Background: an optimization exercise with open tools, aiming at small area. Do not read the settings as production practice. At most, simulation tests tie the RTL to the original design; equivalence was not proved. Some runs may be left out. An edit can pass the tests and still lose a function that they never use. For runs 6 to 8 and 15 to 17, only the layout was checked, not whether the RTL still works. No activity file was given, so power comes from the tool's default toggle rates.

--- flow/design.v: outline only ---
// module cpu65xx: 3297 lines
module cpu65xx(clk, enable, reset, nmi_n, irq_n, so_n, din, dout, addr, we, debugOpcode, debugPc, debugA, debugX, debugY, debugS);
  // ...
==> flow/flow/run.sh <==
#!/bin/bash
# Standard ORFS layout (standard.sh), with two changes:
#  - the port buffers are the smallest buffer (buf_1) instead of the
#    default choice;
#  - clock tree synthesis inserts no dummy loads.
set -euo pipefail
export BUFFER_PORTS_ARGS="-buffer_cell sky130_fd_sc_hd__buf_1"
export CTS_ARGS="-sink_clustering_enable -repair_clock_nets -dont_use_dummy_load"
bash standard.sh > standard.log 2>&1
==> flow/standard.sh <==
#!/bin/bash
# synth_recipe.tcl (not shown) runs the flow's synth.tcl, then flattens the netlist and writes it again
# the make line also repeats each setting of config.mk as NAME=value (left out here)
make -C /OpenROAD-flow-scripts/flow DESIGN_CONFIG=/design/flow/config.mk WORK_HOME=/design/flow/orfs CLKGATE_MAP_FILE= SYNTH_SCRIPT=/design/flow/synth_recipe.tcl "${@:-finish}"
==> flow/config.mk <==
export PLATFORM = sky130hd
export DESIGN_NAME = cpu65xx
export DESIGN_NICKNAME = cpu65xx
export VERILOG_FILES = /design/flow/design.v
export SDC_FILE = /design/flow/constraint.sdc
export NUM_CORES = 4
export LEC_CHECK = 0
export CAP_MARGIN = 20
export CORE_MARGIN = 2
export CORE_UTILIZATION = 40
export SLEW_MARGIN = 20
==> flow/constraint.sdc <==
create_clock -name core_clock -period 10.0 [get_ports {clk}]
set_input_delay 2.0000 -clock core_clock [delete_from_list [all_inputs] [get_ports {clk}]]
set_output_delay 2.0000 -clock core_clock [all_outputs]
set_load 0.01 [all_outputs]
### Met3 routing, run 1

Drawn at 4 px/um. Cells faint in the background.
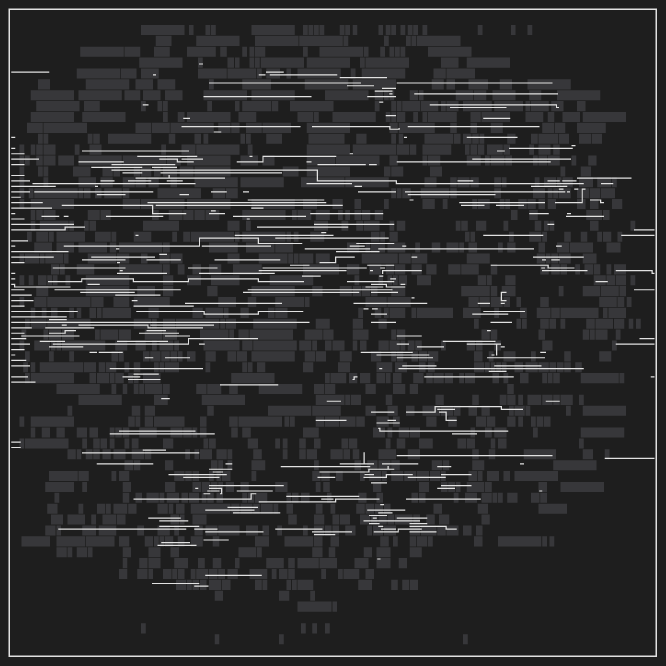
The longest straight run is 74.3 um. The wires run mostly horizontal. The layer carries 3,720 um of wire.

### Selected gate families, run 1

Drawn at 3 px/um.
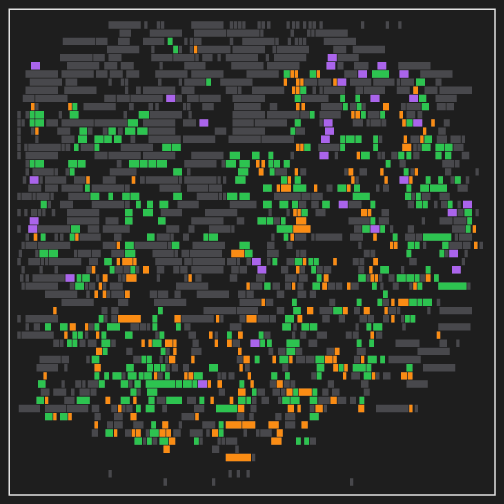
Key: NOR gates = orange [cells 182, most used nor2_1, where widely spread]; XOR/XNOR gates = purple [cells 31, most used xnor2_1]; inverting AOI/OAI gates = green [cells 293, most used a21oi_1]
most common cell after layout, fill and taps aside: nor2_1
Finished Layout Cells: 1,493

### Register map, names as in the netlist, run 1

Drawn at 4 px/um.
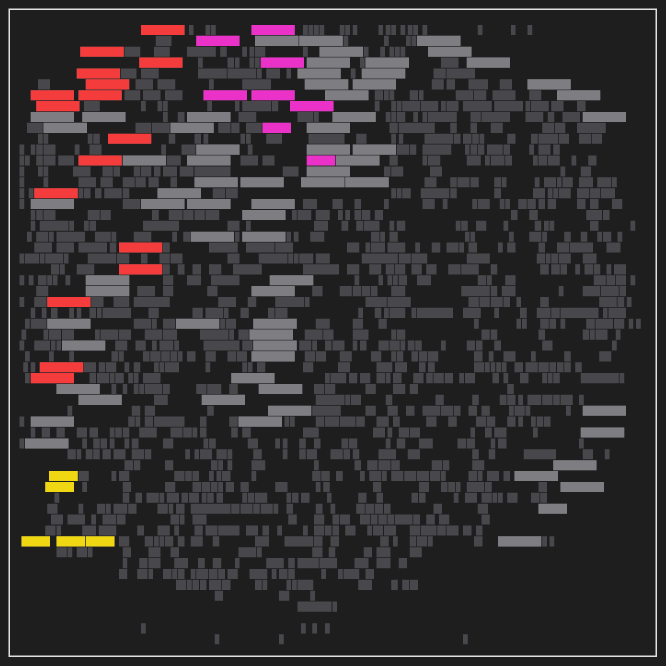
Key: `theCpuCycle` = yellow [flops 5, where south-west]; `debugPc` = red [flops 16, where north-west]; `debugS` = magenta [flops 8, where north]
Another 69 sequential cells are not coloured.

==> impl_metrics.ini, run 1 <==
[sta]
fin_crit_sh = 0.947
fmax_mhz = 106
rsz0062_at_grt = no
maxSlewHeadroom = 0.358

[drt]
drtIter0Drc = 1462
wl_met1_um = 16200
drc = 0

[synthesis]
synth_top_area_frac = 0.273
synth_area_per_cell_sq_um = 8.95
synth_flop_cell = edfxtp_1
yosys.area.top_type = edfxtp_1
ys_seq_area_frac = 0.289
yosysUniqueCellTypes = 115
synth_common_cells = nor2_1, edfxtp_1, nand2_1

[final_layout]
nets = 1256
drive_above_1_share = 0.106
synthToLayoutAreaGrowth_pct = 8.59
design_area_sq_mm = 0.0108
mostFrequentLayoutCells = nor2_1, buf_1, edfxtp_1, nand2_1, a21oi_1

[clock_tree]
post-cts-setup-buffers = 0
cts_tree = yes

[place]
place_inst = 1483
port_buffers = 94
dp_hpwl_um = 30600
dp_slack_ps = 718
gp_congestion = 0.957

[critical_path]
crit_fanout = 22
crit_top_cell = fa_1
cp_data_required_time_ps = 10290
crit_slowest_cell = edfxtp_1
critPathKind = reg2reg

[global_routing]
use_met1 = 0.415
gr-total-overflow = 0
top_usage_layer = met2
first_global_vias = 9376

[power_and_ir_drop]
leakagePower_nw = 3.90
power_frac_comb = 0.414
netSwitchingPower_mw = 0.597
switching_share = 0.398

[floorplanning]
die_x_um = 161
num_rows = 57

[status]
status = timing/DRC/antenna clean
[run 1: cell families (layout without fill, tap and decap cells)]
logic type      Yosys count  count (layout)  synth area share
compound gates          345             345             0.256
xor+xnor                 31              31            0.0274
fa+ha+maj                71              71             0.110
buf+inv                 124             186            0.0582
flops                    98              98             0.289
mux                      35              35            0.0399
simple gates            403             403             0.220
[run 1: cell type report]
| cell class | instances | area (sq um) |
|---|---|---|
| Multi-Input combinational cell | 885 | 6480 |
| Sequential cell | 98 | 2860 |
| Tap cell | 324 | 405 |
| Timing Repair Buffer | 122 | 576 |
| Clock buffer | 9 | 225 |
| Fill cell | 2453 | 13600 |
| Inverter | 55 | 206 |
[run 1: worst max-delay path: cells and delay by family (launching register included)]
family,cells,cell delay [ps]
and+or+nand+nor,6,1450
DFF,1,900
xor gates and xnor gates,3,850
muxes,2,360
adders and majority gates,10,3680
buffers and inverters,2,400
AOI/OAI and AO/OA,9,1720
[run 1: power by group through the flow]
stage          Combinational [mW]  Clock (mW)  Sequential, mW
2_1_floorplan               0.423           0           0.554
3_3_place_gp                0.604           0           0.581
3_5_place_dp                0.603           0           0.580
4_1_cts                     0.607       0.309           0.571
5_1_grt                     0.676       0.323           0.577
6_report                    0.620       0.306           0.573
==> inputs of run 2 (changes only) <==
--- a/flow/config.mk
+++ b/flow/config.mk
@@ -5,7 +5,8 @@
 export SDC_FILE = /design/flow/constraint.sdc
 export NUM_CORES = 4
 export LEC_CHECK = 0
+export ABC_AREA = 1
 export CAP_MARGIN = 20
 export CORE_MARGIN = 2
-export CORE_UTILIZATION = 40
+export CORE_UTILIZATION = 65
 export SLEW_MARGIN = 20
### Path with the least slack, run 2

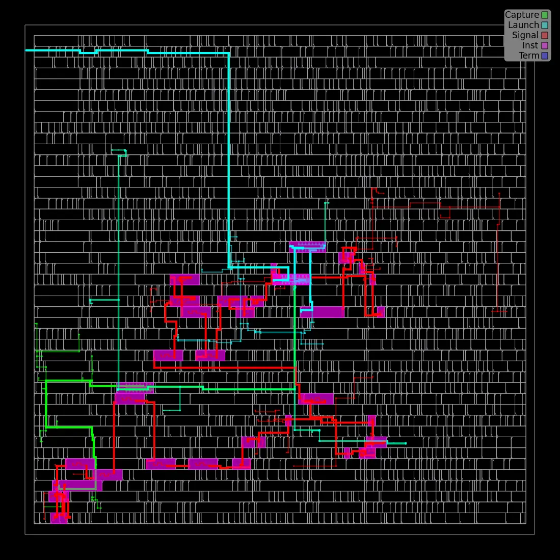
minimum clock period: 9410 ps
final cell utilization of the core: 0.710
final setup TNS: 0 ps
Finished Layout Cells: 1,626

### Selected gate families, run 2

Drawn at 4 px/um.
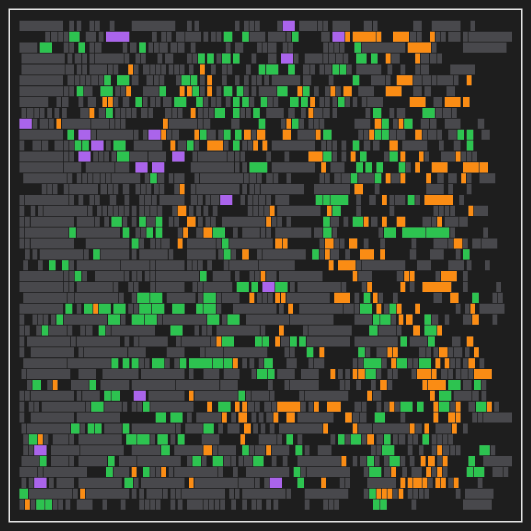
Key: inverting AOI/OAI gates = green [cells 225, most used o21ai_0, where widely spread]; XOR/XNOR gates = purple [cells 18, most used xor2_1]; NOR gates = orange [cells 196, most used nor2_1]

==> impl_metrics.ini, run 2 <==
[power_and_ir_drop]
pg_comb_mw = 0.667
clockNetworkPower_mw = 0.311
switching_share = 0.425
netSwitchingPower_mw = 0.656
power-top-group = combinational logic
pg_seq_mw = 0.563
power_frac_comb = 0.433
leakagePower_nw = 4.90
p_seq_frac = 0.365

[clock_tree]
post-cts-setup-buffers = 0
cts_tree = yes
cts_hold_buffers = 0
cts_max_level = 3
cts.sink_count = 98
clockRootBuffer = clkbuf_16

[sta]
rsz0062_at_grt = no
maxSlewHeadroom = 0.220
fmax_mhz = 106
fin_crit_sh = 0.941

[critical_path]
rr_worst_depth = 36
crit_slowest_cell = edfxtp_1
crit_top_cell = fa_1
critPathKind = reg2reg
crit_path_end_kind = flip-flop
crit_fanout = 10
cp_data_required_time_ps = 10080

[drt]
drtIter0Drc = 1880
drc = 0
vias = 10704
wl_met1_um = 13300
route.met2.wl_um = 15300

[global_routing]
gr-total-overflow = 0
top_usage_layer = met2
use_met1 = 0.616
first_global_vias = 9735

[place]
dp_hpwl_um = 28400
port_buffers = 94
gp_congestion = 1.03

[synthesis]
yosysUniqueCellTypes = 67
synth_top_area_frac = 0.272
synth_common_cells = nand2_1, inv_1, nor2_1
synth_area_per_cell_sq_um = 7.39
ys_ff_latch = 98
ys_seq_area_frac = 0.288
yosys.area.top_type = edfxtp_1
synth_flop_cell = edfxtp_1

[floorplanning]
die_x_um = 128
start_util = 0.660
num_rows = 45

[final_layout]
drive_above_1_share = 0.122
design_area_sq_mm = 0.0107
synthToLayoutAreaGrowth_pct = 7.62
final_common_cell = nand2_1
mostFrequentLayoutCells = nand2_1, inv_1, nor2_1, buf_1, edfxtp_1
nets = 1525

[status]
status = timing/DRC/antenna clean
## run 2: area by class of cell
type / instances / area (sq um)
clock buffer: 9 / 225
fill: 1232 / 4380
inverter: 247 / 935
multi-input combinational: 983 / 6050
sequential: 98 / 2860
tap: 188 / 235
timing repair buffer: 101 / 405
## run 2: kinds of logic (layout without fill, tap and decap cells)
family                     after synthesis  in the layout  synth area share
muxes                                    7              7           0.00792
DFF                                     98             98             0.288
buffers and inverters                  265            357             0.107
AOI/OAI and AO/OA                      233            233             0.149
and+or+nand+nor                        654            654             0.322
xor gates and xnor gates                18             18            0.0166
adders and majority gates               71             71             0.110
## run 2: per-stage QoR
stage	cells	hold slack, ps	setup slack [ps]
after detailed placement	1616	479	769
after global routing	1626	495	241
after floorplan	1346	431	1990
after global placement	1616	443	1170
final	1626	485	591
after CTS	1625	482	769
## run 2: critical path: cells and delay by family, from the launching register on
kind | cells | cell delay (ps)
AOI/OAI and AO/OA | 7 | 1170
xor gates and xnor gates | 1 | 160
adders and majority gates | 14 | 5250
buffers and inverters | 7 | 850
DFF | 1 | 810
and+or+nand+nor | 7 | 890
==> inputs of run 3 (changes only) <==
==> flow/config.mk (replaced) <==
export PLATFORM = sky130hd
export DESIGN_NAME = cpu65xx
export DESIGN_NICKNAME = cpu65xx
export VERILOG_FILES = /design/flow/design.v
export SDC_FILE = /design/flow/constraint.sdc
export NUM_CORES = 4
export LEC_CHECK = 0
export CAP_MARGIN = 5
export CORE_MARGIN = 2
export CORE_UTILIZATION = 55
export SLEW_MARGIN = 5
### Register map, names as in the netlist, run 3

Drawn at 6 px/um.
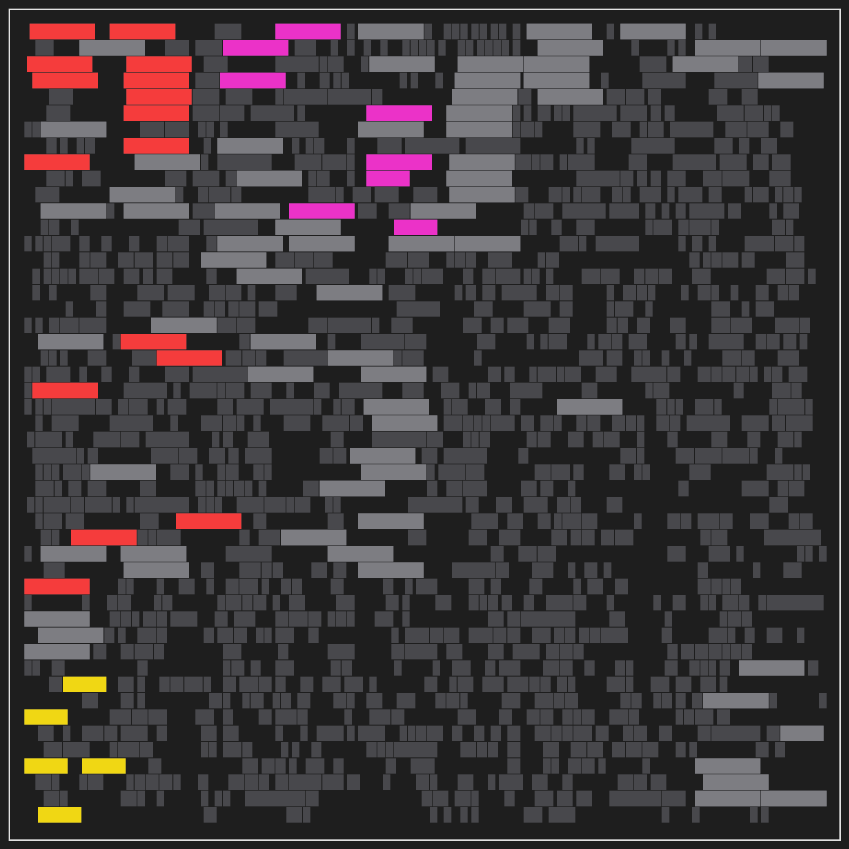
Key: `debugPc` = red [flops 16]; `debugS` = magenta [flops 8, where north]; `theCpuCycle` = yellow [flops 5, where south-west]

### Selected gate families, run 3

Drawn at 3 px/um.
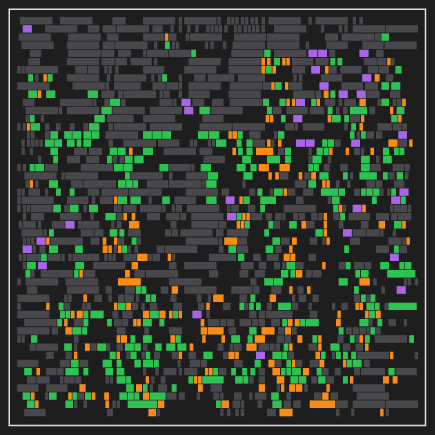
Key: XOR/XNOR gates = purple [cells 31, most used xnor2_1]; NOR gates = orange [cells 182, most used nor2_1, where widely spread]; inverting AOI/OAI gates = green [cells 293, most used a21oi_1, where widely spread]

==> impl_metrics.ini, run 3 <==
[status]
status = timing/DRC/antenna clean

[final_layout]
final_common_cell = nor2_1
seqCellArea_sq_mm = 0.00286
buffer_area_frac = 0.0507
seq_share = 0.270
clockNetworkAreaShare = 0.0212
n_all_buffers = 117
clkbuf_count = 9
multi_input_area_share = 0.611
design_area_sq_mm = 0.0106
synthToLayoutAreaGrowth_pct = 7.00

[critical_path]
rr_worst_depth = 33
crit_slowest_cell = edfxtp_1
crit_path_end_kind = flip-flop
crit_family = adder cells
critPathKind = reg2reg
critPathBufInv = 2
cp.depth = 33
cp_data_required_time_ps = 10290

[sta]
rsz0062_at_grt = no
fin_crit_sh = 0.936
whs_ps = 477
maxSlewHeadroom = 0.147
layout_min_cycle_time_ps = 9360

[synthesis]
synth_flop_cell = edfxtp_1
yosysUniqueCellTypes = 115
synthSimpleGateAreaFrac = 0.220
synthMuxAreaShare = 0.0399
ys_ff_latch = 98
synth_fa_ha_area_frac = 0.110
synth_top_family_by_area = compound AO/OA/AOI/OAI gates
yosys.area.top_type = edfxtp_1
ys_seq_area_frac = 0.289

[clock_tree]
cts_hold_buffers = 0
cts_tree = yes
cts.sink_count = 98

[floorplanning]
start_util = 0.555

[place]
port_buffers = 94
dp_hpwl_um = 28800

[drt]
drtIter0Drc = 1449
drc = 0
vias = 9864

[power_and_ir_drop]
netSwitchingPower_mw = 0.590
leakagePower_nw = 3.87

[global_routing]
first_global_vias = 9280
[run 3: cell count changes after synthesis, sizes merged, moves of 24 or more]
cell / previous run / this run
nand2: 338 / 73
inv: 245 / 53
nand3: 90 / 38
nor2: 168 / 117
o21ai: 91 / 56
clkbuf: 6 / 37
and2: 1 / 25
[run 3: stage by stage]
stage / util / setup slack (ps) / instances / total power, mW
2_1_floorplan: - / 1400 / 1107 / 0.977
5_1_grt: 0.594 / 246 / 1393 / 1.55
4_1_cts: 0.594 / 843 / 1393 / 1.47
3_5_place_dp: 0.582 / 791 / 1384 / 1.18
6_report: 0.594 / 636 / 1394 / 1.49
3_3_place_gp: 0.582 / 987 / 1384 / 1.17
[run 3: power by group through the flow]
stage | registers (mW) | clock network [mW] | logic, mW
2_1_floorplan | 0.554 | 0 | 0.423
3_3_place_gp | 0.579 | 0 | 0.595
3_5_place_dp | 0.579 | 0 | 0.597
4_1_cts | 0.570 | 0.302 | 0.601
5_1_grt | 0.576 | 0.313 | 0.666
6_report | 0.573 | 0.300 | 0.616
[run 3: per-layer routing]
layer,track usage,vias to the layer above,wire [um]
li1,-,4316,-
met1,0.517,4698,14300
met2,0.613,721,17200
met3,0.0696,129,4020
met4,0.196,0,2190
met5,0,-,0
==> inputs of run 4 (changes only) <==
==> flow/flow/run.sh (replaced) <==
#!/bin/bash
# Standard ORFS layout (standard.sh), with two changes:
#  - the port buffers are the smallest buffer (buf_1) instead of the
#    default choice;
#  - clock tree synthesis clusters up to 50 sinks per buffer and inserts
#    no dummy loads.
set -euo pipefail
export BUFFER_PORTS_ARGS="-buffer_cell sky130_fd_sc_hd__buf_1"
export CTS_ARGS="-sink_clustering_enable -sink_clustering_size 50 -sink_clustering_max_diameter 300 -repair_clock_nets -dont_use_dummy_load"
bash standard.sh > standard.log 2>&1
==> flow/config.mk (replaced) <==
export PLATFORM = sky130hd
export DESIGN_NAME = cpu65xx
export DESIGN_NICKNAME = cpu65xx
export VERILOG_FILES = /design/flow/design.v
export SDC_FILE = /design/flow/constraint.sdc
export NUM_CORES = 4
export LEC_CHECK = 0
export CAP_MARGIN = 20
export CORE_MARGIN = 2
export CORE_UTILIZATION = 40
export SLEW_MARGIN = 20
### Clock wiring as the flow saved it, run 4

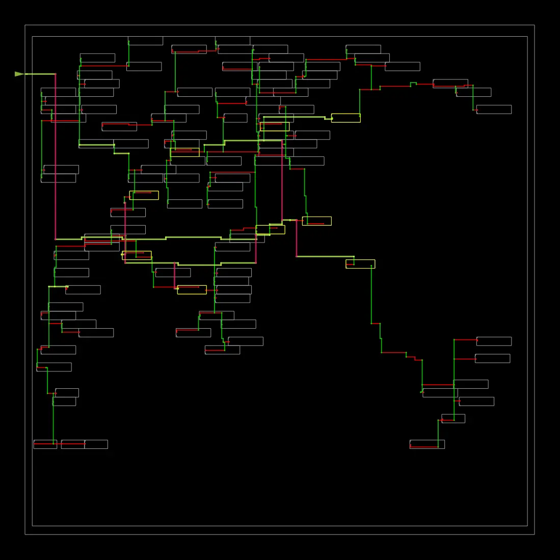
seq_cells: 98
CTS buffer count: 9

### Path with the least slack, run 4

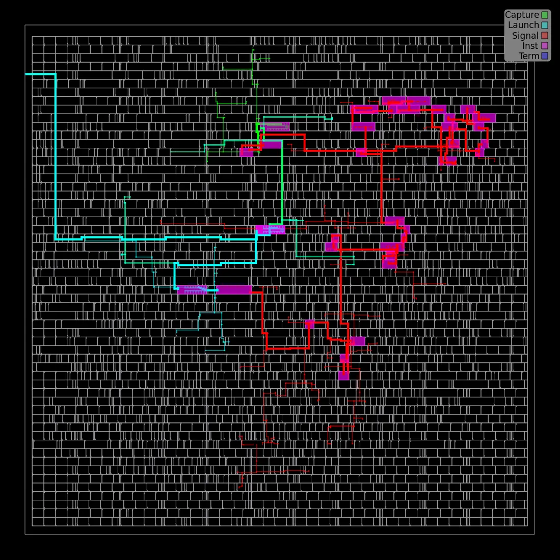
Finished Layout Cells: 1,493
post-route worst setup slack: 529 ps

==> impl_metrics.ini, run 4 <==
[critical_path]
critPathKind = reg2reg
rr_worst_depth = 32
crit_slowest_cell = edfxtp_1
crit_path_end_kind = flip-flop
cp.depth = 32
critPathBufInv = 2
cp_data_required_time_ps = 10290

[global_routing]
use_met1 = 0.415
use_met3 = 0.0560
top_usage_layer = met2

[sta]
layout_min_cycle_time_ps = 9470
fmax_mhz = 106
rsz0062_at_grt = no
fin_crit_sh = 0.947
maxSlewHeadroom = 0.358
whs_ps = 470

[final_layout]
drive_above_1_share = 0.106
nets = 1256
synthToLayoutAreaGrowth_pct = 8.59

[power_and_ir_drop]
fin_total_pwr_mw = 1.50
leakagePower_nw = 3.90

[synthesis]
yosysUniqueCellTypes = 115
synth-xor-area-share = 0.0274
ys_seq_area_frac = 0.289
synth_flop_cell = edfxtp_1
synth_compound_area_frac = 0.256

[drt]
drtIter0Drc = 1462
drc = 0

[place]
dp_hpwl_um = 30600

[clock_tree]
cts_tree = yes
cts_max_level = 3
post-cts-setup-buffers = 0
cts.sink_count = 98

[status]
status = timing/DRC/antenna clean
-- run 4: cell count changes in the layout (fill, tap and decap cells not counted), sizes merged --
cell	delta
buf	+4
diode	-1
clkbuf	+1
-- run 4: kinds of logic after synthesis --
family | Yosys count
simple gates | 403
compound gates | 345
buf+inv | 124
flops | 98
fa+ha+maj | 71
mux | 35
xor+xnor | 31
-- run 4: where the power goes --
part	internal [mW]	switching (mW)
combinational	0.235	0.385
sequential	0.508	0.0653
clock	0.159	0.147
total	0.902	0.597
-- run 4: per-layer routing --
metal  vias up  wire, um
met5         -         0
met4         0      1280
met3        90      3720
met2       626     18300
met1      4763     16200
li1       4327         -
-- run 4: layout make-up --
| type | instances | share of cell area |
|---|---|---|
| tap | 324 | 0.0377 |
| multi-input combinational | 885 | 0.603 |
| clock buffer | 9 | 0.0209 |
| inverter | 55 | 0.0192 |
| sequential | 98 | 0.266 |
| timing repair buffer | 122 | 0.0535 |
==> inputs of run 5 (changes only) <==
==> flow/flow/run.sh (replaced) <==
#!/bin/bash
# Standard ORFS layout (standard.sh), with two changes:
#  - the port buffers are the smallest buffer (buf_1) instead of the
#    default choice;
#  - clock tree synthesis uses clkbuf_8 below the root buffer and
#    inserts no dummy loads.
set -euo pipefail
export BUFFER_PORTS_ARGS="-buffer_cell sky130_fd_sc_hd__buf_1"
export CTS_ARGS="-sink_clustering_enable -repair_clock_nets -dont_use_dummy_load -root_buf sky130_fd_sc_hd__clkbuf_16 -buf_list sky130_fd_sc_hd__clkbuf_8"
bash standard.sh > standard.log 2>&1
### Cells by drive strength, run 5

Drawn at 2 px/um.
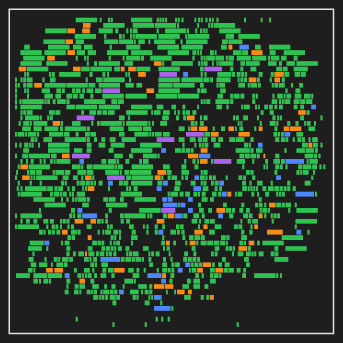
Key: _3 and _4 cells = blue [cells 40, share 3.4%, most used buf_4]; _2 cells = orange [cells 74, share 6.3%, most used mux2_2]; _6 and larger = purple [cells 10, share 0.86%, most used clkbuf_16]; _0 and _1 cells = green [cells 1,045, share 89%, most used nor2_1]
Post-Layout Inst Area: 0.0108 sq mm
Non-clk bufs: 122
P&R area growth vs syn: 8.59%

==> impl_metrics.ini, run 5 <==
[critical_path]
crit_top_cell = fa_1
critPathBufInv = 2
crit_slowest_cell = edfxtp_1
rr_worst_depth = 32
cp_data_required_time_ps = 10290
cp.depth = 32

[power_and_ir_drop]
clockNetworkPower_mw = 0.306
p_seq_frac = 0.382
pg_seq_mw = 0.573
internal_power_mw = 0.902
switching_share = 0.398
netSwitchingPower_mw = 0.597
power_frac_comb = 0.414
power-top-group = combinational logic
power_frac_clock = 0.204
pg_comb_mw = 0.620
leakagePower_nw = 3.90

[synthesis]
synth_flop_cell = edfxtp_1
yosys.area.top_type = edfxtp_1
synth_compound_area_frac = 0.256
synthMuxAreaShare = 0.0399
synth_common_cells = nor2_1, edfxtp_1, nand2_1
synth_top_family_by_area = compound AO/OA/AOI/OAI gates
synth-xor-area-share = 0.0274
synth_top_area_frac = 0.273
synthSimpleGateAreaFrac = 0.220
synth_fa_ha_area_frac = 0.110

[place]
dp_hpwl_um = 30600
gp_congestion = 0.957
place_inst = 1483

[final_layout]
stdcell_count = 1493
final_common_cell = nor2_1

[status]
status = timing/DRC/antenna clean

[sta]
maxSlewHeadroom = 0.358
fin_crit_sh = 0.947
layout_min_cycle_time_ps = 9470
fin_tns_setup_ps = 0
fmax_mhz = 106

[global_routing]
gr-total-overflow = 0
first_global_vias = 9376

[clock_tree]
post-cts-setup-buffers = 0
numCtsBuffers = 9
cts_tree = yes
clockRootBuffer = clkbuf_16
cts_max_level = 3
cts_hold_buffers = 0

[drt]
vias = 9806
drc = 0

[floorplanning]
num_rows = 57
start_util = 0.407
die_x_um = 161
[run 5: cell counts after synthesis]
No cell type changed its count.
[run 5: metal layers]
layer	up-vias	global-route usage	part of all wire
li1	4327	-	-
met1	4763	0.415	0.41
met2	626	0.483	0.46
met3	90	0.0560	0.094
met4	0	0.0974	0.032
met5	-	0	0
[run 5: cells by family (layout without fill, tap and decap cells)]
| group | count (synthesis) | after routing |
|---|---|---|
| XOR/XNOR | 31 | 31 |
| flip-flops | 98 | 98 |
| multiplexers | 35 | 35 |
| adder cells (fa/ha/maj) | 71 | 71 |
| buffers and inverters | 124 | 186 |
| AND/OR/NAND/NOR | 403 | 403 |
| AO/OA/AOI/OAI | 345 | 345 |
[run 5: per-stage QoR]
step	worst slack [ps]	total power [mW]	hold slack [ps]	util
floorplan	1400	0.977	427	-
global placement	933	1.18	460	0.433
detailed placement	718	1.18	463	0.433
CTS	676	1.49	476	0.442
global route	114	1.58	489	0.442
finish	529	1.50	470	0.442
[run 5: cell type report]
type / instances / area, sq um
timing repair buffer: 122 / 576
fill: 2453 / 13600
inverter: 55 / 206
multi-input combinational: 885 / 6480
tap: 324 / 405
clock buffer: 9 / 225
sequential: 98 / 2860
## Run 6: large edit since run 5, in outline
flow/design.v: 3297 -> 2901 lines; modules unchanged: 0
  cpu65xx: edited, 3297 -> 2901 lines
==> flow/flow/run.sh (replaced) <==
#!/bin/bash
# Standard ORFS layout (standard.sh), with two changes:
#  - the port buffers are the smallest buffer (buf_1) instead of the
#    default choice;
#  - clock tree synthesis inserts no dummy loads.
set -euo pipefail
export BUFFER_PORTS_ARGS="-buffer_cell sky130_fd_sc_hd__buf_1"
export CTS_ARGS="-sink_clustering_enable -repair_clock_nets -dont_use_dummy_load"
bash standard.sh > standard.log 2>&1
### Path with the least slack, run 6

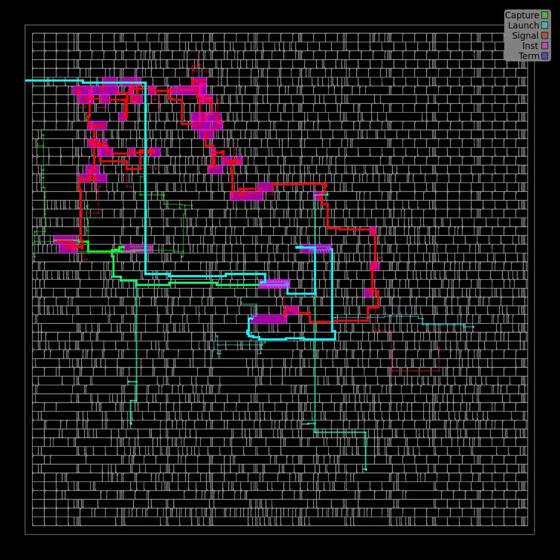
minimum clock period: 9550 ps
final cell utilization of the core: 0.468

### Met3 routing, run 6

Drawn at 4 px/um. Cells faint in the background.
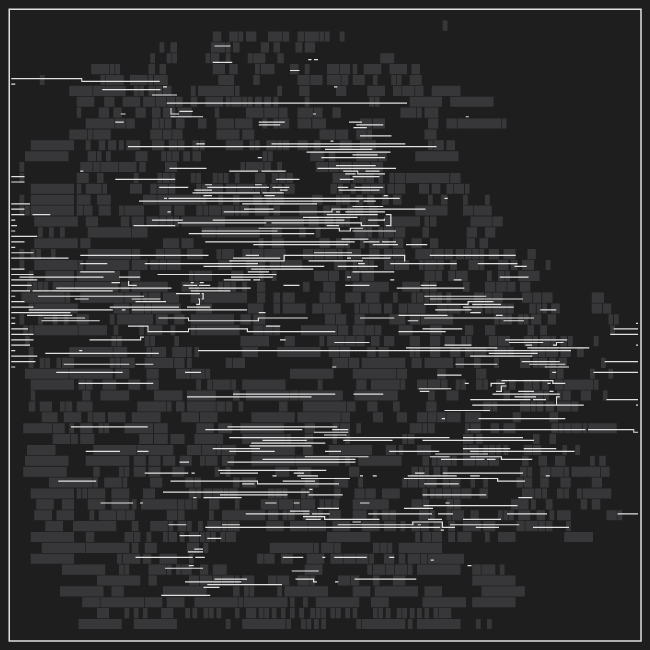
The layer holds 10% of the routed length. 261 nets have wire on it.
met3 usage: 0.0662
via count: 9,982
WL final: 38,700 um

==> impl_metrics.ini, run 6 <==
[global_routing]
top_usage_layer = met2
use_met1 = 0.433

[final_layout]
design_area_sq_mm = 0.0109
mostFrequentLayoutCells = nand2_1, nor2_1, buf_1, edfxtp_1, buf_4
nets = 1312
stdcell_count = 1545

[critical_path]
crit_slowest_cell = or4_1
crit_top_cell = ha_1
cp_data_required_time_ps = 10310
crit_fanout = 5

[synthesis]
synth_top_area_frac = 0.267
ys_ff_latch = 98

[floorplanning]
start_util = 0.404
num_rows = 56

[drt]
drc = 0
wl_met3_um = 3870
route.met2.wl_um = 16400
highest_layer = met4

[power_and_ir_drop]
power_frac_clock = 0.176
netSwitchingPower_mw = 0.769
fin_total_pwr_mw = 1.78

[sta]
fmax_mhz = 105
fin_crit_sh = 0.955

[clock_tree]
numCtsBuffers = 9
cts_max_level = 3

[status]
status = timing/DRC/antenna clean

[place]
dp_hpwl_um = 29900
[run 6: stage by stage]
| stage | TNS [ps] | hold WS, ps | worst slack [ps] |
|---|---|---|---|
| global route | -140 | 504 | -74.3 |
| detailed placement | -11.9 | 474 | -11.9 |
| floorplan | 0 | 426 | 54.0 |
| finish | 0 | 489 | 450 |
| CTS | 0 | 491 | 94.1 |
| global placement | 0 | 465 | 257 |
[run 6: power by group through the flow]
stage	logic (mW)	registers [mW]	clock network [mW]
floorplan	0.528	0.600	0
global placement	0.807	0.623	0
detailed placement	0.810	0.623	0
CTS	0.815	0.614	0.315
global route	0.929	0.620	0.326
finish	0.854	0.616	0.314
[run 6: final cells by class]
| class | count | area, sq um |
|---|---|---|
| fill | 2301 | 12400 |
| multi-input combinational | 890 | 6320 |
| sequential | 98 | 2800 |
| timing repair buffer | 168 | 933 |
| tap | 319 | 399 |
| inverter | 61 | 229 |
| clock buffer | 9 | 225 |
[run 6: cells by family after synthesis]
kind of cell,count (synthesis),synth area share
muxes,45,0.0533
AOI/OAI and AO/OA,333,0.256
buffers and inverters,113,0.0465
and+or+nand+nor,405,0.214
adders and majority gates,70,0.0984
DFF,98,0.297
xor gates and xnor gates,37,0.0351
==> run 7: too many edits to list; what changed since run 6 <==
flow/design.v: 2901 -> 3442 lines; modules unchanged: 0
  cpu65xx: edited, 2901 -> 3442 lines
### Path with the least slack, run 7

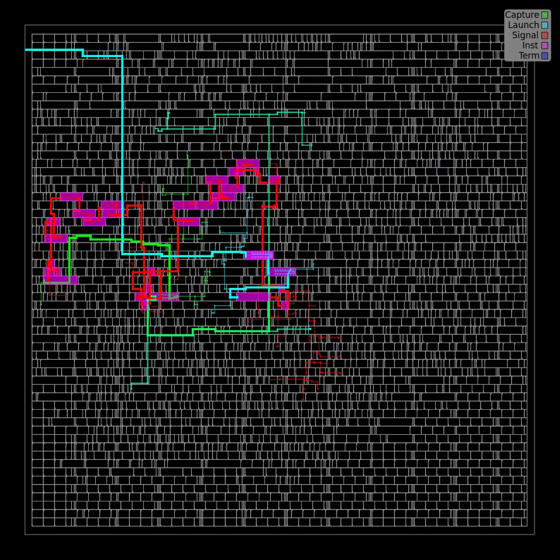
post-route worst setup slack: 616 ps
Finished Layout Cells: 1,619

### Selected gate families, run 7

Drawn at 3 px/um.
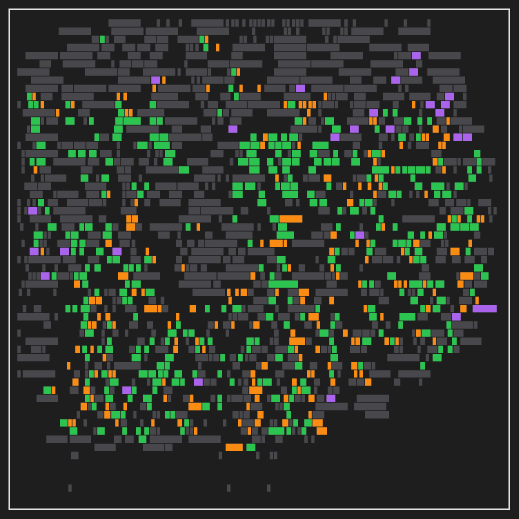
Key: NOR gates = orange [cells 200, most used nor2_1]; XOR/XNOR gates = purple [cells 27, most used xnor2_1]; inverting AOI/OAI gates = green [cells 343, most used a21oi_1]

==> impl_metrics.ini, run 7 <==
[floorplanning]
taps = 335
die_x_um = 166

[global_routing]
met2_usage = 0.499
gr-total-overflow = 0
use_met3 = 0.0560
use_met1 = 0.410

[clock_tree]
cts_hold_buffers = 0
cts.sink_count = 99

[final_layout]
design_area_sq_mm = 0.0113
fin_util = 0.437
synthToLayoutAreaGrowth_pct = 7.68
clockNetworkAreaShare = 0.0199
buffer_area_frac = 0.0484
dominant_cells = multi-input combinational cells
fillers = 2634
drive_above_1_share = 0.0880
clkbuf_count = 9
seq_share = 0.254

[critical_path]
cp.depth = 28

[sta]
maxSlewHeadroom = 0.285
fmax_mhz = 107

[place]
dp_hpwl_um = 33900

[synthesis]
synth_common_cells = nor2_1, nand2_1, edfxtp_1
ys_ff_latch = 99
synth_flop_cell = edfxtp_1

[status]
status = timing/DRC/antenna clean
-- run 7: changes by cell type in the layout (fill, tap and decap cells not counted), moves of 14 or more --
cell,delta
buf_4,-46
o21ai_0,+14
a21oi_1,+25
mux2_2,+15
fa_1,+20
nor2_1,+35
mux2i_1,-19
o22ai_1,+17
ha_1,-15
-- run 7: power breakdown --
part / total, mW / internal (mW) / switching, mW
Sequential: 0.574 / 0.509 / 0.0648
Combinational: 0.640 / 0.230 / 0.410
Clock: 0.315 / 0.160 / 0.155
Total: 1.53 / 0.898 / 0.630
-- run 7: kinds of logic after synthesis --
logic type / Yosys count / share of synthesized area
adders and majority gates: 74 / 0.107
muxes: 38 / 0.0404
DFF: 99 / 0.273
and+or+nand+nor: 440 / 0.215
AOI/OAI and AO/OA: 404 / 0.277
xor gates and xnor gates: 27 / 0.0238
buffers and inverters: 157 / 0.0635
-- run 7: stage by stage --
stage	cells	total power [mW]	hold WS, ps
final	1619	1.53	475
after global routing	1619	1.59	489
after CTS	1619	1.52	484
after detailed placement	1610	1.20	472
after global placement	1610	1.20	444
after floorplan	1239	0.976	426
--- run 8: outline of the changes from run 7 ---
flow/design.v: 3442 -> 3030 lines; modules unchanged: 0
  cpu65xx: edited, 3442 -> 3030 lines
### Cells by drive strength, run 8

Drawn at 2 px/um.
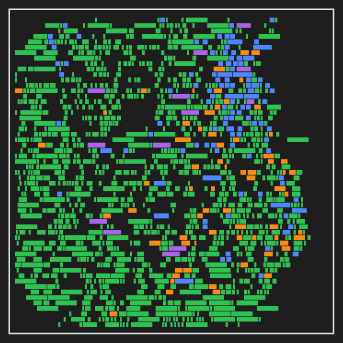
Key: _2 cells = orange [cells 67, share 5.1%, most used or2_2]; _0 and _1 cells = green [cells 1,120, share 85%, most used nor2_1]; _3 and _4 cells = blue [cells 111, share 8.5%, most used buf_4]; _6 and larger = purple [cells 13, share 0.99%, most used clkbuf_16]

### Register map, names as in the netlist, run 8

Drawn at 4 px/um.
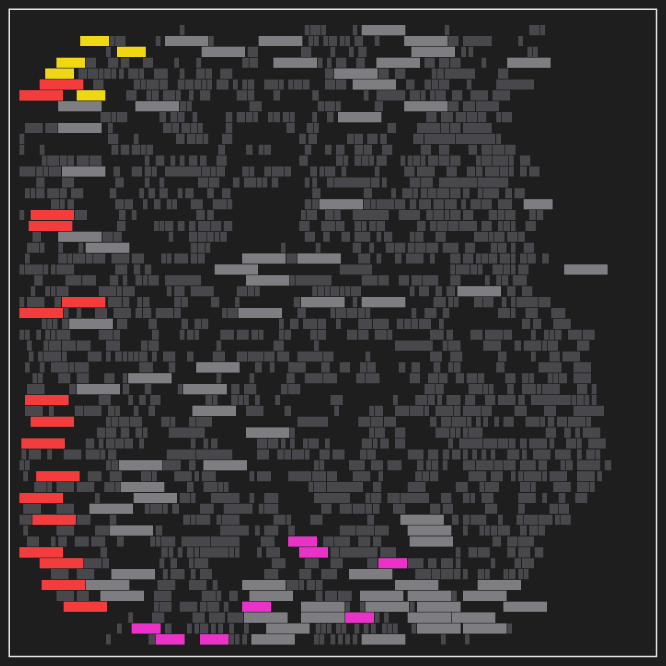
Key: `debugPc` = red [flops 16]; `theCpuCycle` = yellow [flops 5, where north-west]; `debugS` = magenta [flops 8]
Another 70 sequential cells are not coloured.
Seq. pwr: 0.571 mW
Seq/total area: 0.247
final cell utilization of the core: 0.471
area occupied by registers: 0.00283 sq mm

==> impl_metrics.ini, run 8 <==
[clock_tree]
cts_max_level = 3
numCtsBuffers = 9

[floorplanning]
die_x_um = 161
start_util = 0.408

[sta]
fin_tns_setup_ps = 0
worst_slack_ps = 408
fmax_mhz = 104
whs_ps = 491

[power_and_ir_drop]
clockNetworkPower_mw = 0.318
netSwitchingPower_mw = 0.661
power_frac_comb = 0.442
pg_comb_mw = 0.705
fin_total_pwr_mw = 1.59
leakagePower_nw = 4.38

[final_layout]
fillers = 2392
stdcell_count = 1635
drive_above_1_share = 0.146
nets = 1387
final_common_cell = nor2_1
synthToLayoutAreaGrowth_pct = 15.7
design_area_sq_mm = 0.0115
multi_input_area_sq_mm = 0.00667

[critical_path]
crit_top_cell = ha_1
cp_data_required_time_ps = 10230
crit_slowest_cell = edfxtp_1
crit_fanout = 6

[drt]
drc = 0
vias = 10524
totalWireLength_um = 43000

[place]
dp_slack_ps = -94.3
gp_congestion = 1.06
dp_hpwl_um = 33500
place_inst = 1617

[global_routing]
use_met1 = 0.445
first_global_vias = 9894
top_usage_layer = met2
gr-total-overflow = 0
met2_usage = 0.502

[synthesis]
synth_top_area_frac = 0.257
ys_seq_area_frac = 0.286
yosysUniqueCellTypes = 111
ys_ff_latch = 99
synth_flop_cell = edfxtp_1

[status]
status = timing/DRC/antenna clean
run 8: kinds of logic (layout without fill, tap and decap cells):
family | after synthesis | after routing | share of synthesized area
multiplexers | 41 | 41 | 0.0437
XOR/XNOR | 44 | 44 | 0.0389
AO/OA/AOI/OAI | 373 | 373 | 0.275
buffers and inverters | 127 | 260 | 0.0564
flip-flops | 99 | 99 | 0.286
adder cells (fa/ha/maj) | 61 | 61 | 0.0828
AND/OR/NAND/NOR | 433 | 433 | 0.217
run 8: repair_timing:
action	CTS	global route
endpoints found under the setup margin	4	13
gates resized for setup	3	26
pin swaps	0	7
setup buffers	1	8
hold endpoints to repair	0	0
run 8: critical path: cells and delay by family (launching register included):
kind	cells	cell delay, ps
and+or+nand+nor	16	2710
AOI/OAI and AO/OA	14	2000
buffers and inverters	5	570
adders and majority gates	9	2440
DFF	1	510
muxes	2	380
xor gates and xnor gates	5	900
run 8: area by class of cell:
type	count	area share
Clock buffer	9	0.0196
Inverter	63	0.0207
Sequential cell	99	0.247
Multi-Input combinational cell	952	0.581
Timing Repair Buffer	188	0.0959
Tap cell	324	0.0354
run 8: layer usage:
layer	up-vias	wire length, um
met2	662	19000
met3	150	3980
met4	0	2360
met5	-	0
li1	4694	-
met1	5018	17700
## Run 9: large edit since run 8, in outline
flow/design.v: 3030 -> 3249 lines; modules unchanged: 0
  cpu65xx: edited, 3030 -> 3249 lines
### Cells by drive strength, run 9

Drawn at 2 px/um.
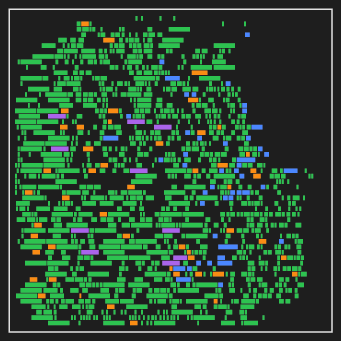
Key: _3 and _4 cells = blue [cells 46, share 3.9%, most used buf_4]; _0 and _1 cells = green [cells 1,069, share 91%, most used nand2_1]; _6 and larger = purple [cells 10, share 0.85%, most used clkbuf_16]; _2 cells = orange [cells 49, share 4.2%, most used mux2_2]

### Selected gate families, run 9

Drawn at 3 px/um.
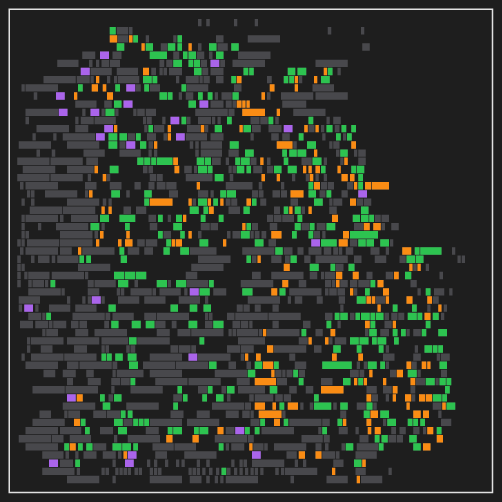
Key: XOR/XNOR gates = purple [cells 27, most used xnor2_1]; NOR gates = orange [cells 166, most used nor2_1, where widely spread]; inverting AOI/OAI gates = green [cells 295, most used a21oi_1, where widely spread]
most common cell after layout, fill and taps aside: nand2_1
Finished Layout Cells: 1,498

==> impl_metrics.ini, run 9 <==
[sta]
rsz0062_at_grt = no
fin_tns_setup_ps = 0
fin_crit_sh = 0.948
layout_min_cycle_time_ps = 9480
fmax_mhz = 105

[clock_tree]
numCtsBuffers = 9
cts_max_level = 3
cts_hold_buffers = 0
cts.sink_count = 98
clockRootBuffer = clkbuf_16
cts_tree = yes

[place]
port_buffers = 94

[drt]
vias = 9729
drc = 0
drtIter0Drc = 1318

[critical_path]
cp_data_required_time_ps = 10070
cp.depth = 31

[global_routing]
use_met1 = 0.402
use_met3 = 0.0511

[power_and_ir_drop]
clockNetworkPower_mw = 0.311
power_frac_comb = 0.415
p_seq_frac = 0.379
leakagePower_nw = 3.86
internal_power_mw = 0.908

[final_layout]
mostFrequentLayoutCells = nand2_1, buf_1, edfxtp_1, nor2_1, a21oi_1
fin_util = 0.443
fillers = 2413

[synthesis]
synth_top_area_frac = 0.276
synth_area_per_cell_sq_um = 8.83
yosys.area.top_type = edfxtp_1
synth_compound_area_frac = 0.272
synth_common_cells = nand2_1, edfxtp_1, nor2_1
synth_fa_ha_area_frac = 0.110

[status]
status = timing/DRC/antenna clean
==> run 9: cell types whose count changed after synthesis, moves of 13 or more <==
cell	change
fa_1	+21
o21ai_0	-16
buf_2	+13
mux2i_1	-24
nor2b_1	+13
nor2_1	-51
==> run 9: worst register-to-register path, delay by kind of cell, from the launching register on <==
family                     cells  cell delay [ps]
AOI/OAI and AO/OA              8             1550
and+or+nand+nor                3              560
xor gates and xnor gates       1              150
DFF                            1              830
buffers and inverters          5              870
adders and majority gates     14             5260
==> run 9: cell type report <==
class	count	area, sq um	area share
inverters	56	210	0.0196
multi-input cells	881	6390	0.596
well taps	324	405	0.0378
repair buffers	130	621	0.0579
clock buffers	9	225	0.0210
flip-flops and latches	98	2860	0.267
==> run 9: per-stage QoR <==
stage / total power, mW / instance area (sq um) / cells
after global routing: 1.58 / 10700 / 1498
after floorplan: 0.987 / 9810 / 1111
final: 1.51 / 10700 / 1498
after global placement: 1.19 / 10500 / 1488
after CTS: 1.50 / 10700 / 1497
after detailed placement: 1.19 / 10500 / 1488
==> inputs of run 10 (changes only) <==
--- a/flow/config.mk
+++ b/flow/config.mk
@@ -7,5 +7,5 @@
 export LEC_CHECK = 0
 export CAP_MARGIN = 20
 export CORE_MARGIN = 2
-export CORE_UTILIZATION = 40
+export CORE_UTILIZATION = 55
 export SLEW_MARGIN = 20
### Clock wiring as the flow saved it, run 10

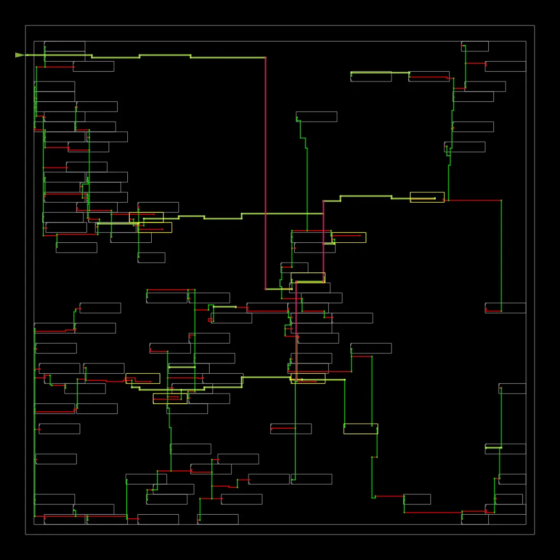
CTS Sinks: 98
Clock group: 0.312 mW
clock buf count: 9

### Met3 routing, run 10

Drawn at 4 px/um. Cells faint in the background.
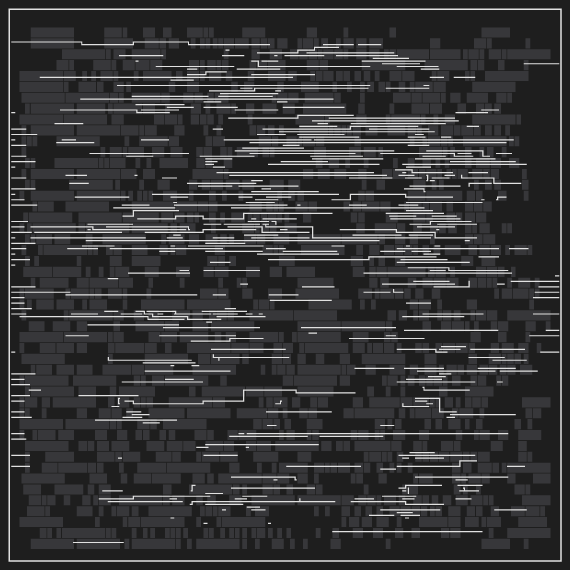
The wires run mostly horizontal. The layer holds 12% of the routed length. The longest straight run is 73.1 um. The layer carries 4,590 um of wire. 273 nets have wire on it.
met3 usage: 0.111
via count: 9,923
WL final: 36,900 um

==> impl_metrics.ini, run 10 <==
[drt]
wl_met1_um = 15100
route.met2.wl_um = 15800
highest_layer = met4
drc = 0
drtIter0Drc = 1606

[floorplanning]
num_rows = 48
taps = 225
die_x_um = 138

[global_routing]
use_met1 = 0.566
gr-total-overflow = 0
met2_usage = 0.567

[sta]
worst_slack_ps = 499
whs_ps = 500
fin_crit_sh = 0.950
rsz0062_at_grt = no
fin_tns_setup_ps = 0
fmax_mhz = 105

[place]
port_buffers = 94
dp_hpwl_um = 28100
dp_slack_ps = 681

[clock_tree]
ctsResizeCount = 0
cts_hold_buffers = 0
post-cts-setup-buffers = 0
clockRootBuffer = clkbuf_16
numCtsBuffers = 9
cts_tree = yes
cts_max_level = 3

[synthesis]
synth_area_per_cell_sq_um = 8.83
yosysUniqueCellTypes = 100
yosys.area.top_type = edfxtp_1
synth_flop_cell = edfxtp_1
synth_common_cells = nand2_1, edfxtp_1, nor2_1
ys_seq_area_frac = 0.292

[power_and_ir_drop]
leakagePower_nw = 3.84
fin_total_pwr_mw = 1.51

[final_layout]
nets = 1254
buffer_area_frac = 0.0555
seqCellArea_sq_mm = 0.00286
synthToLayoutAreaGrowth_pct = 7.65
multi_input_area_share = 0.606
stdcell_count = 1394
fin_util = 0.608
final_common_cell = nand2_1
dominant_cells = multi-input combinational cells
fillers = 1585
design_area_sq_mm = 0.0106
n_all_buffers = 125
drive_above_1_share = 0.0864
seq_cells = 98

[critical_path]
crit_family = adder cells
rr_worst_depth = 34
critPathKind = reg2reg
cp_data_required_time_ps = 10290

[status]
status = timing/DRC/antenna clean
==> run 10: changes by cell type in the layout (fill, tap and decap cells not counted), sizes merged <==
| cell | change |
|---|---|
| buf | -5 |
==> run 10: worst register-to-register path: cells and delay by family, from the launching register on <==
| kind | cells | cell delay [ps] |
|---|---|---|
| simple gates | 7 | 1970 |
| flops | 1 | 950 |
| fa+ha+maj | 8 | 2940 |
| mux | 2 | 410 |
| compound gates | 11 | 2350 |
| buf+inv | 4 | 270 |
| xor+xnor | 2 | 570 |
==> run 10: cells by family after synthesis <==
| kind of cell | after synthesis | synth area share |
|---|---|---|
| AO/OA/AOI/OAI | 368 | 0.272 |
| XOR/XNOR | 27 | 0.0241 |
| adder cells (fa/ha/maj) | 69 | 0.110 |
| buffers and inverters | 132 | 0.0574 |
| flip-flops | 98 | 0.292 |
| multiplexers | 28 | 0.0323 |
| AND/OR/NAND/NOR | 389 | 0.212 |
==> run 10: report_power, final <==
part	leakage (nW)	internal [mW]	switching, mW	total, mW
Clock	0.111	0.159	0.153	0.312
Combinational	2.83	0.233	0.392	0.625
Sequential	0.896	0.512	0.0606	0.573
==> inputs of run 11 (changes only) <==
--- a/flow/config.mk
+++ b/flow/config.mk
@@ -7,5 +7,5 @@
 export LEC_CHECK = 0
 export CAP_MARGIN = 20
 export CORE_MARGIN = 2
-export CORE_UTILIZATION = 55
+export CORE_UTILIZATION = 65
 export SLEW_MARGIN = 20
### Clock wiring as the flow saved it, run 11

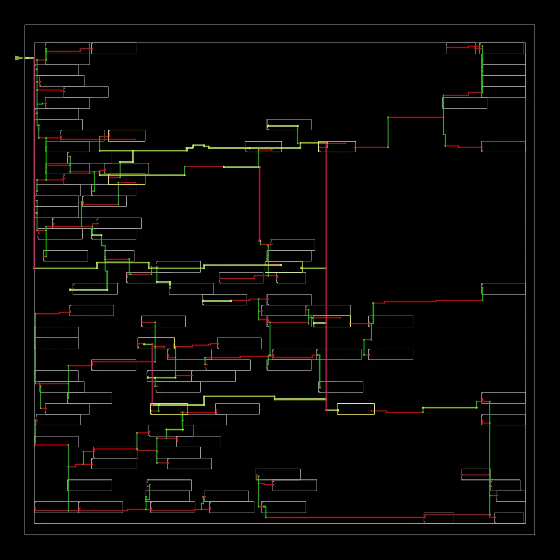
Setup Skew: 20.9 ps
clock latency at the later pin of the worst-skew pair: 360 ps

### Cells by drive strength, run 11

Drawn at 3 px/um.
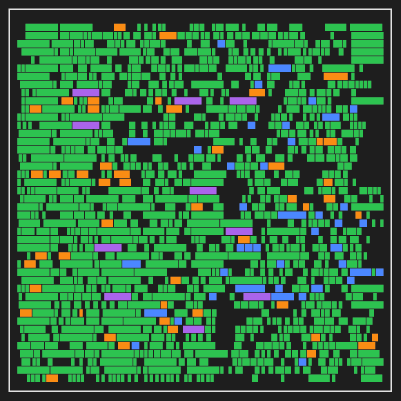
Key: _0 and _1 cells = green [cells 1,069, share 92%, most used nand2_1]; _3 and _4 cells = blue [cells 41, share 3.5%, most used buf_4]; _6 and larger = purple [cells 10, share 0.86%, most used clkbuf_16]; _2 cells = orange [cells 48, share 4.1%, most used mux2_2]

==> impl_metrics.ini, run 11 <==
[final_layout]
mostFrequentLayoutCells = nand2_1, buf_1, edfxtp_1, nor2_1, a21oi_1
design_area_sq_mm = 0.0105
fillers = 1152
drive_above_1_share = 0.0848
fin_util = 0.717
multi_input_area_sq_mm = 0.00639

[synthesis]
ys_seq_area_frac = 0.292
ys_ff_latch = 98

[critical_path]
critPathKind = reg2reg
cp_data_required_time_ps = 10090
crit_top_cell = fa_1
crit_slowest_cell = edfxtp_1
crit_path_end_kind = flip-flop
critPathBufInv = 5
crit_fanout = 21

[power_and_ir_drop]
fin_total_pwr_mw = 1.51

[sta]
worst_slack_ps = 535
maxSlewHeadroom = 0.190
whs_ps = 477

[place]
gp_congestion = 1.00
port_buffers = 94
place_inst = 1343

[status]
status = timing/DRC/antenna clean

[floorplanning]
die_x_um = 127

[clock_tree]
clockRootBuffer = clkbuf_16
numCtsBuffers = 9
post-cts-setup-buffers = 0
[run 11: changes by cell type in the layout (fill, tap and decap cells not counted), sizes merged]
| cell | previous run | this run |
|---|---|---|
| buf | 125 | 124 |
[run 11: final cells by class]
type,count,area share
multi-input combinational,881,0.609
sequential,98,0.273
timing repair buffer,124,0.0551
tap,184,0.0219
clock buffer,9,0.0215
inverter,56,0.0200
[run 11: cells by family after synthesis]
logic type,Yosys count,share of synthesized area
AOI/OAI and AO/OA,368,0.272
muxes,28,0.0323
buffers and inverters,132,0.0574
and+or+nand+nor,389,0.212
adders and majority gates,69,0.110
DFF,98,0.292
xor gates and xnor gates,27,0.0241
[run 11: power by group]
| part | leakage [nW] | internal (mW) | switching, mW |
|---|---|---|---|
| Sequential | 0.896 | 0.512 | 0.0576 |
| Clock | 0.111 | 0.159 | 0.152 |
| Combinational | 2.83 | 0.236 | 0.397 |
[run 11: metal layers]
| layer | vias up | track usage | part of all wire |
|---|---|---|---|
| li1 | 4324 | - | - |
| met2 | 929 | 0.642 | 0.42 |
| met1 | 4726 | 0.622 | 0.38 |
| met3 | 144 | 0.116 | 0.15 |
| met5 | - | 0 | 0 |
| met4 | 0 | 0.191 | 0.053 |
==> inputs of run 12 (changes only) <==
--- a/flow/config.mk
+++ b/flow/config.mk
@@ -5,6 +5,7 @@
 export SDC_FILE = /design/flow/constraint.sdc
 export NUM_CORES = 4
 export LEC_CHECK = 0
+export ABC_AREA = 1
 export CAP_MARGIN = 20
 export CORE_MARGIN = 2
 export CORE_UTILIZATION = 65
### Register map, names as in the netlist, run 12

Drawn at 6 px/um.
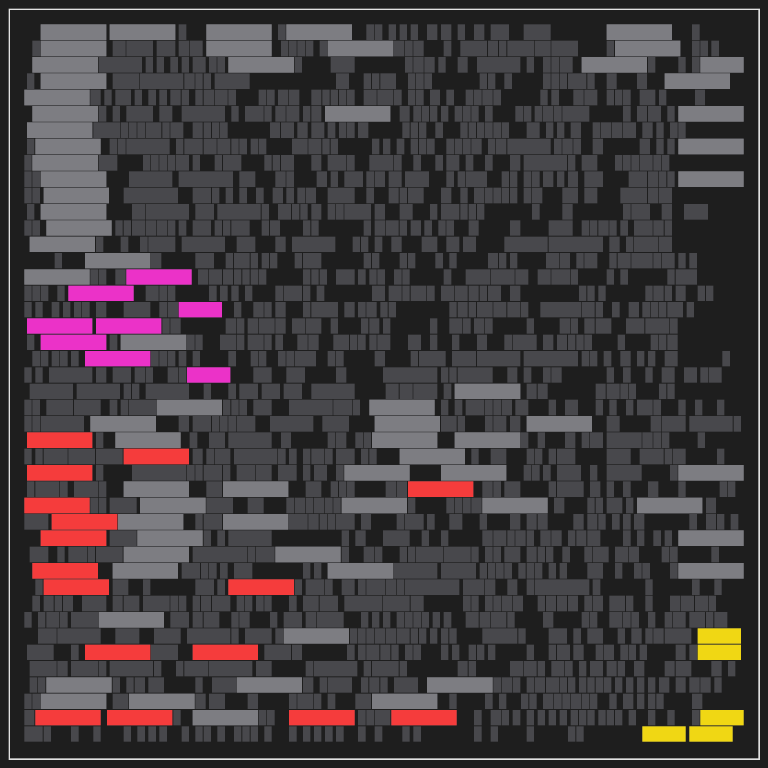
Key: `theCpuCycle` = yellow [flops 5, where south-east]; `debugS` = magenta [flops 8, where west]; `debugPc` = red [flops 16]
Another 69 sequential cells are not coloured.

### Path with the least slack, run 12

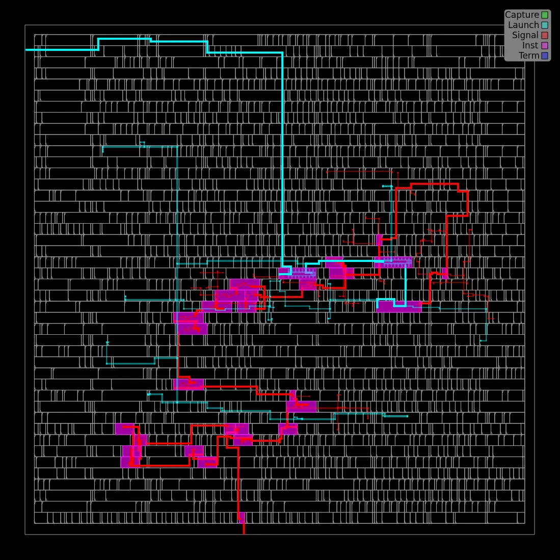
Finished Layout Cells: 1,544
final cell utilization of the core: 0.712
minimum clock period: 9010 ps
post-route worst setup slack: 993 ps

==> impl_metrics.ini, run 12 <==
[clock_tree]
post-cts-setup-buffers = 0
cts_tree = yes
cts_hold_buffers = 0
clockRootBuffer = clkbuf_16
clk_latency_ps = 370
numCtsBuffers = 9
cts.sink_count = 98
ctsResizeCount = 0

[place]
dp_hpwl_um = 26500
place_inst = 1535
gp_congestion = 1.02
port_buffers = 94

[sta]
fin_crit_sh = 0.901
whs_ps = 504
maxSlewHeadroom = 0.238
fmax_mhz = 111

[critical_path]
critPathKind = reg2out
crit_family = adder cells
critPathBufInv = 3
crit_path_end_kind = output port
cp.depth = 26
crit_top_cell = ha_1
crit_fanout = 13
rr_worst_depth = 35
crit_slowest_cell = edfxtp_1

[drt]
drc = 0
vias = 10085
drtIter0Drc = 2042

[power_and_ir_drop]
leakagePower_nw = 4.48
fin_total_pwr_mw = 1.47

[synthesis]
synth_flop_cell = edfxtp_1
synth_area_per_cell_sq_um = 7.47
synth_top_area_frac = 0.285
ys_seq_area_frac = 0.302

[floorplanning]
die_x_um = 125
start_util = 0.660
num_rows = 44

[status]
status = timing/DRC/antenna clean

[final_layout]
synthToLayoutAreaGrowth_pct = 7.88
nets = 1445

[global_routing]
gr-total-overflow = 0
run 12: final cells by class:
class / instances / area, sq um
sequential: 98 / 2860
tap: 184 / 230
timing repair buffer: 100 / 398
fill: 1217 / 4150
multi-input combinational: 951 / 5740
inverter: 202 / 763
clock buffer: 9 / 225
run 12: power breakdown:
part	leakage (nW)	switching, mW	internal, mW
combinational	3.47	0.399	0.195
clock	0.111	0.158	0.159
sequential	0.894	0.0503	0.510
total	4.48	0.608	0.865
run 12: cell families after synthesis:
family	synth area share
and+or+nand+nor	0.304
AOI/OAI and AO/OA	0.157
buffers and inverters	0.0929
DFF	0.302
adders and majority gates	0.114
xor gates and xnor gates	0.0176
muxes	0.0119
run 12: worst register-to-register path, delay by kind of cell (launching register included):
family	cells	cell delay, ps
fa+ha+maj	14	5140
simple gates	9	1230
compound gates	7	860
buf+inv	4	680
flops	1	560
xor+xnor	1	160
run 12: metal layers:
| metal | GRT usage | vias up | share of wire |
|---|---|---|---|
| met1 | 0.601 | 4581 | 0.38 |
| met2 | 0.625 | 874 | 0.42 |
| met4 | 0.210 | 0 | 0.059 |
| met3 | 0.109 | 172 | 0.14 |
| li1 | - | 4458 | - |
| met5 | 0 | - | 0 |
==> inputs of run 13 (changes only) <==
--- a/flow/config.mk
+++ b/flow/config.mk
@@ -8,5 +8,5 @@
 export ABC_AREA = 1
 export CAP_MARGIN = 20
 export CORE_MARGIN = 2
-export CORE_UTILIZATION = 65
+export CORE_UTILIZATION = 55
 export SLEW_MARGIN = 20
### Cells by drive strength, run 13

Drawn at 3 px/um.
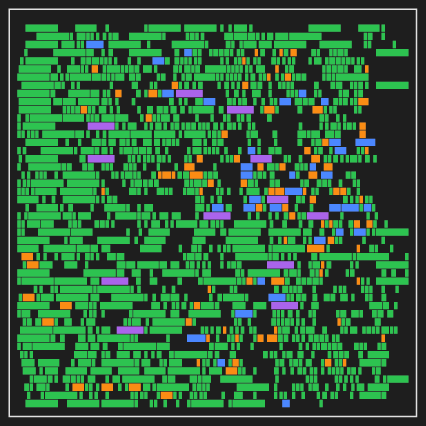
Key: _3 and _4 cells = blue [cells 34, share 2.5%, most used nor2_4]; _2 cells = orange [cells 88, share 6.5%, most used inv_2]; _6 and larger = purple [cells 12, share 0.88%, most used clkbuf_16]; _0 and _1 cells = green [cells 1,229, share 90%, most used nand2_1]
P&R area growth vs syn: 8.53%
post-route worst setup slack: 1150 ps
Post-Layout Inst Area: 0.0103 sq mm

### Register map, names as in the netlist, run 13

Drawn at 6 px/um.
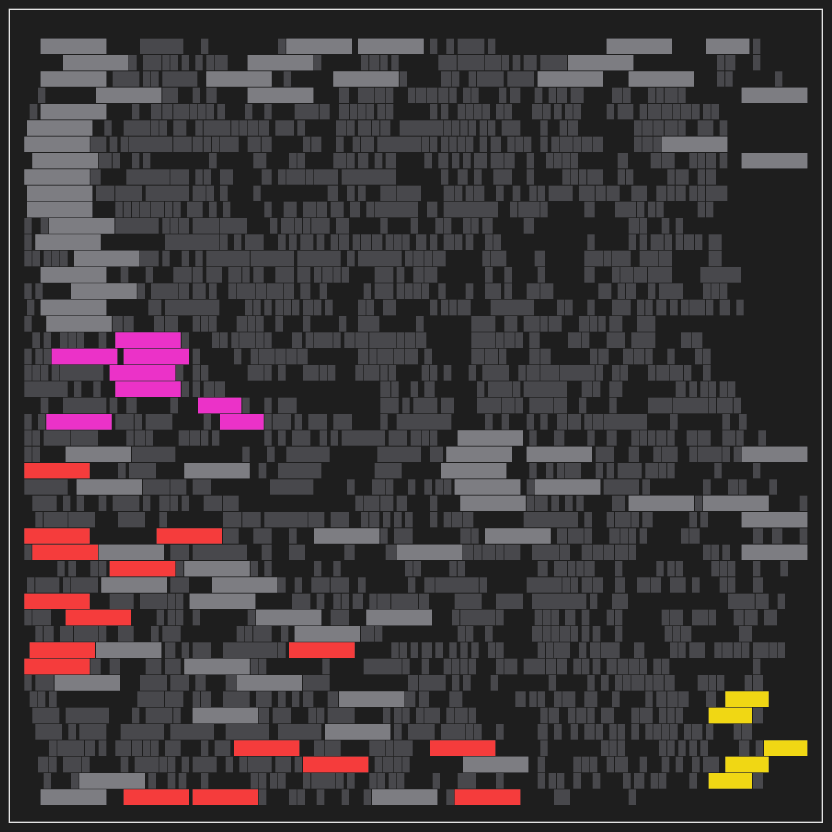
Key: `debugPc` = red [flops 16, where south-west]; `debugS` = magenta [flops 8, where west]; `theCpuCycle` = yellow [flops 5, where south-east]
Another 69 sequential cells are not coloured.
Seq. pwr: 0.562 mW
Seq/total area: 0.278
area occupied by registers: 0.00286 sq mm
final cell utilization of the core: 0.616

==> impl_metrics.ini, run 13 <==
[drt]
vias = 9986
wl_met1_um = 14300
totalWireLength_um = 35000
drtIter0Drc = 1707
wl_met3_um = 4300
route.met2.wl_um = 15100

[power_and_ir_drop]
internal_power_mw = 0.864
switching_share = 0.410
power-top-group = combinational logic
p_seq_frac = 0.384
netSwitchingPower_mw = 0.601
leakagePower_nw = 4.49
power_frac_comb = 0.403

[floorplanning]
die_x_um = 135
num_rows = 47
start_util = 0.567

[critical_path]
crit_slowest_cell = edfxtp_1
rr_worst_depth = 35
crit_path_end_kind = output port

[final_layout]
final_common_cell = nand2_1
drive_above_1_share = 0.0983
fillers = 1583
nets = 1448

[clock_tree]
cts.sink_count = 98
clk_latency_ps = 370
numCtsBuffers = 9
post-cts-setup-buffers = 0
cts_hold_buffers = 0

[status]
status = timing/DRC/antenna clean

[synthesis]
synth_top_area_frac = 0.285
synth_flop_cell = edfxtp_1
yosys.area.top_type = edfxtp_1

[sta]
skew_ps = 24.6
maxSlewHeadroom = 0.323
layout_min_cycle_time_ps = 8850
fmax_mhz = 113

[place]
place_area_sq_mm = 0.0101
dp_slack_ps = 1320
gp_congestion = 1.02

[global_routing]
use_met3 = 0.0868
met2_usage = 0.574
run 13: critical path: cells and delay by family (launching register included):
kind	cells	cell delay [ps]
AO/OA/AOI/OAI	4	780
XOR/XNOR	1	170
adder cells (fa/ha/maj)	15	4070
buffers and inverters	4	550
flip-flops	1	600
AND/OR/NAND/NOR	2	300
run 13: logic make-up after synthesis:
group	Yosys count	share of synthesized area
compound gates	229	0.157
xor+xnor	19	0.0176
fa+ha+maj	69	0.114
buf+inv	220	0.0929
flops	98	0.302
mux	10	0.0119
simple gates	624	0.304
run 13: per-stage QoR:
stage,hold slack (ps),util,instances,power (mW)
final,525,0.616,1583,1.47
after global routing,536,0.616,1583,1.53
after CTS,529,0.615,1582,1.44
after detailed placement,507,0.602,1573,1.14
after global placement,490,0.602,1573,1.14
after floorplan,454,-,1269,0.956
run 13: layout make-up:
type / count / area [sq um] / share of cell area
Multi-Input combinational cell: 951 / 5740 / 0.558
Inverter: 202 / 763 / 0.0742
Clock buffer: 9 / 225 / 0.0219
Tap cell: 220 / 275 / 0.0268
Sequential cell: 98 / 2860 / 0.278
Timing Repair Buffer: 103 / 420 / 0.0409
==> inputs of run 14 (changes only) <==
==> flow/flow/run.sh (replaced) <==
#!/bin/bash
# Standard ORFS layout (standard.sh), with two changes:
#  - the port buffers are the smallest buffer (buf_1) instead of the
#    default choice;
#  - clock tree synthesis uses clkbuf_8 and inserts no dummy loads.
set -euo pipefail
export BUFFER_PORTS_ARGS="-buffer_cell sky130_fd_sc_hd__buf_1"
export CTS_ARGS="-sink_clustering_enable -repair_clock_nets -dont_use_dummy_load -buf_list sky130_fd_sc_hd__clkbuf_8"
bash standard.sh > standard.log 2>&1
--- a/flow/config.mk
+++ b/flow/config.mk
@@ -8,5 +8,5 @@
 export ABC_AREA = 1
 export CAP_MARGIN = 20
 export CORE_MARGIN = 2
-export CORE_UTILIZATION = 55
+export CORE_UTILIZATION = 65
 export SLEW_MARGIN = 20
### Path with the least slack, run 14

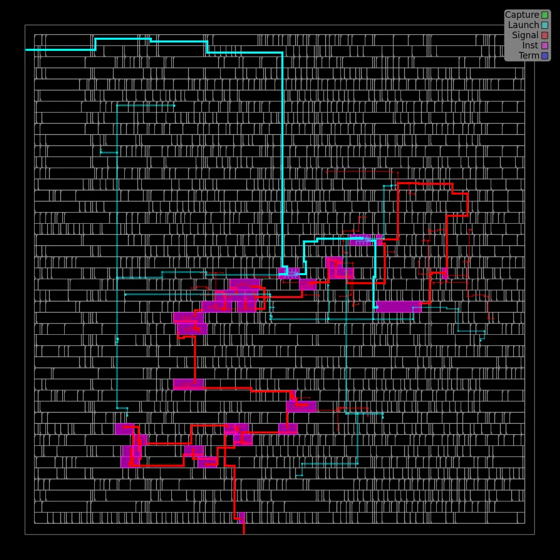
final cell utilization of the core: 0.704
post-route worst setup slack: 968 ps

### Selected gate families, run 14

Drawn at 4 px/um.
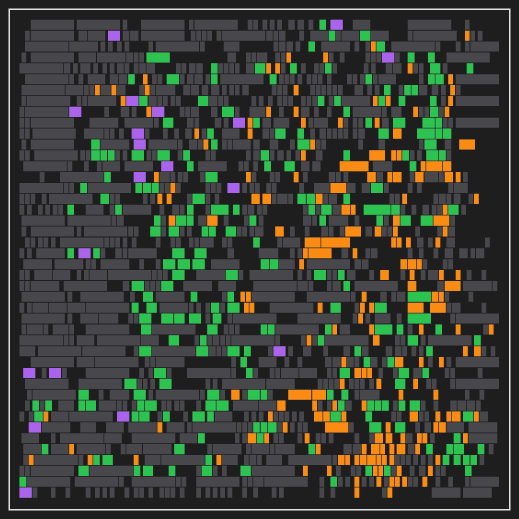
Key: XOR/XNOR gates = purple [cells 19, most used xor2_1]; inverting AOI/OAI gates = green [cells 227, most used a21oi_1, where widely spread]; NOR gates = orange [cells 191, most used nor2_1]

==> impl_metrics.ini, run 14 <==
[status]
status = timing/DRC/antenna clean

[critical_path]
crit_family = adder cells
crit_fanout = 13
critPathBufInv = 3
crit_slowest_cell = edfxtp_1
crit_path_end_kind = output port
critPathKind = reg2out

[clock_tree]
cts_tree = yes
clockRootBuffer = clkbuf_8
numCtsBuffers = 9
ctsResizeCount = 0

[final_layout]
stdcell_count = 1544
drive_above_1_share = 0.0971
mostFrequentLayoutCells = nand2_1, inv_1, nor2_1, buf_1, edfxtp_1
synthToLayoutAreaGrowth_pct = 6.81

[drt]
drtIter0Drc = 1911
drc = 0
totalWireLength_um = 33400

[synthesis]
synthMuxAreaShare = 0.0119
synth-xor-area-share = 0.0176
synth_top_family_by_area = simple AND/OR/NAND/NOR gates
yosys.area.top_type = edfxtp_1
synth_top_area_frac = 0.285
synthSimpleGateAreaFrac = 0.304

[sta]
fin_crit_sh = 0.903

[place]
dp_slack_ps = 1240
dp_hpwl_um = 26500
gp_congestion = 1.02

[power_and_ir_drop]
leakagePower_nw = 4.43
## run 14: layer usage
layer	vias up	global-route usage	part of all wire
met2	835	0.631	0.42
met1	4602	0.603	0.40
met4	0	0.203	0.054
met5	-	0	0
li1	4462	-	-
met3	150	0.0906	0.13
## run 14: final cells by class
cell class,count,area [sq um]
fillers,1239,4250
flip-flops and latches,98,2860
well taps,184,230
repair buffers,100,398
multi-input cells,951,5740
clock buffers,9,124
inverters,202,763
## run 14: where the power goes
group          total (mW)  leakage (nW)  switching (mW)  internal [mW]
logic               0.592          3.47           0.397          0.195
clock network       0.226        0.0647           0.144         0.0813
registers           0.560         0.894          0.0502          0.510
## run 14: kinds of logic (layout without fill, tap and decap cells)
family | after synthesis | in the layout
flip-flops | 98 | 98
multiplexers | 10 | 10
XOR/XNOR | 19 | 19
adder cells (fa/ha/maj) | 69 | 69
buffers and inverters | 220 | 311
AO/OA/AOI/OAI | 229 | 229
AND/OR/NAND/NOR | 624 | 624
--- run 15: outline of the changes from run 14 ---
flow/design.v: 3249 -> 3370 lines; modules unchanged: 0
  cpu65xx: edited, 3249 -> 3370 lines
==> flow/flow/run.sh (replaced) <==
#!/bin/bash
# Standard ORFS layout (standard.sh), with two changes:
#  - the port buffers are the smallest buffer (buf_1) instead of the
#    default choice;
#  - clock tree synthesis inserts no dummy loads.
set -euo pipefail
export BUFFER_PORTS_ARGS="-buffer_cell sky130_fd_sc_hd__buf_1"
export CTS_ARGS="-sink_clustering_enable -repair_clock_nets -dont_use_dummy_load"
bash standard.sh > standard.log 2>&1
--- a/flow/config.mk
+++ b/flow/config.mk
@@ -6,7 +6,6 @@
 export NUM_CORES = 4
 export LEC_CHECK = 0
-export ABC_AREA = 1
 export CAP_MARGIN = 20
 export CORE_MARGIN = 2
-export CORE_UTILIZATION = 65
+export CORE_UTILIZATION = 40
 export SLEW_MARGIN = 20
### Selected gate families, run 15

Drawn at 3 px/um.
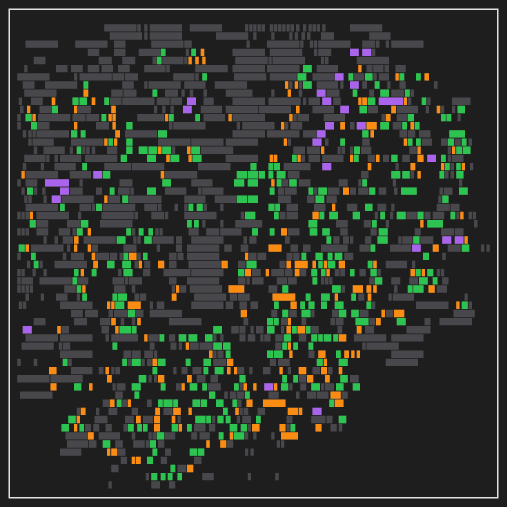
Key: XOR/XNOR gates = purple [cells 26, most used xnor2_1]; NOR gates = orange [cells 191, most used nor2_1, where widely spread]; inverting AOI/OAI gates = green [cells 295, most used o21ai_0, where widely spread]
most common cell after layout, fill and taps aside: nor2_1
Finished Layout Cells: 1,535

### Clock wiring as the flow saved it, run 15

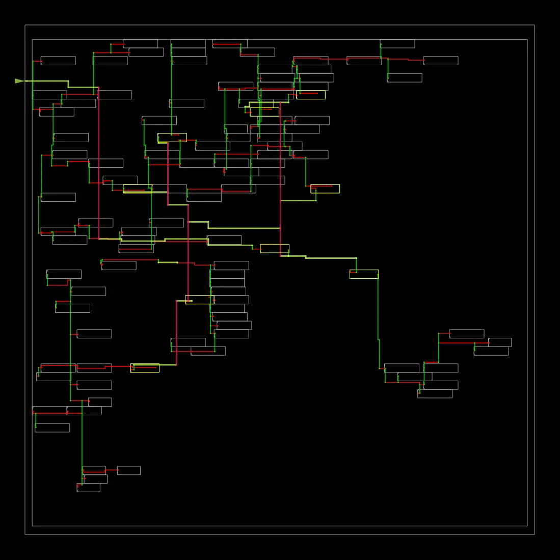
Clock group: 0.304 mW
clock latency at the later pin of the worst-skew pair: 370 ps
Setup Skew: 30.0 ps

==> impl_metrics.ini, run 15 <==
[global_routing]
gr-total-overflow = 0
first_global_vias = 9439

[place]
place_area_sq_mm = 0.0107
dp_slack_ps = 308

[final_layout]
fin_util = 0.445
nets = 1294
design_area_sq_mm = 0.0109

[sta]
fmax_mhz = 105
layout_min_cycle_time_ps = 9540
maxSlewHeadroom = 0.263
whs_ps = 481

[synthesis]
synth_common_cells = nor2_1, nand2_1, edfxtp_1
ys_seq_area_frac = 0.285
synth_top_area_frac = 0.269
synth_top_family_by_area = compound AO/OA/AOI/OAI gates
synth_area_per_cell_sq_um = 8.71
yosysUniqueCellTypes = 107

[critical_path]
crit_path_end_kind = flip-flop
critPathKind = reg2reg
crit_top_cell = fa_1

[power_and_ir_drop]
power_frac_clock = 0.192
switching_share = 0.401
fin_total_pwr_mw = 1.58

[clock_tree]
cts_hold_buffers = 0
cts_tree = yes
numCtsBuffers = 9
clockRootBuffer = clkbuf_16

[floorplanning]
start_util = 0.410

[drt]
totalWireLength_um = 38900

[status]
status = timing/DRC/antenna clean
[run 15: final cells by class]
type	instances	area share
clock buffer	9	0.0207
timing repair buffer	123	0.0527
sequential	98	0.263
multi-input combinational	911	0.603
inverter	70	0.0241
tap	324	0.0372
[run 15: power by group through the flow]
stage               Combinational (mW)  Clock [mW]  Sequential (mW)
floorplan                        0.473           0            0.561
global placement                 0.681           0            0.580
detailed placement               0.683           0            0.581
CTS                              0.688       0.307            0.572
global route                     0.763       0.320            0.577
finish                           0.700       0.304            0.574
[run 15: repair_timing]
action / 4_1_cts / 5_1_grt
endpoints found under the setup margin: 0 / 1
gates resized for setup: 0 / 3
endpoints found under the hold margin: 0 / 0
setup buffers: 0 / 0
[run 15: layer usage]
layer  track usage  vias up  part of all wire
met4         0.124        2             0.047
li1              -     4473                 -
met1         0.390     4732              0.41
met2         0.473      577              0.45
met5             0        -           0.00033
met3        0.0537      114             0.092
[run 15: critical path: cells and delay by family, from the launching register on]
family                   cells  cell delay, ps
flip-flops                   1             560
adder cells (fa/ha/maj)     16            5320
XOR/XNOR                     1             310
AND/OR/NAND/NOR              9            1910
multiplexers                 1             260
buffers and inverters        7             590
AO/OA/AOI/OAI                3             350
==> inputs of run 16 (changes only) <==
--- a/flow/config.mk
+++ b/flow/config.mk
@@ -5,7 +5,8 @@
 export SDC_FILE = /design/flow/constraint.sdc
 export NUM_CORES = 4
 export LEC_CHECK = 0
+export ABC_AREA = 1
 export CAP_MARGIN = 20
 export CORE_MARGIN = 2
-export CORE_UTILIZATION = 40
+export CORE_UTILIZATION = 65
 export SLEW_MARGIN = 20
### Register map, names as in the netlist, run 16

Drawn at 6 px/um.
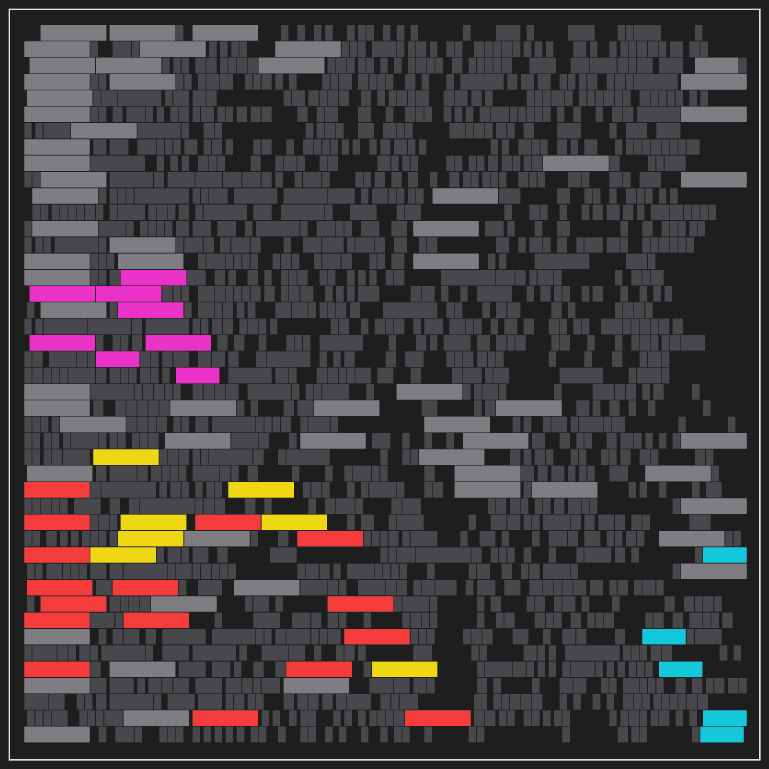
Key: `T_reg` = yellow [flops 7]; `ctrl.theCpuCycle` = cyan [flops 5, where south-east]; `debugPc` = red [flops 16, where south-west]; `debugS` = magenta [flops 8, where west]
Another 62 sequential cells are not coloured.
Seq/total area: 0.280
Seq. pwr: 0.572 mW
final cell utilization of the core: 0.709

### Cells by drive strength, run 16

Drawn at 3 px/um.
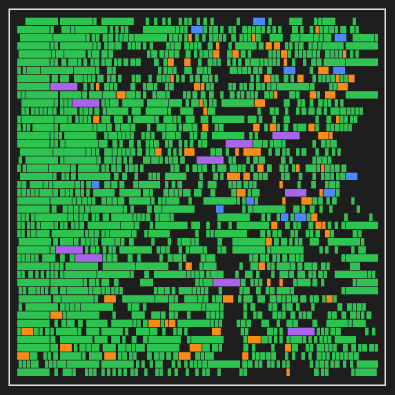
Key: _3 and _4 cells = blue [cells 12, share 0.85%, most used nor2_4]; _0 and _1 cells = green [cells 1,313, share 93%, most used nand2_1]; _2 cells = orange [cells 80, share 5.7%, most used inv_2]; _6 and larger = purple [cells 10, share 0.71%, most used clkbuf_16]
Non-clk bufs: 98
Post-Layout Inst Area: 0.0102 sq mm
post-route worst setup slack: 492 ps
P&R area growth vs syn: 7.74%

==> impl_metrics.ini, run 16 <==
[place]
dp_hpwl_um = 28600
dp_slack_ps = 533
place_inst = 1590

[synthesis]
yosysUniqueCellTypes = 59
synth_area_per_cell_sq_um = 7.14
synthMuxAreaShare = 0.00830
synth_common_cells = nand2_1, inv_1, nor2_1
ys_seq_area_frac = 0.302
ys_ff_latch = 98
synth-xor-area-share = 0.0166

[drt]
drc = 0
drtIter0Drc = 1929

[final_layout]
nets = 1498
stdcell_count = 1599
final_common_cell = nand2_1
drive_above_1_share = 0.0721

[clock_tree]
cts_hold_buffers = 0
numCtsBuffers = 9
clk_latency_ps = 370
cts.sink_count = 98

[critical_path]
cp.depth = 40
critPathBufInv = 11
crit_top_cell = fa_1

[global_routing]
first_global_vias = 9801
gr-total-overflow = 0

[sta]
maxSlewHeadroom = 0.223
whs_ps = 502

[status]
status = timing/DRC/antenna clean

[floorplanning]
num_rows = 44
-- run 16: worst register-to-register path, delay by kind of cell (launching register included) --
family          cells  cell delay, ps
compound gates      4             660
fa+ha+maj          16            5290
xor+xnor            2             260
flops               1             490
mux                 1             330
buf+inv            11            1250
simple gates        6             980
-- run 16: cell families (layout without fill, tap and decap cells) --
logic type / count (synthesis) / after routing
and+or+nand+nor: 634 / 634
AOI/OAI and AO/OA: 270 / 270
buffers and inverters: 236 / 321
DFF: 98 / 98
adders and majority gates: 67 / 67
xor gates and xnor gates: 18 / 18
muxes: 7 / 7
-- run 16: layer usage --
metal  vias up  track usage  share of wire
li1       4633            -              -
met1      4909        0.634           0.36
met2      1025        0.672           0.42
met3       190        0.134           0.16
met4         0        0.222          0.061
met5         -            0              0
-- run 16: cell type report --
| cell class | instances | share of cell area |
|---|---|---|
| clock buffers | 9 | 0.0220 |
| inverters | 214 | 0.0787 |
| flip-flops and latches | 98 | 0.280 |
| well taps | 184 | 0.0225 |
| multi-input cells | 996 | 0.559 |
| repair buffers | 98 | 0.0374 |
-- run 16: power by group --
group | switching (mW) | internal [mW]
Sequential | 0.0504 | 0.522
Combinational | 0.488 | 0.224
Clock | 0.152 | 0.159
==> run 17: too many edits to list; what changed since run 16 <==
flow/design.v: 3370 -> 2969 lines; modules unchanged: 0
  cpu65xx: edited, 3370 -> 2969 lines
--- a/flow/config.mk
+++ b/flow/config.mk
@@ -9,4 +9,4 @@
 export CAP_MARGIN = 20
 export CORE_MARGIN = 2
-export CORE_UTILIZATION = 65
+export CORE_UTILIZATION = 55
 export SLEW_MARGIN = 20
### Register map, names as in the netlist, run 17

Drawn at 6 px/um.
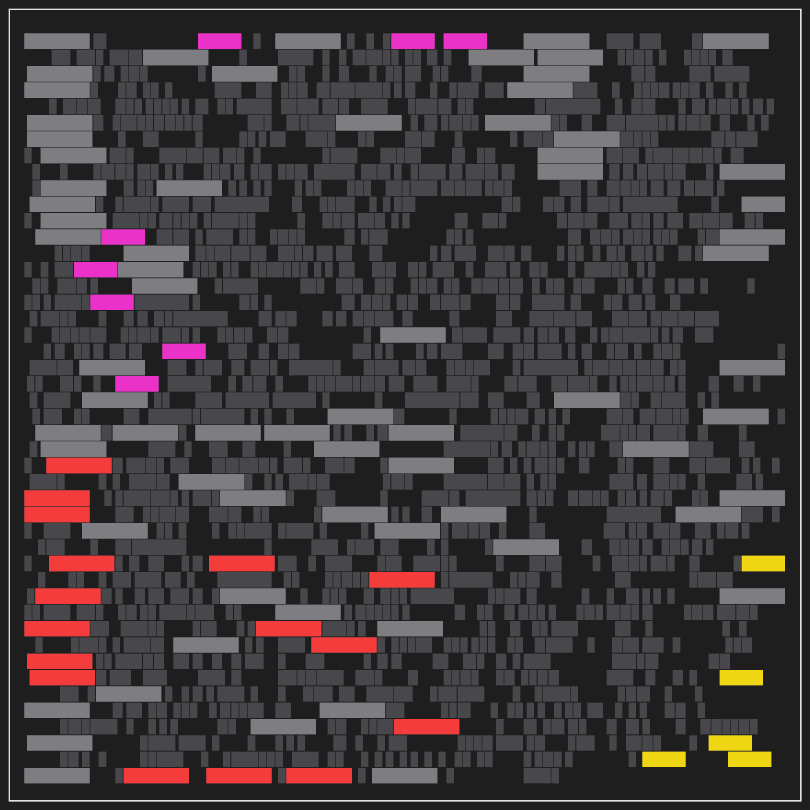
Key: `theCpuCycle` = yellow [flops 5, where south-east]; `debugPc` = red [flops 16, where south-west]; `debugS` = magenta [flops 8]
Another 69 sequential cells are not coloured.
area occupied by registers: 0.00280 sq mm
Seq. pwr: 0.591 mW

### Met3 routing, run 17

Drawn at 4 px/um. Cells faint in the background.
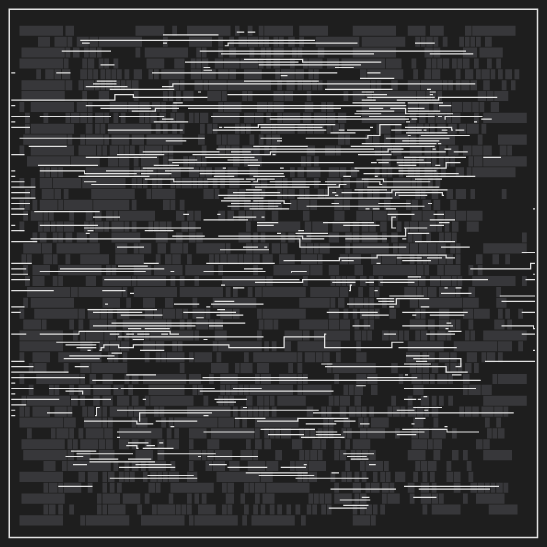
297 nets have wire on it. The longest straight run is 96.8 um. The wires run mostly horizontal. The layer carries 4,790 um of wire. The layer holds 13% of the routed length.

==> impl_metrics.ini, run 17 <==
[final_layout]
design_area_sq_mm = 0.0104
stdcell_count = 1590
mostFrequentLayoutCells = nand2_1, inv_1, nor2_1, buf_1, edfxtp_1
nets = 1452
drive_above_1_share = 0.138
synthToLayoutAreaGrowth_pct = 15.5
final_common_cell = nand2_1

[sta]
skew_ps = 19.2
whs_ps = 512
fin_tns_setup_ps = 0
maxSlewHeadroom = 0.264
worst_slack_ps = 377
layout_min_cycle_time_ps = 9620
fmax_mhz = 104

[clock_tree]
cts_hold_buffers = 0
cts.sink_count = 98
cts_tree = yes
cts_max_level = 3
clockRootBuffer = clkbuf_16

[power_and_ir_drop]
power_frac_comb = 0.449
p_seq_frac = 0.360
clockNetworkPower_mw = 0.315
switching_share = 0.436
leakagePower_nw = 4.58
fin_total_pwr_mw = 1.64

[synthesis]
synth_top_area_frac = 0.281
synth_top_family_by_area = simple AND/OR/NAND/NOR gates
ys_seq_area_frac = 0.313
ys_ff_latch = 98
yosys.area.top_type = edfxtp_1
synth-xor-area-share = 0.0272
synth_area_per_cell_sq_um = 7.28
synth_fa_ha_area_frac = 0.0924
synth_flop_cell = edfxtp_1
synthSimpleGateAreaFrac = 0.286

[critical_path]
cp_data_required_time_ps = 10110
crit_top_cell = nand2_1
crit_family = simple AND/OR/NAND/NOR gates
crit_slowest_cell = edfxtp_1
crit_fanout = 6
critPathBufInv = 5
crit_path_end_kind = flip-flop

[place]
dp_hpwl_um = 28200
dp_slack_ps = 67.7

[drt]
drtIter0Drc = 1534
drc = 0

[global_routing]
gr-total-overflow = 0
first_global_vias = 9111

[floorplanning]
start_util = 0.564
die_x_um = 132

[status]
status = timing/DRC/antenna clean
[run 17: cell count changes in the layout (fill, tap and decap cells not counted), moves of 11 or more]
| cell | previous run | this run |
|---|---|---|
| nand2_1 | 318 | 222 |
| buf_4 | 4 | 48 |
| a21oi_1 | 75 | 52 |
| fa_1 | 29 | 7 |
| ha_1 | 38 | 54 |
| o21ai_0 | 84 | 68 |
| a221oi_1 | 3 | 17 |
| nand2_2 | 8 | 21 |
| nand3_1 | 82 | 70 |
| o22ai_1 | 11 | 22 |
[run 17: cell type report]
cell class | count | area, sq um | share of cell area
inverters | 213 | 807 | 0.0779
flip-flops and latches | 98 | 2800 | 0.271
clock buffers | 9 | 225 | 0.0217
well taps | 216 | 270 | 0.0261
repair buffers | 147 | 795 | 0.0767
multi-input cells | 907 | 5460 | 0.527
[run 17: per-layer routing]
metal / routed length (um) / vias up / track usage
met5: 0 / - / 0
met2: 15000 / 761 / 0.587
li1: - / 4468 / -
met4: 1910 / 0 / 0.175
met1: 14100 / 4591 / 0.564
met3: 4790 / 158 / 0.105
[run 17: timing repair]
action                                  CTS  global route
pin swaps                                 0            15
endpoints found under the setup margin    3            16
resized for setup                         0            50
buffers inserted                          2            24
cloned                                    0             1

==> screenshots <==
Path with the least slack.
picture 1
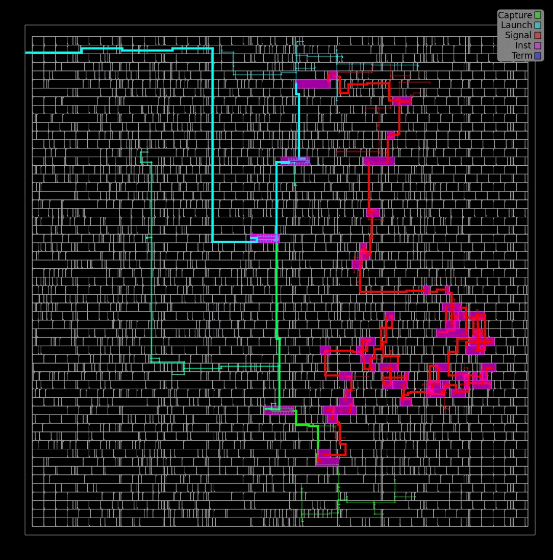
picture 2
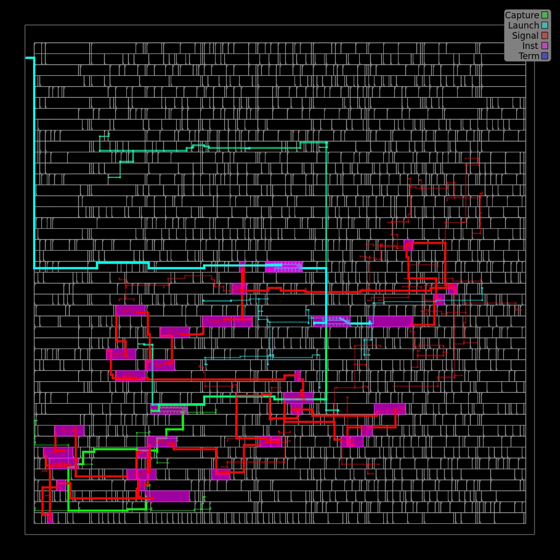
picture 3
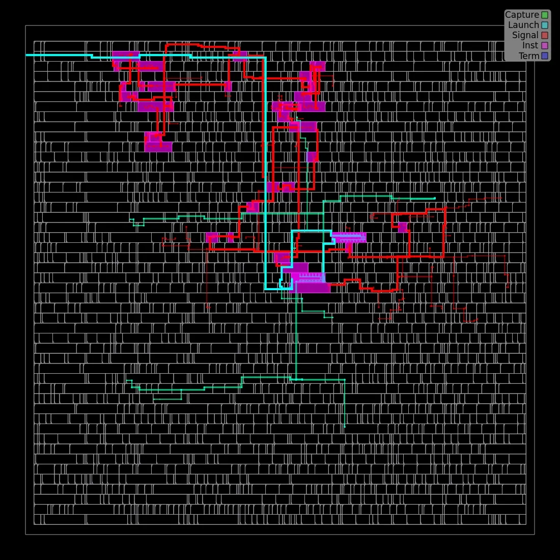
picture 4
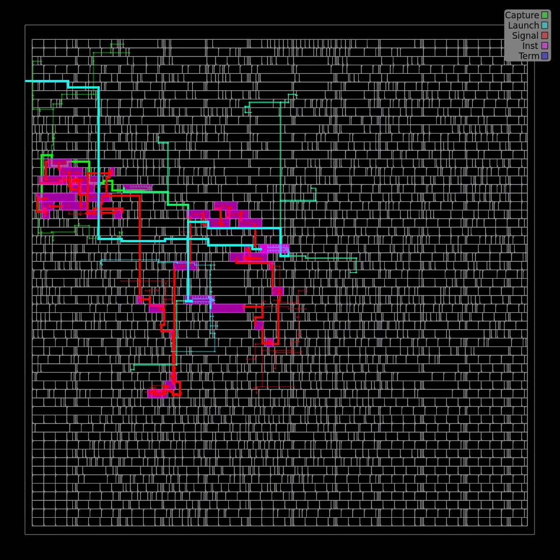
Picture 3 is run 10.
Picture 1 is run 8.
Picture 4 is run 15.
Picture 2 is run 11.
The one with the highest utilization is picture 2.


==> gallery <==
Cells by drive strength.
image #1
Drawn at 3 px/um.
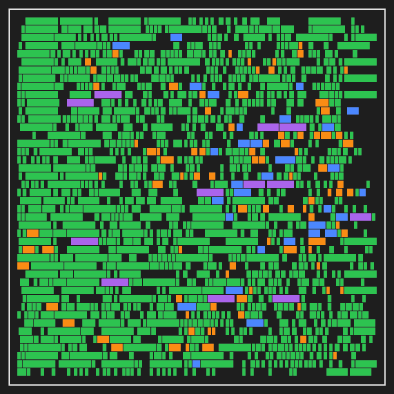
image #2
Drawn at 3 px/um.
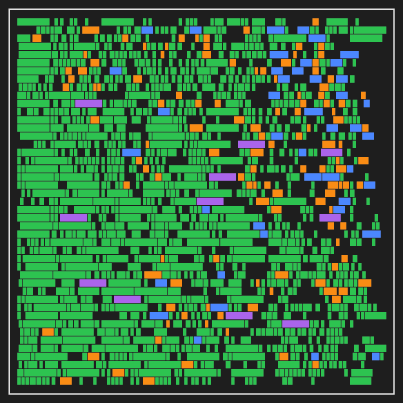
image #3
Drawn at 3 px/um.
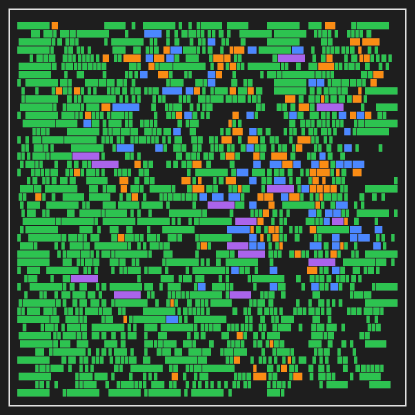
image #4
Drawn at 2 px/um.
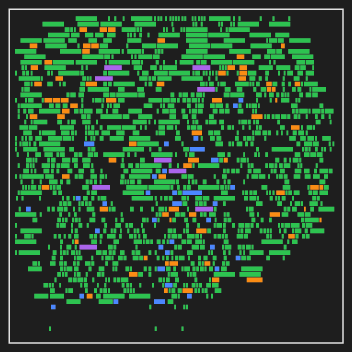
image #5
Drawn at 3 px/um.
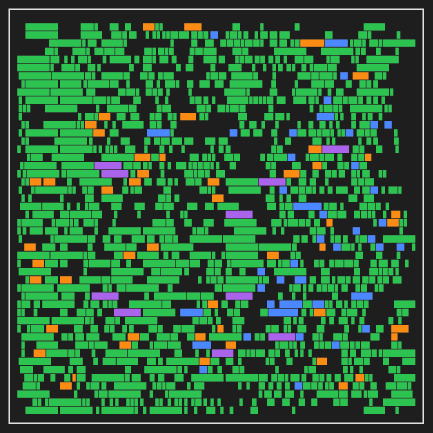
image #6
Drawn at 3 px/um.
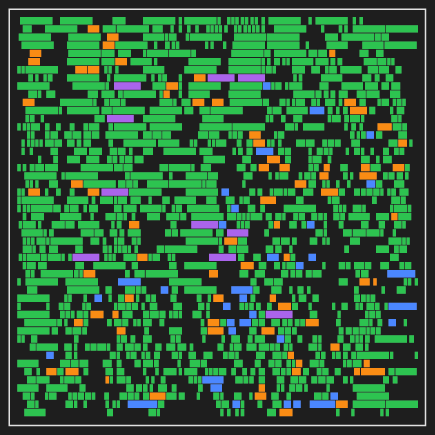
run 2 -> image #2
run 12 -> image #1
run 17 -> image #3
run 3 -> image #6
run 10 -> image #5
run 7 -> image #4
Of these, largest die: image #4

afterwards: timing with drivers on the ports:
The flow's constraints put no driver on any port. The routed layouts listed below were extracted and timed again, unchanged, in two steps.
Step 1, drivers: a clkbuf_16 drives clk and a buf_2 each remaining input, both assumed.
Step 2 also shifts input and output timing later by t, the mid clock arrival at the registers, as if the neighbouring blocks saw the same clock.
Slacks: ideal ports / drivers / drivers and shift; pairs: ideal ports / drivers.
run | t (ns) | slack for setup (ns) | hold WS [ns] | worst data-port slew with drivers (ns)
run 1 | 0.398 | 0.529 / 0.529 / 0.529 | 0.470 / 0.470 / 0.470 | 0.04
run 2 | 0.400 | 0.591 / 0.591 / 0.591 | 0.485 / 0.485 / 0.485 | 0.03
run 3 | 0.390 | 0.636 / 0.636 / 0.636 | 0.477 / 0.477 / 0.477 | 0.05
run 4 | 0.398 | 0.529 / 0.529 / 0.529 | 0.470 / 0.470 / 0.470 | 0.04
run 5 | 0.398 | 0.529 / 0.529 / 0.529 | 0.470 / 0.470 / 0.470 | 0.04
run 6 | 0.400 | 0.450 / 0.450 / 0.450 | 0.489 / 0.489 / 0.489 | 0.03
run 7 | 0.405 | 0.616 / 0.616 / 0.616 | 0.475 / 0.475 / 0.475 | 0.03
run 8 | 0.402 | 0.408 / 0.408 / 0.408 | 0.491 / 0.491 / 0.491 | 0.04
run 9 | 0.398 | 0.517 / 0.516 / 0.516 | 0.478 / 0.478 / 0.478 | 0.03
run 10 | 0.399 | 0.499 / 0.499 / 0.499 | 0.500 / 0.500 / 0.500 | 0.05
run 11 | 0.400 | 0.535 / 0.535 / 0.535 | 0.477 / 0.477 / 0.477 | 0.04
run 12 | 0.404 | 0.993 / 0.946 / 1.093 | 0.504 / 0.504 / 0.504 | 0.03
run 13 | 0.405 | 1.154 / 1.107 / 1.217 | 0.525 / 0.525 / 0.525 | 0.03
run 14 | 0.436 | 0.968 / 0.925 / 1.133 | 0.513 / 0.513 / 0.513 | 0.03
run 15 | 0.406 | 0.464 / 0.464 / 0.464 | 0.481 / 0.481 / 0.481 | 0.04
run 16 | 0.398 | 0.492 / 0.492 / 0.492 | 0.502 / 0.502 / 0.502 | 0.03
run 17 | 0.403 | 0.377 / 0.377 / 0.377 | 0.512 / 0.512 / 0.512 | 0.03
After both steps setup and hold are still met in every run listed. For run 9, which loses most, drivers alone change the setup slack by -0.001 ns; drivers and shift together by -0.001 ns.
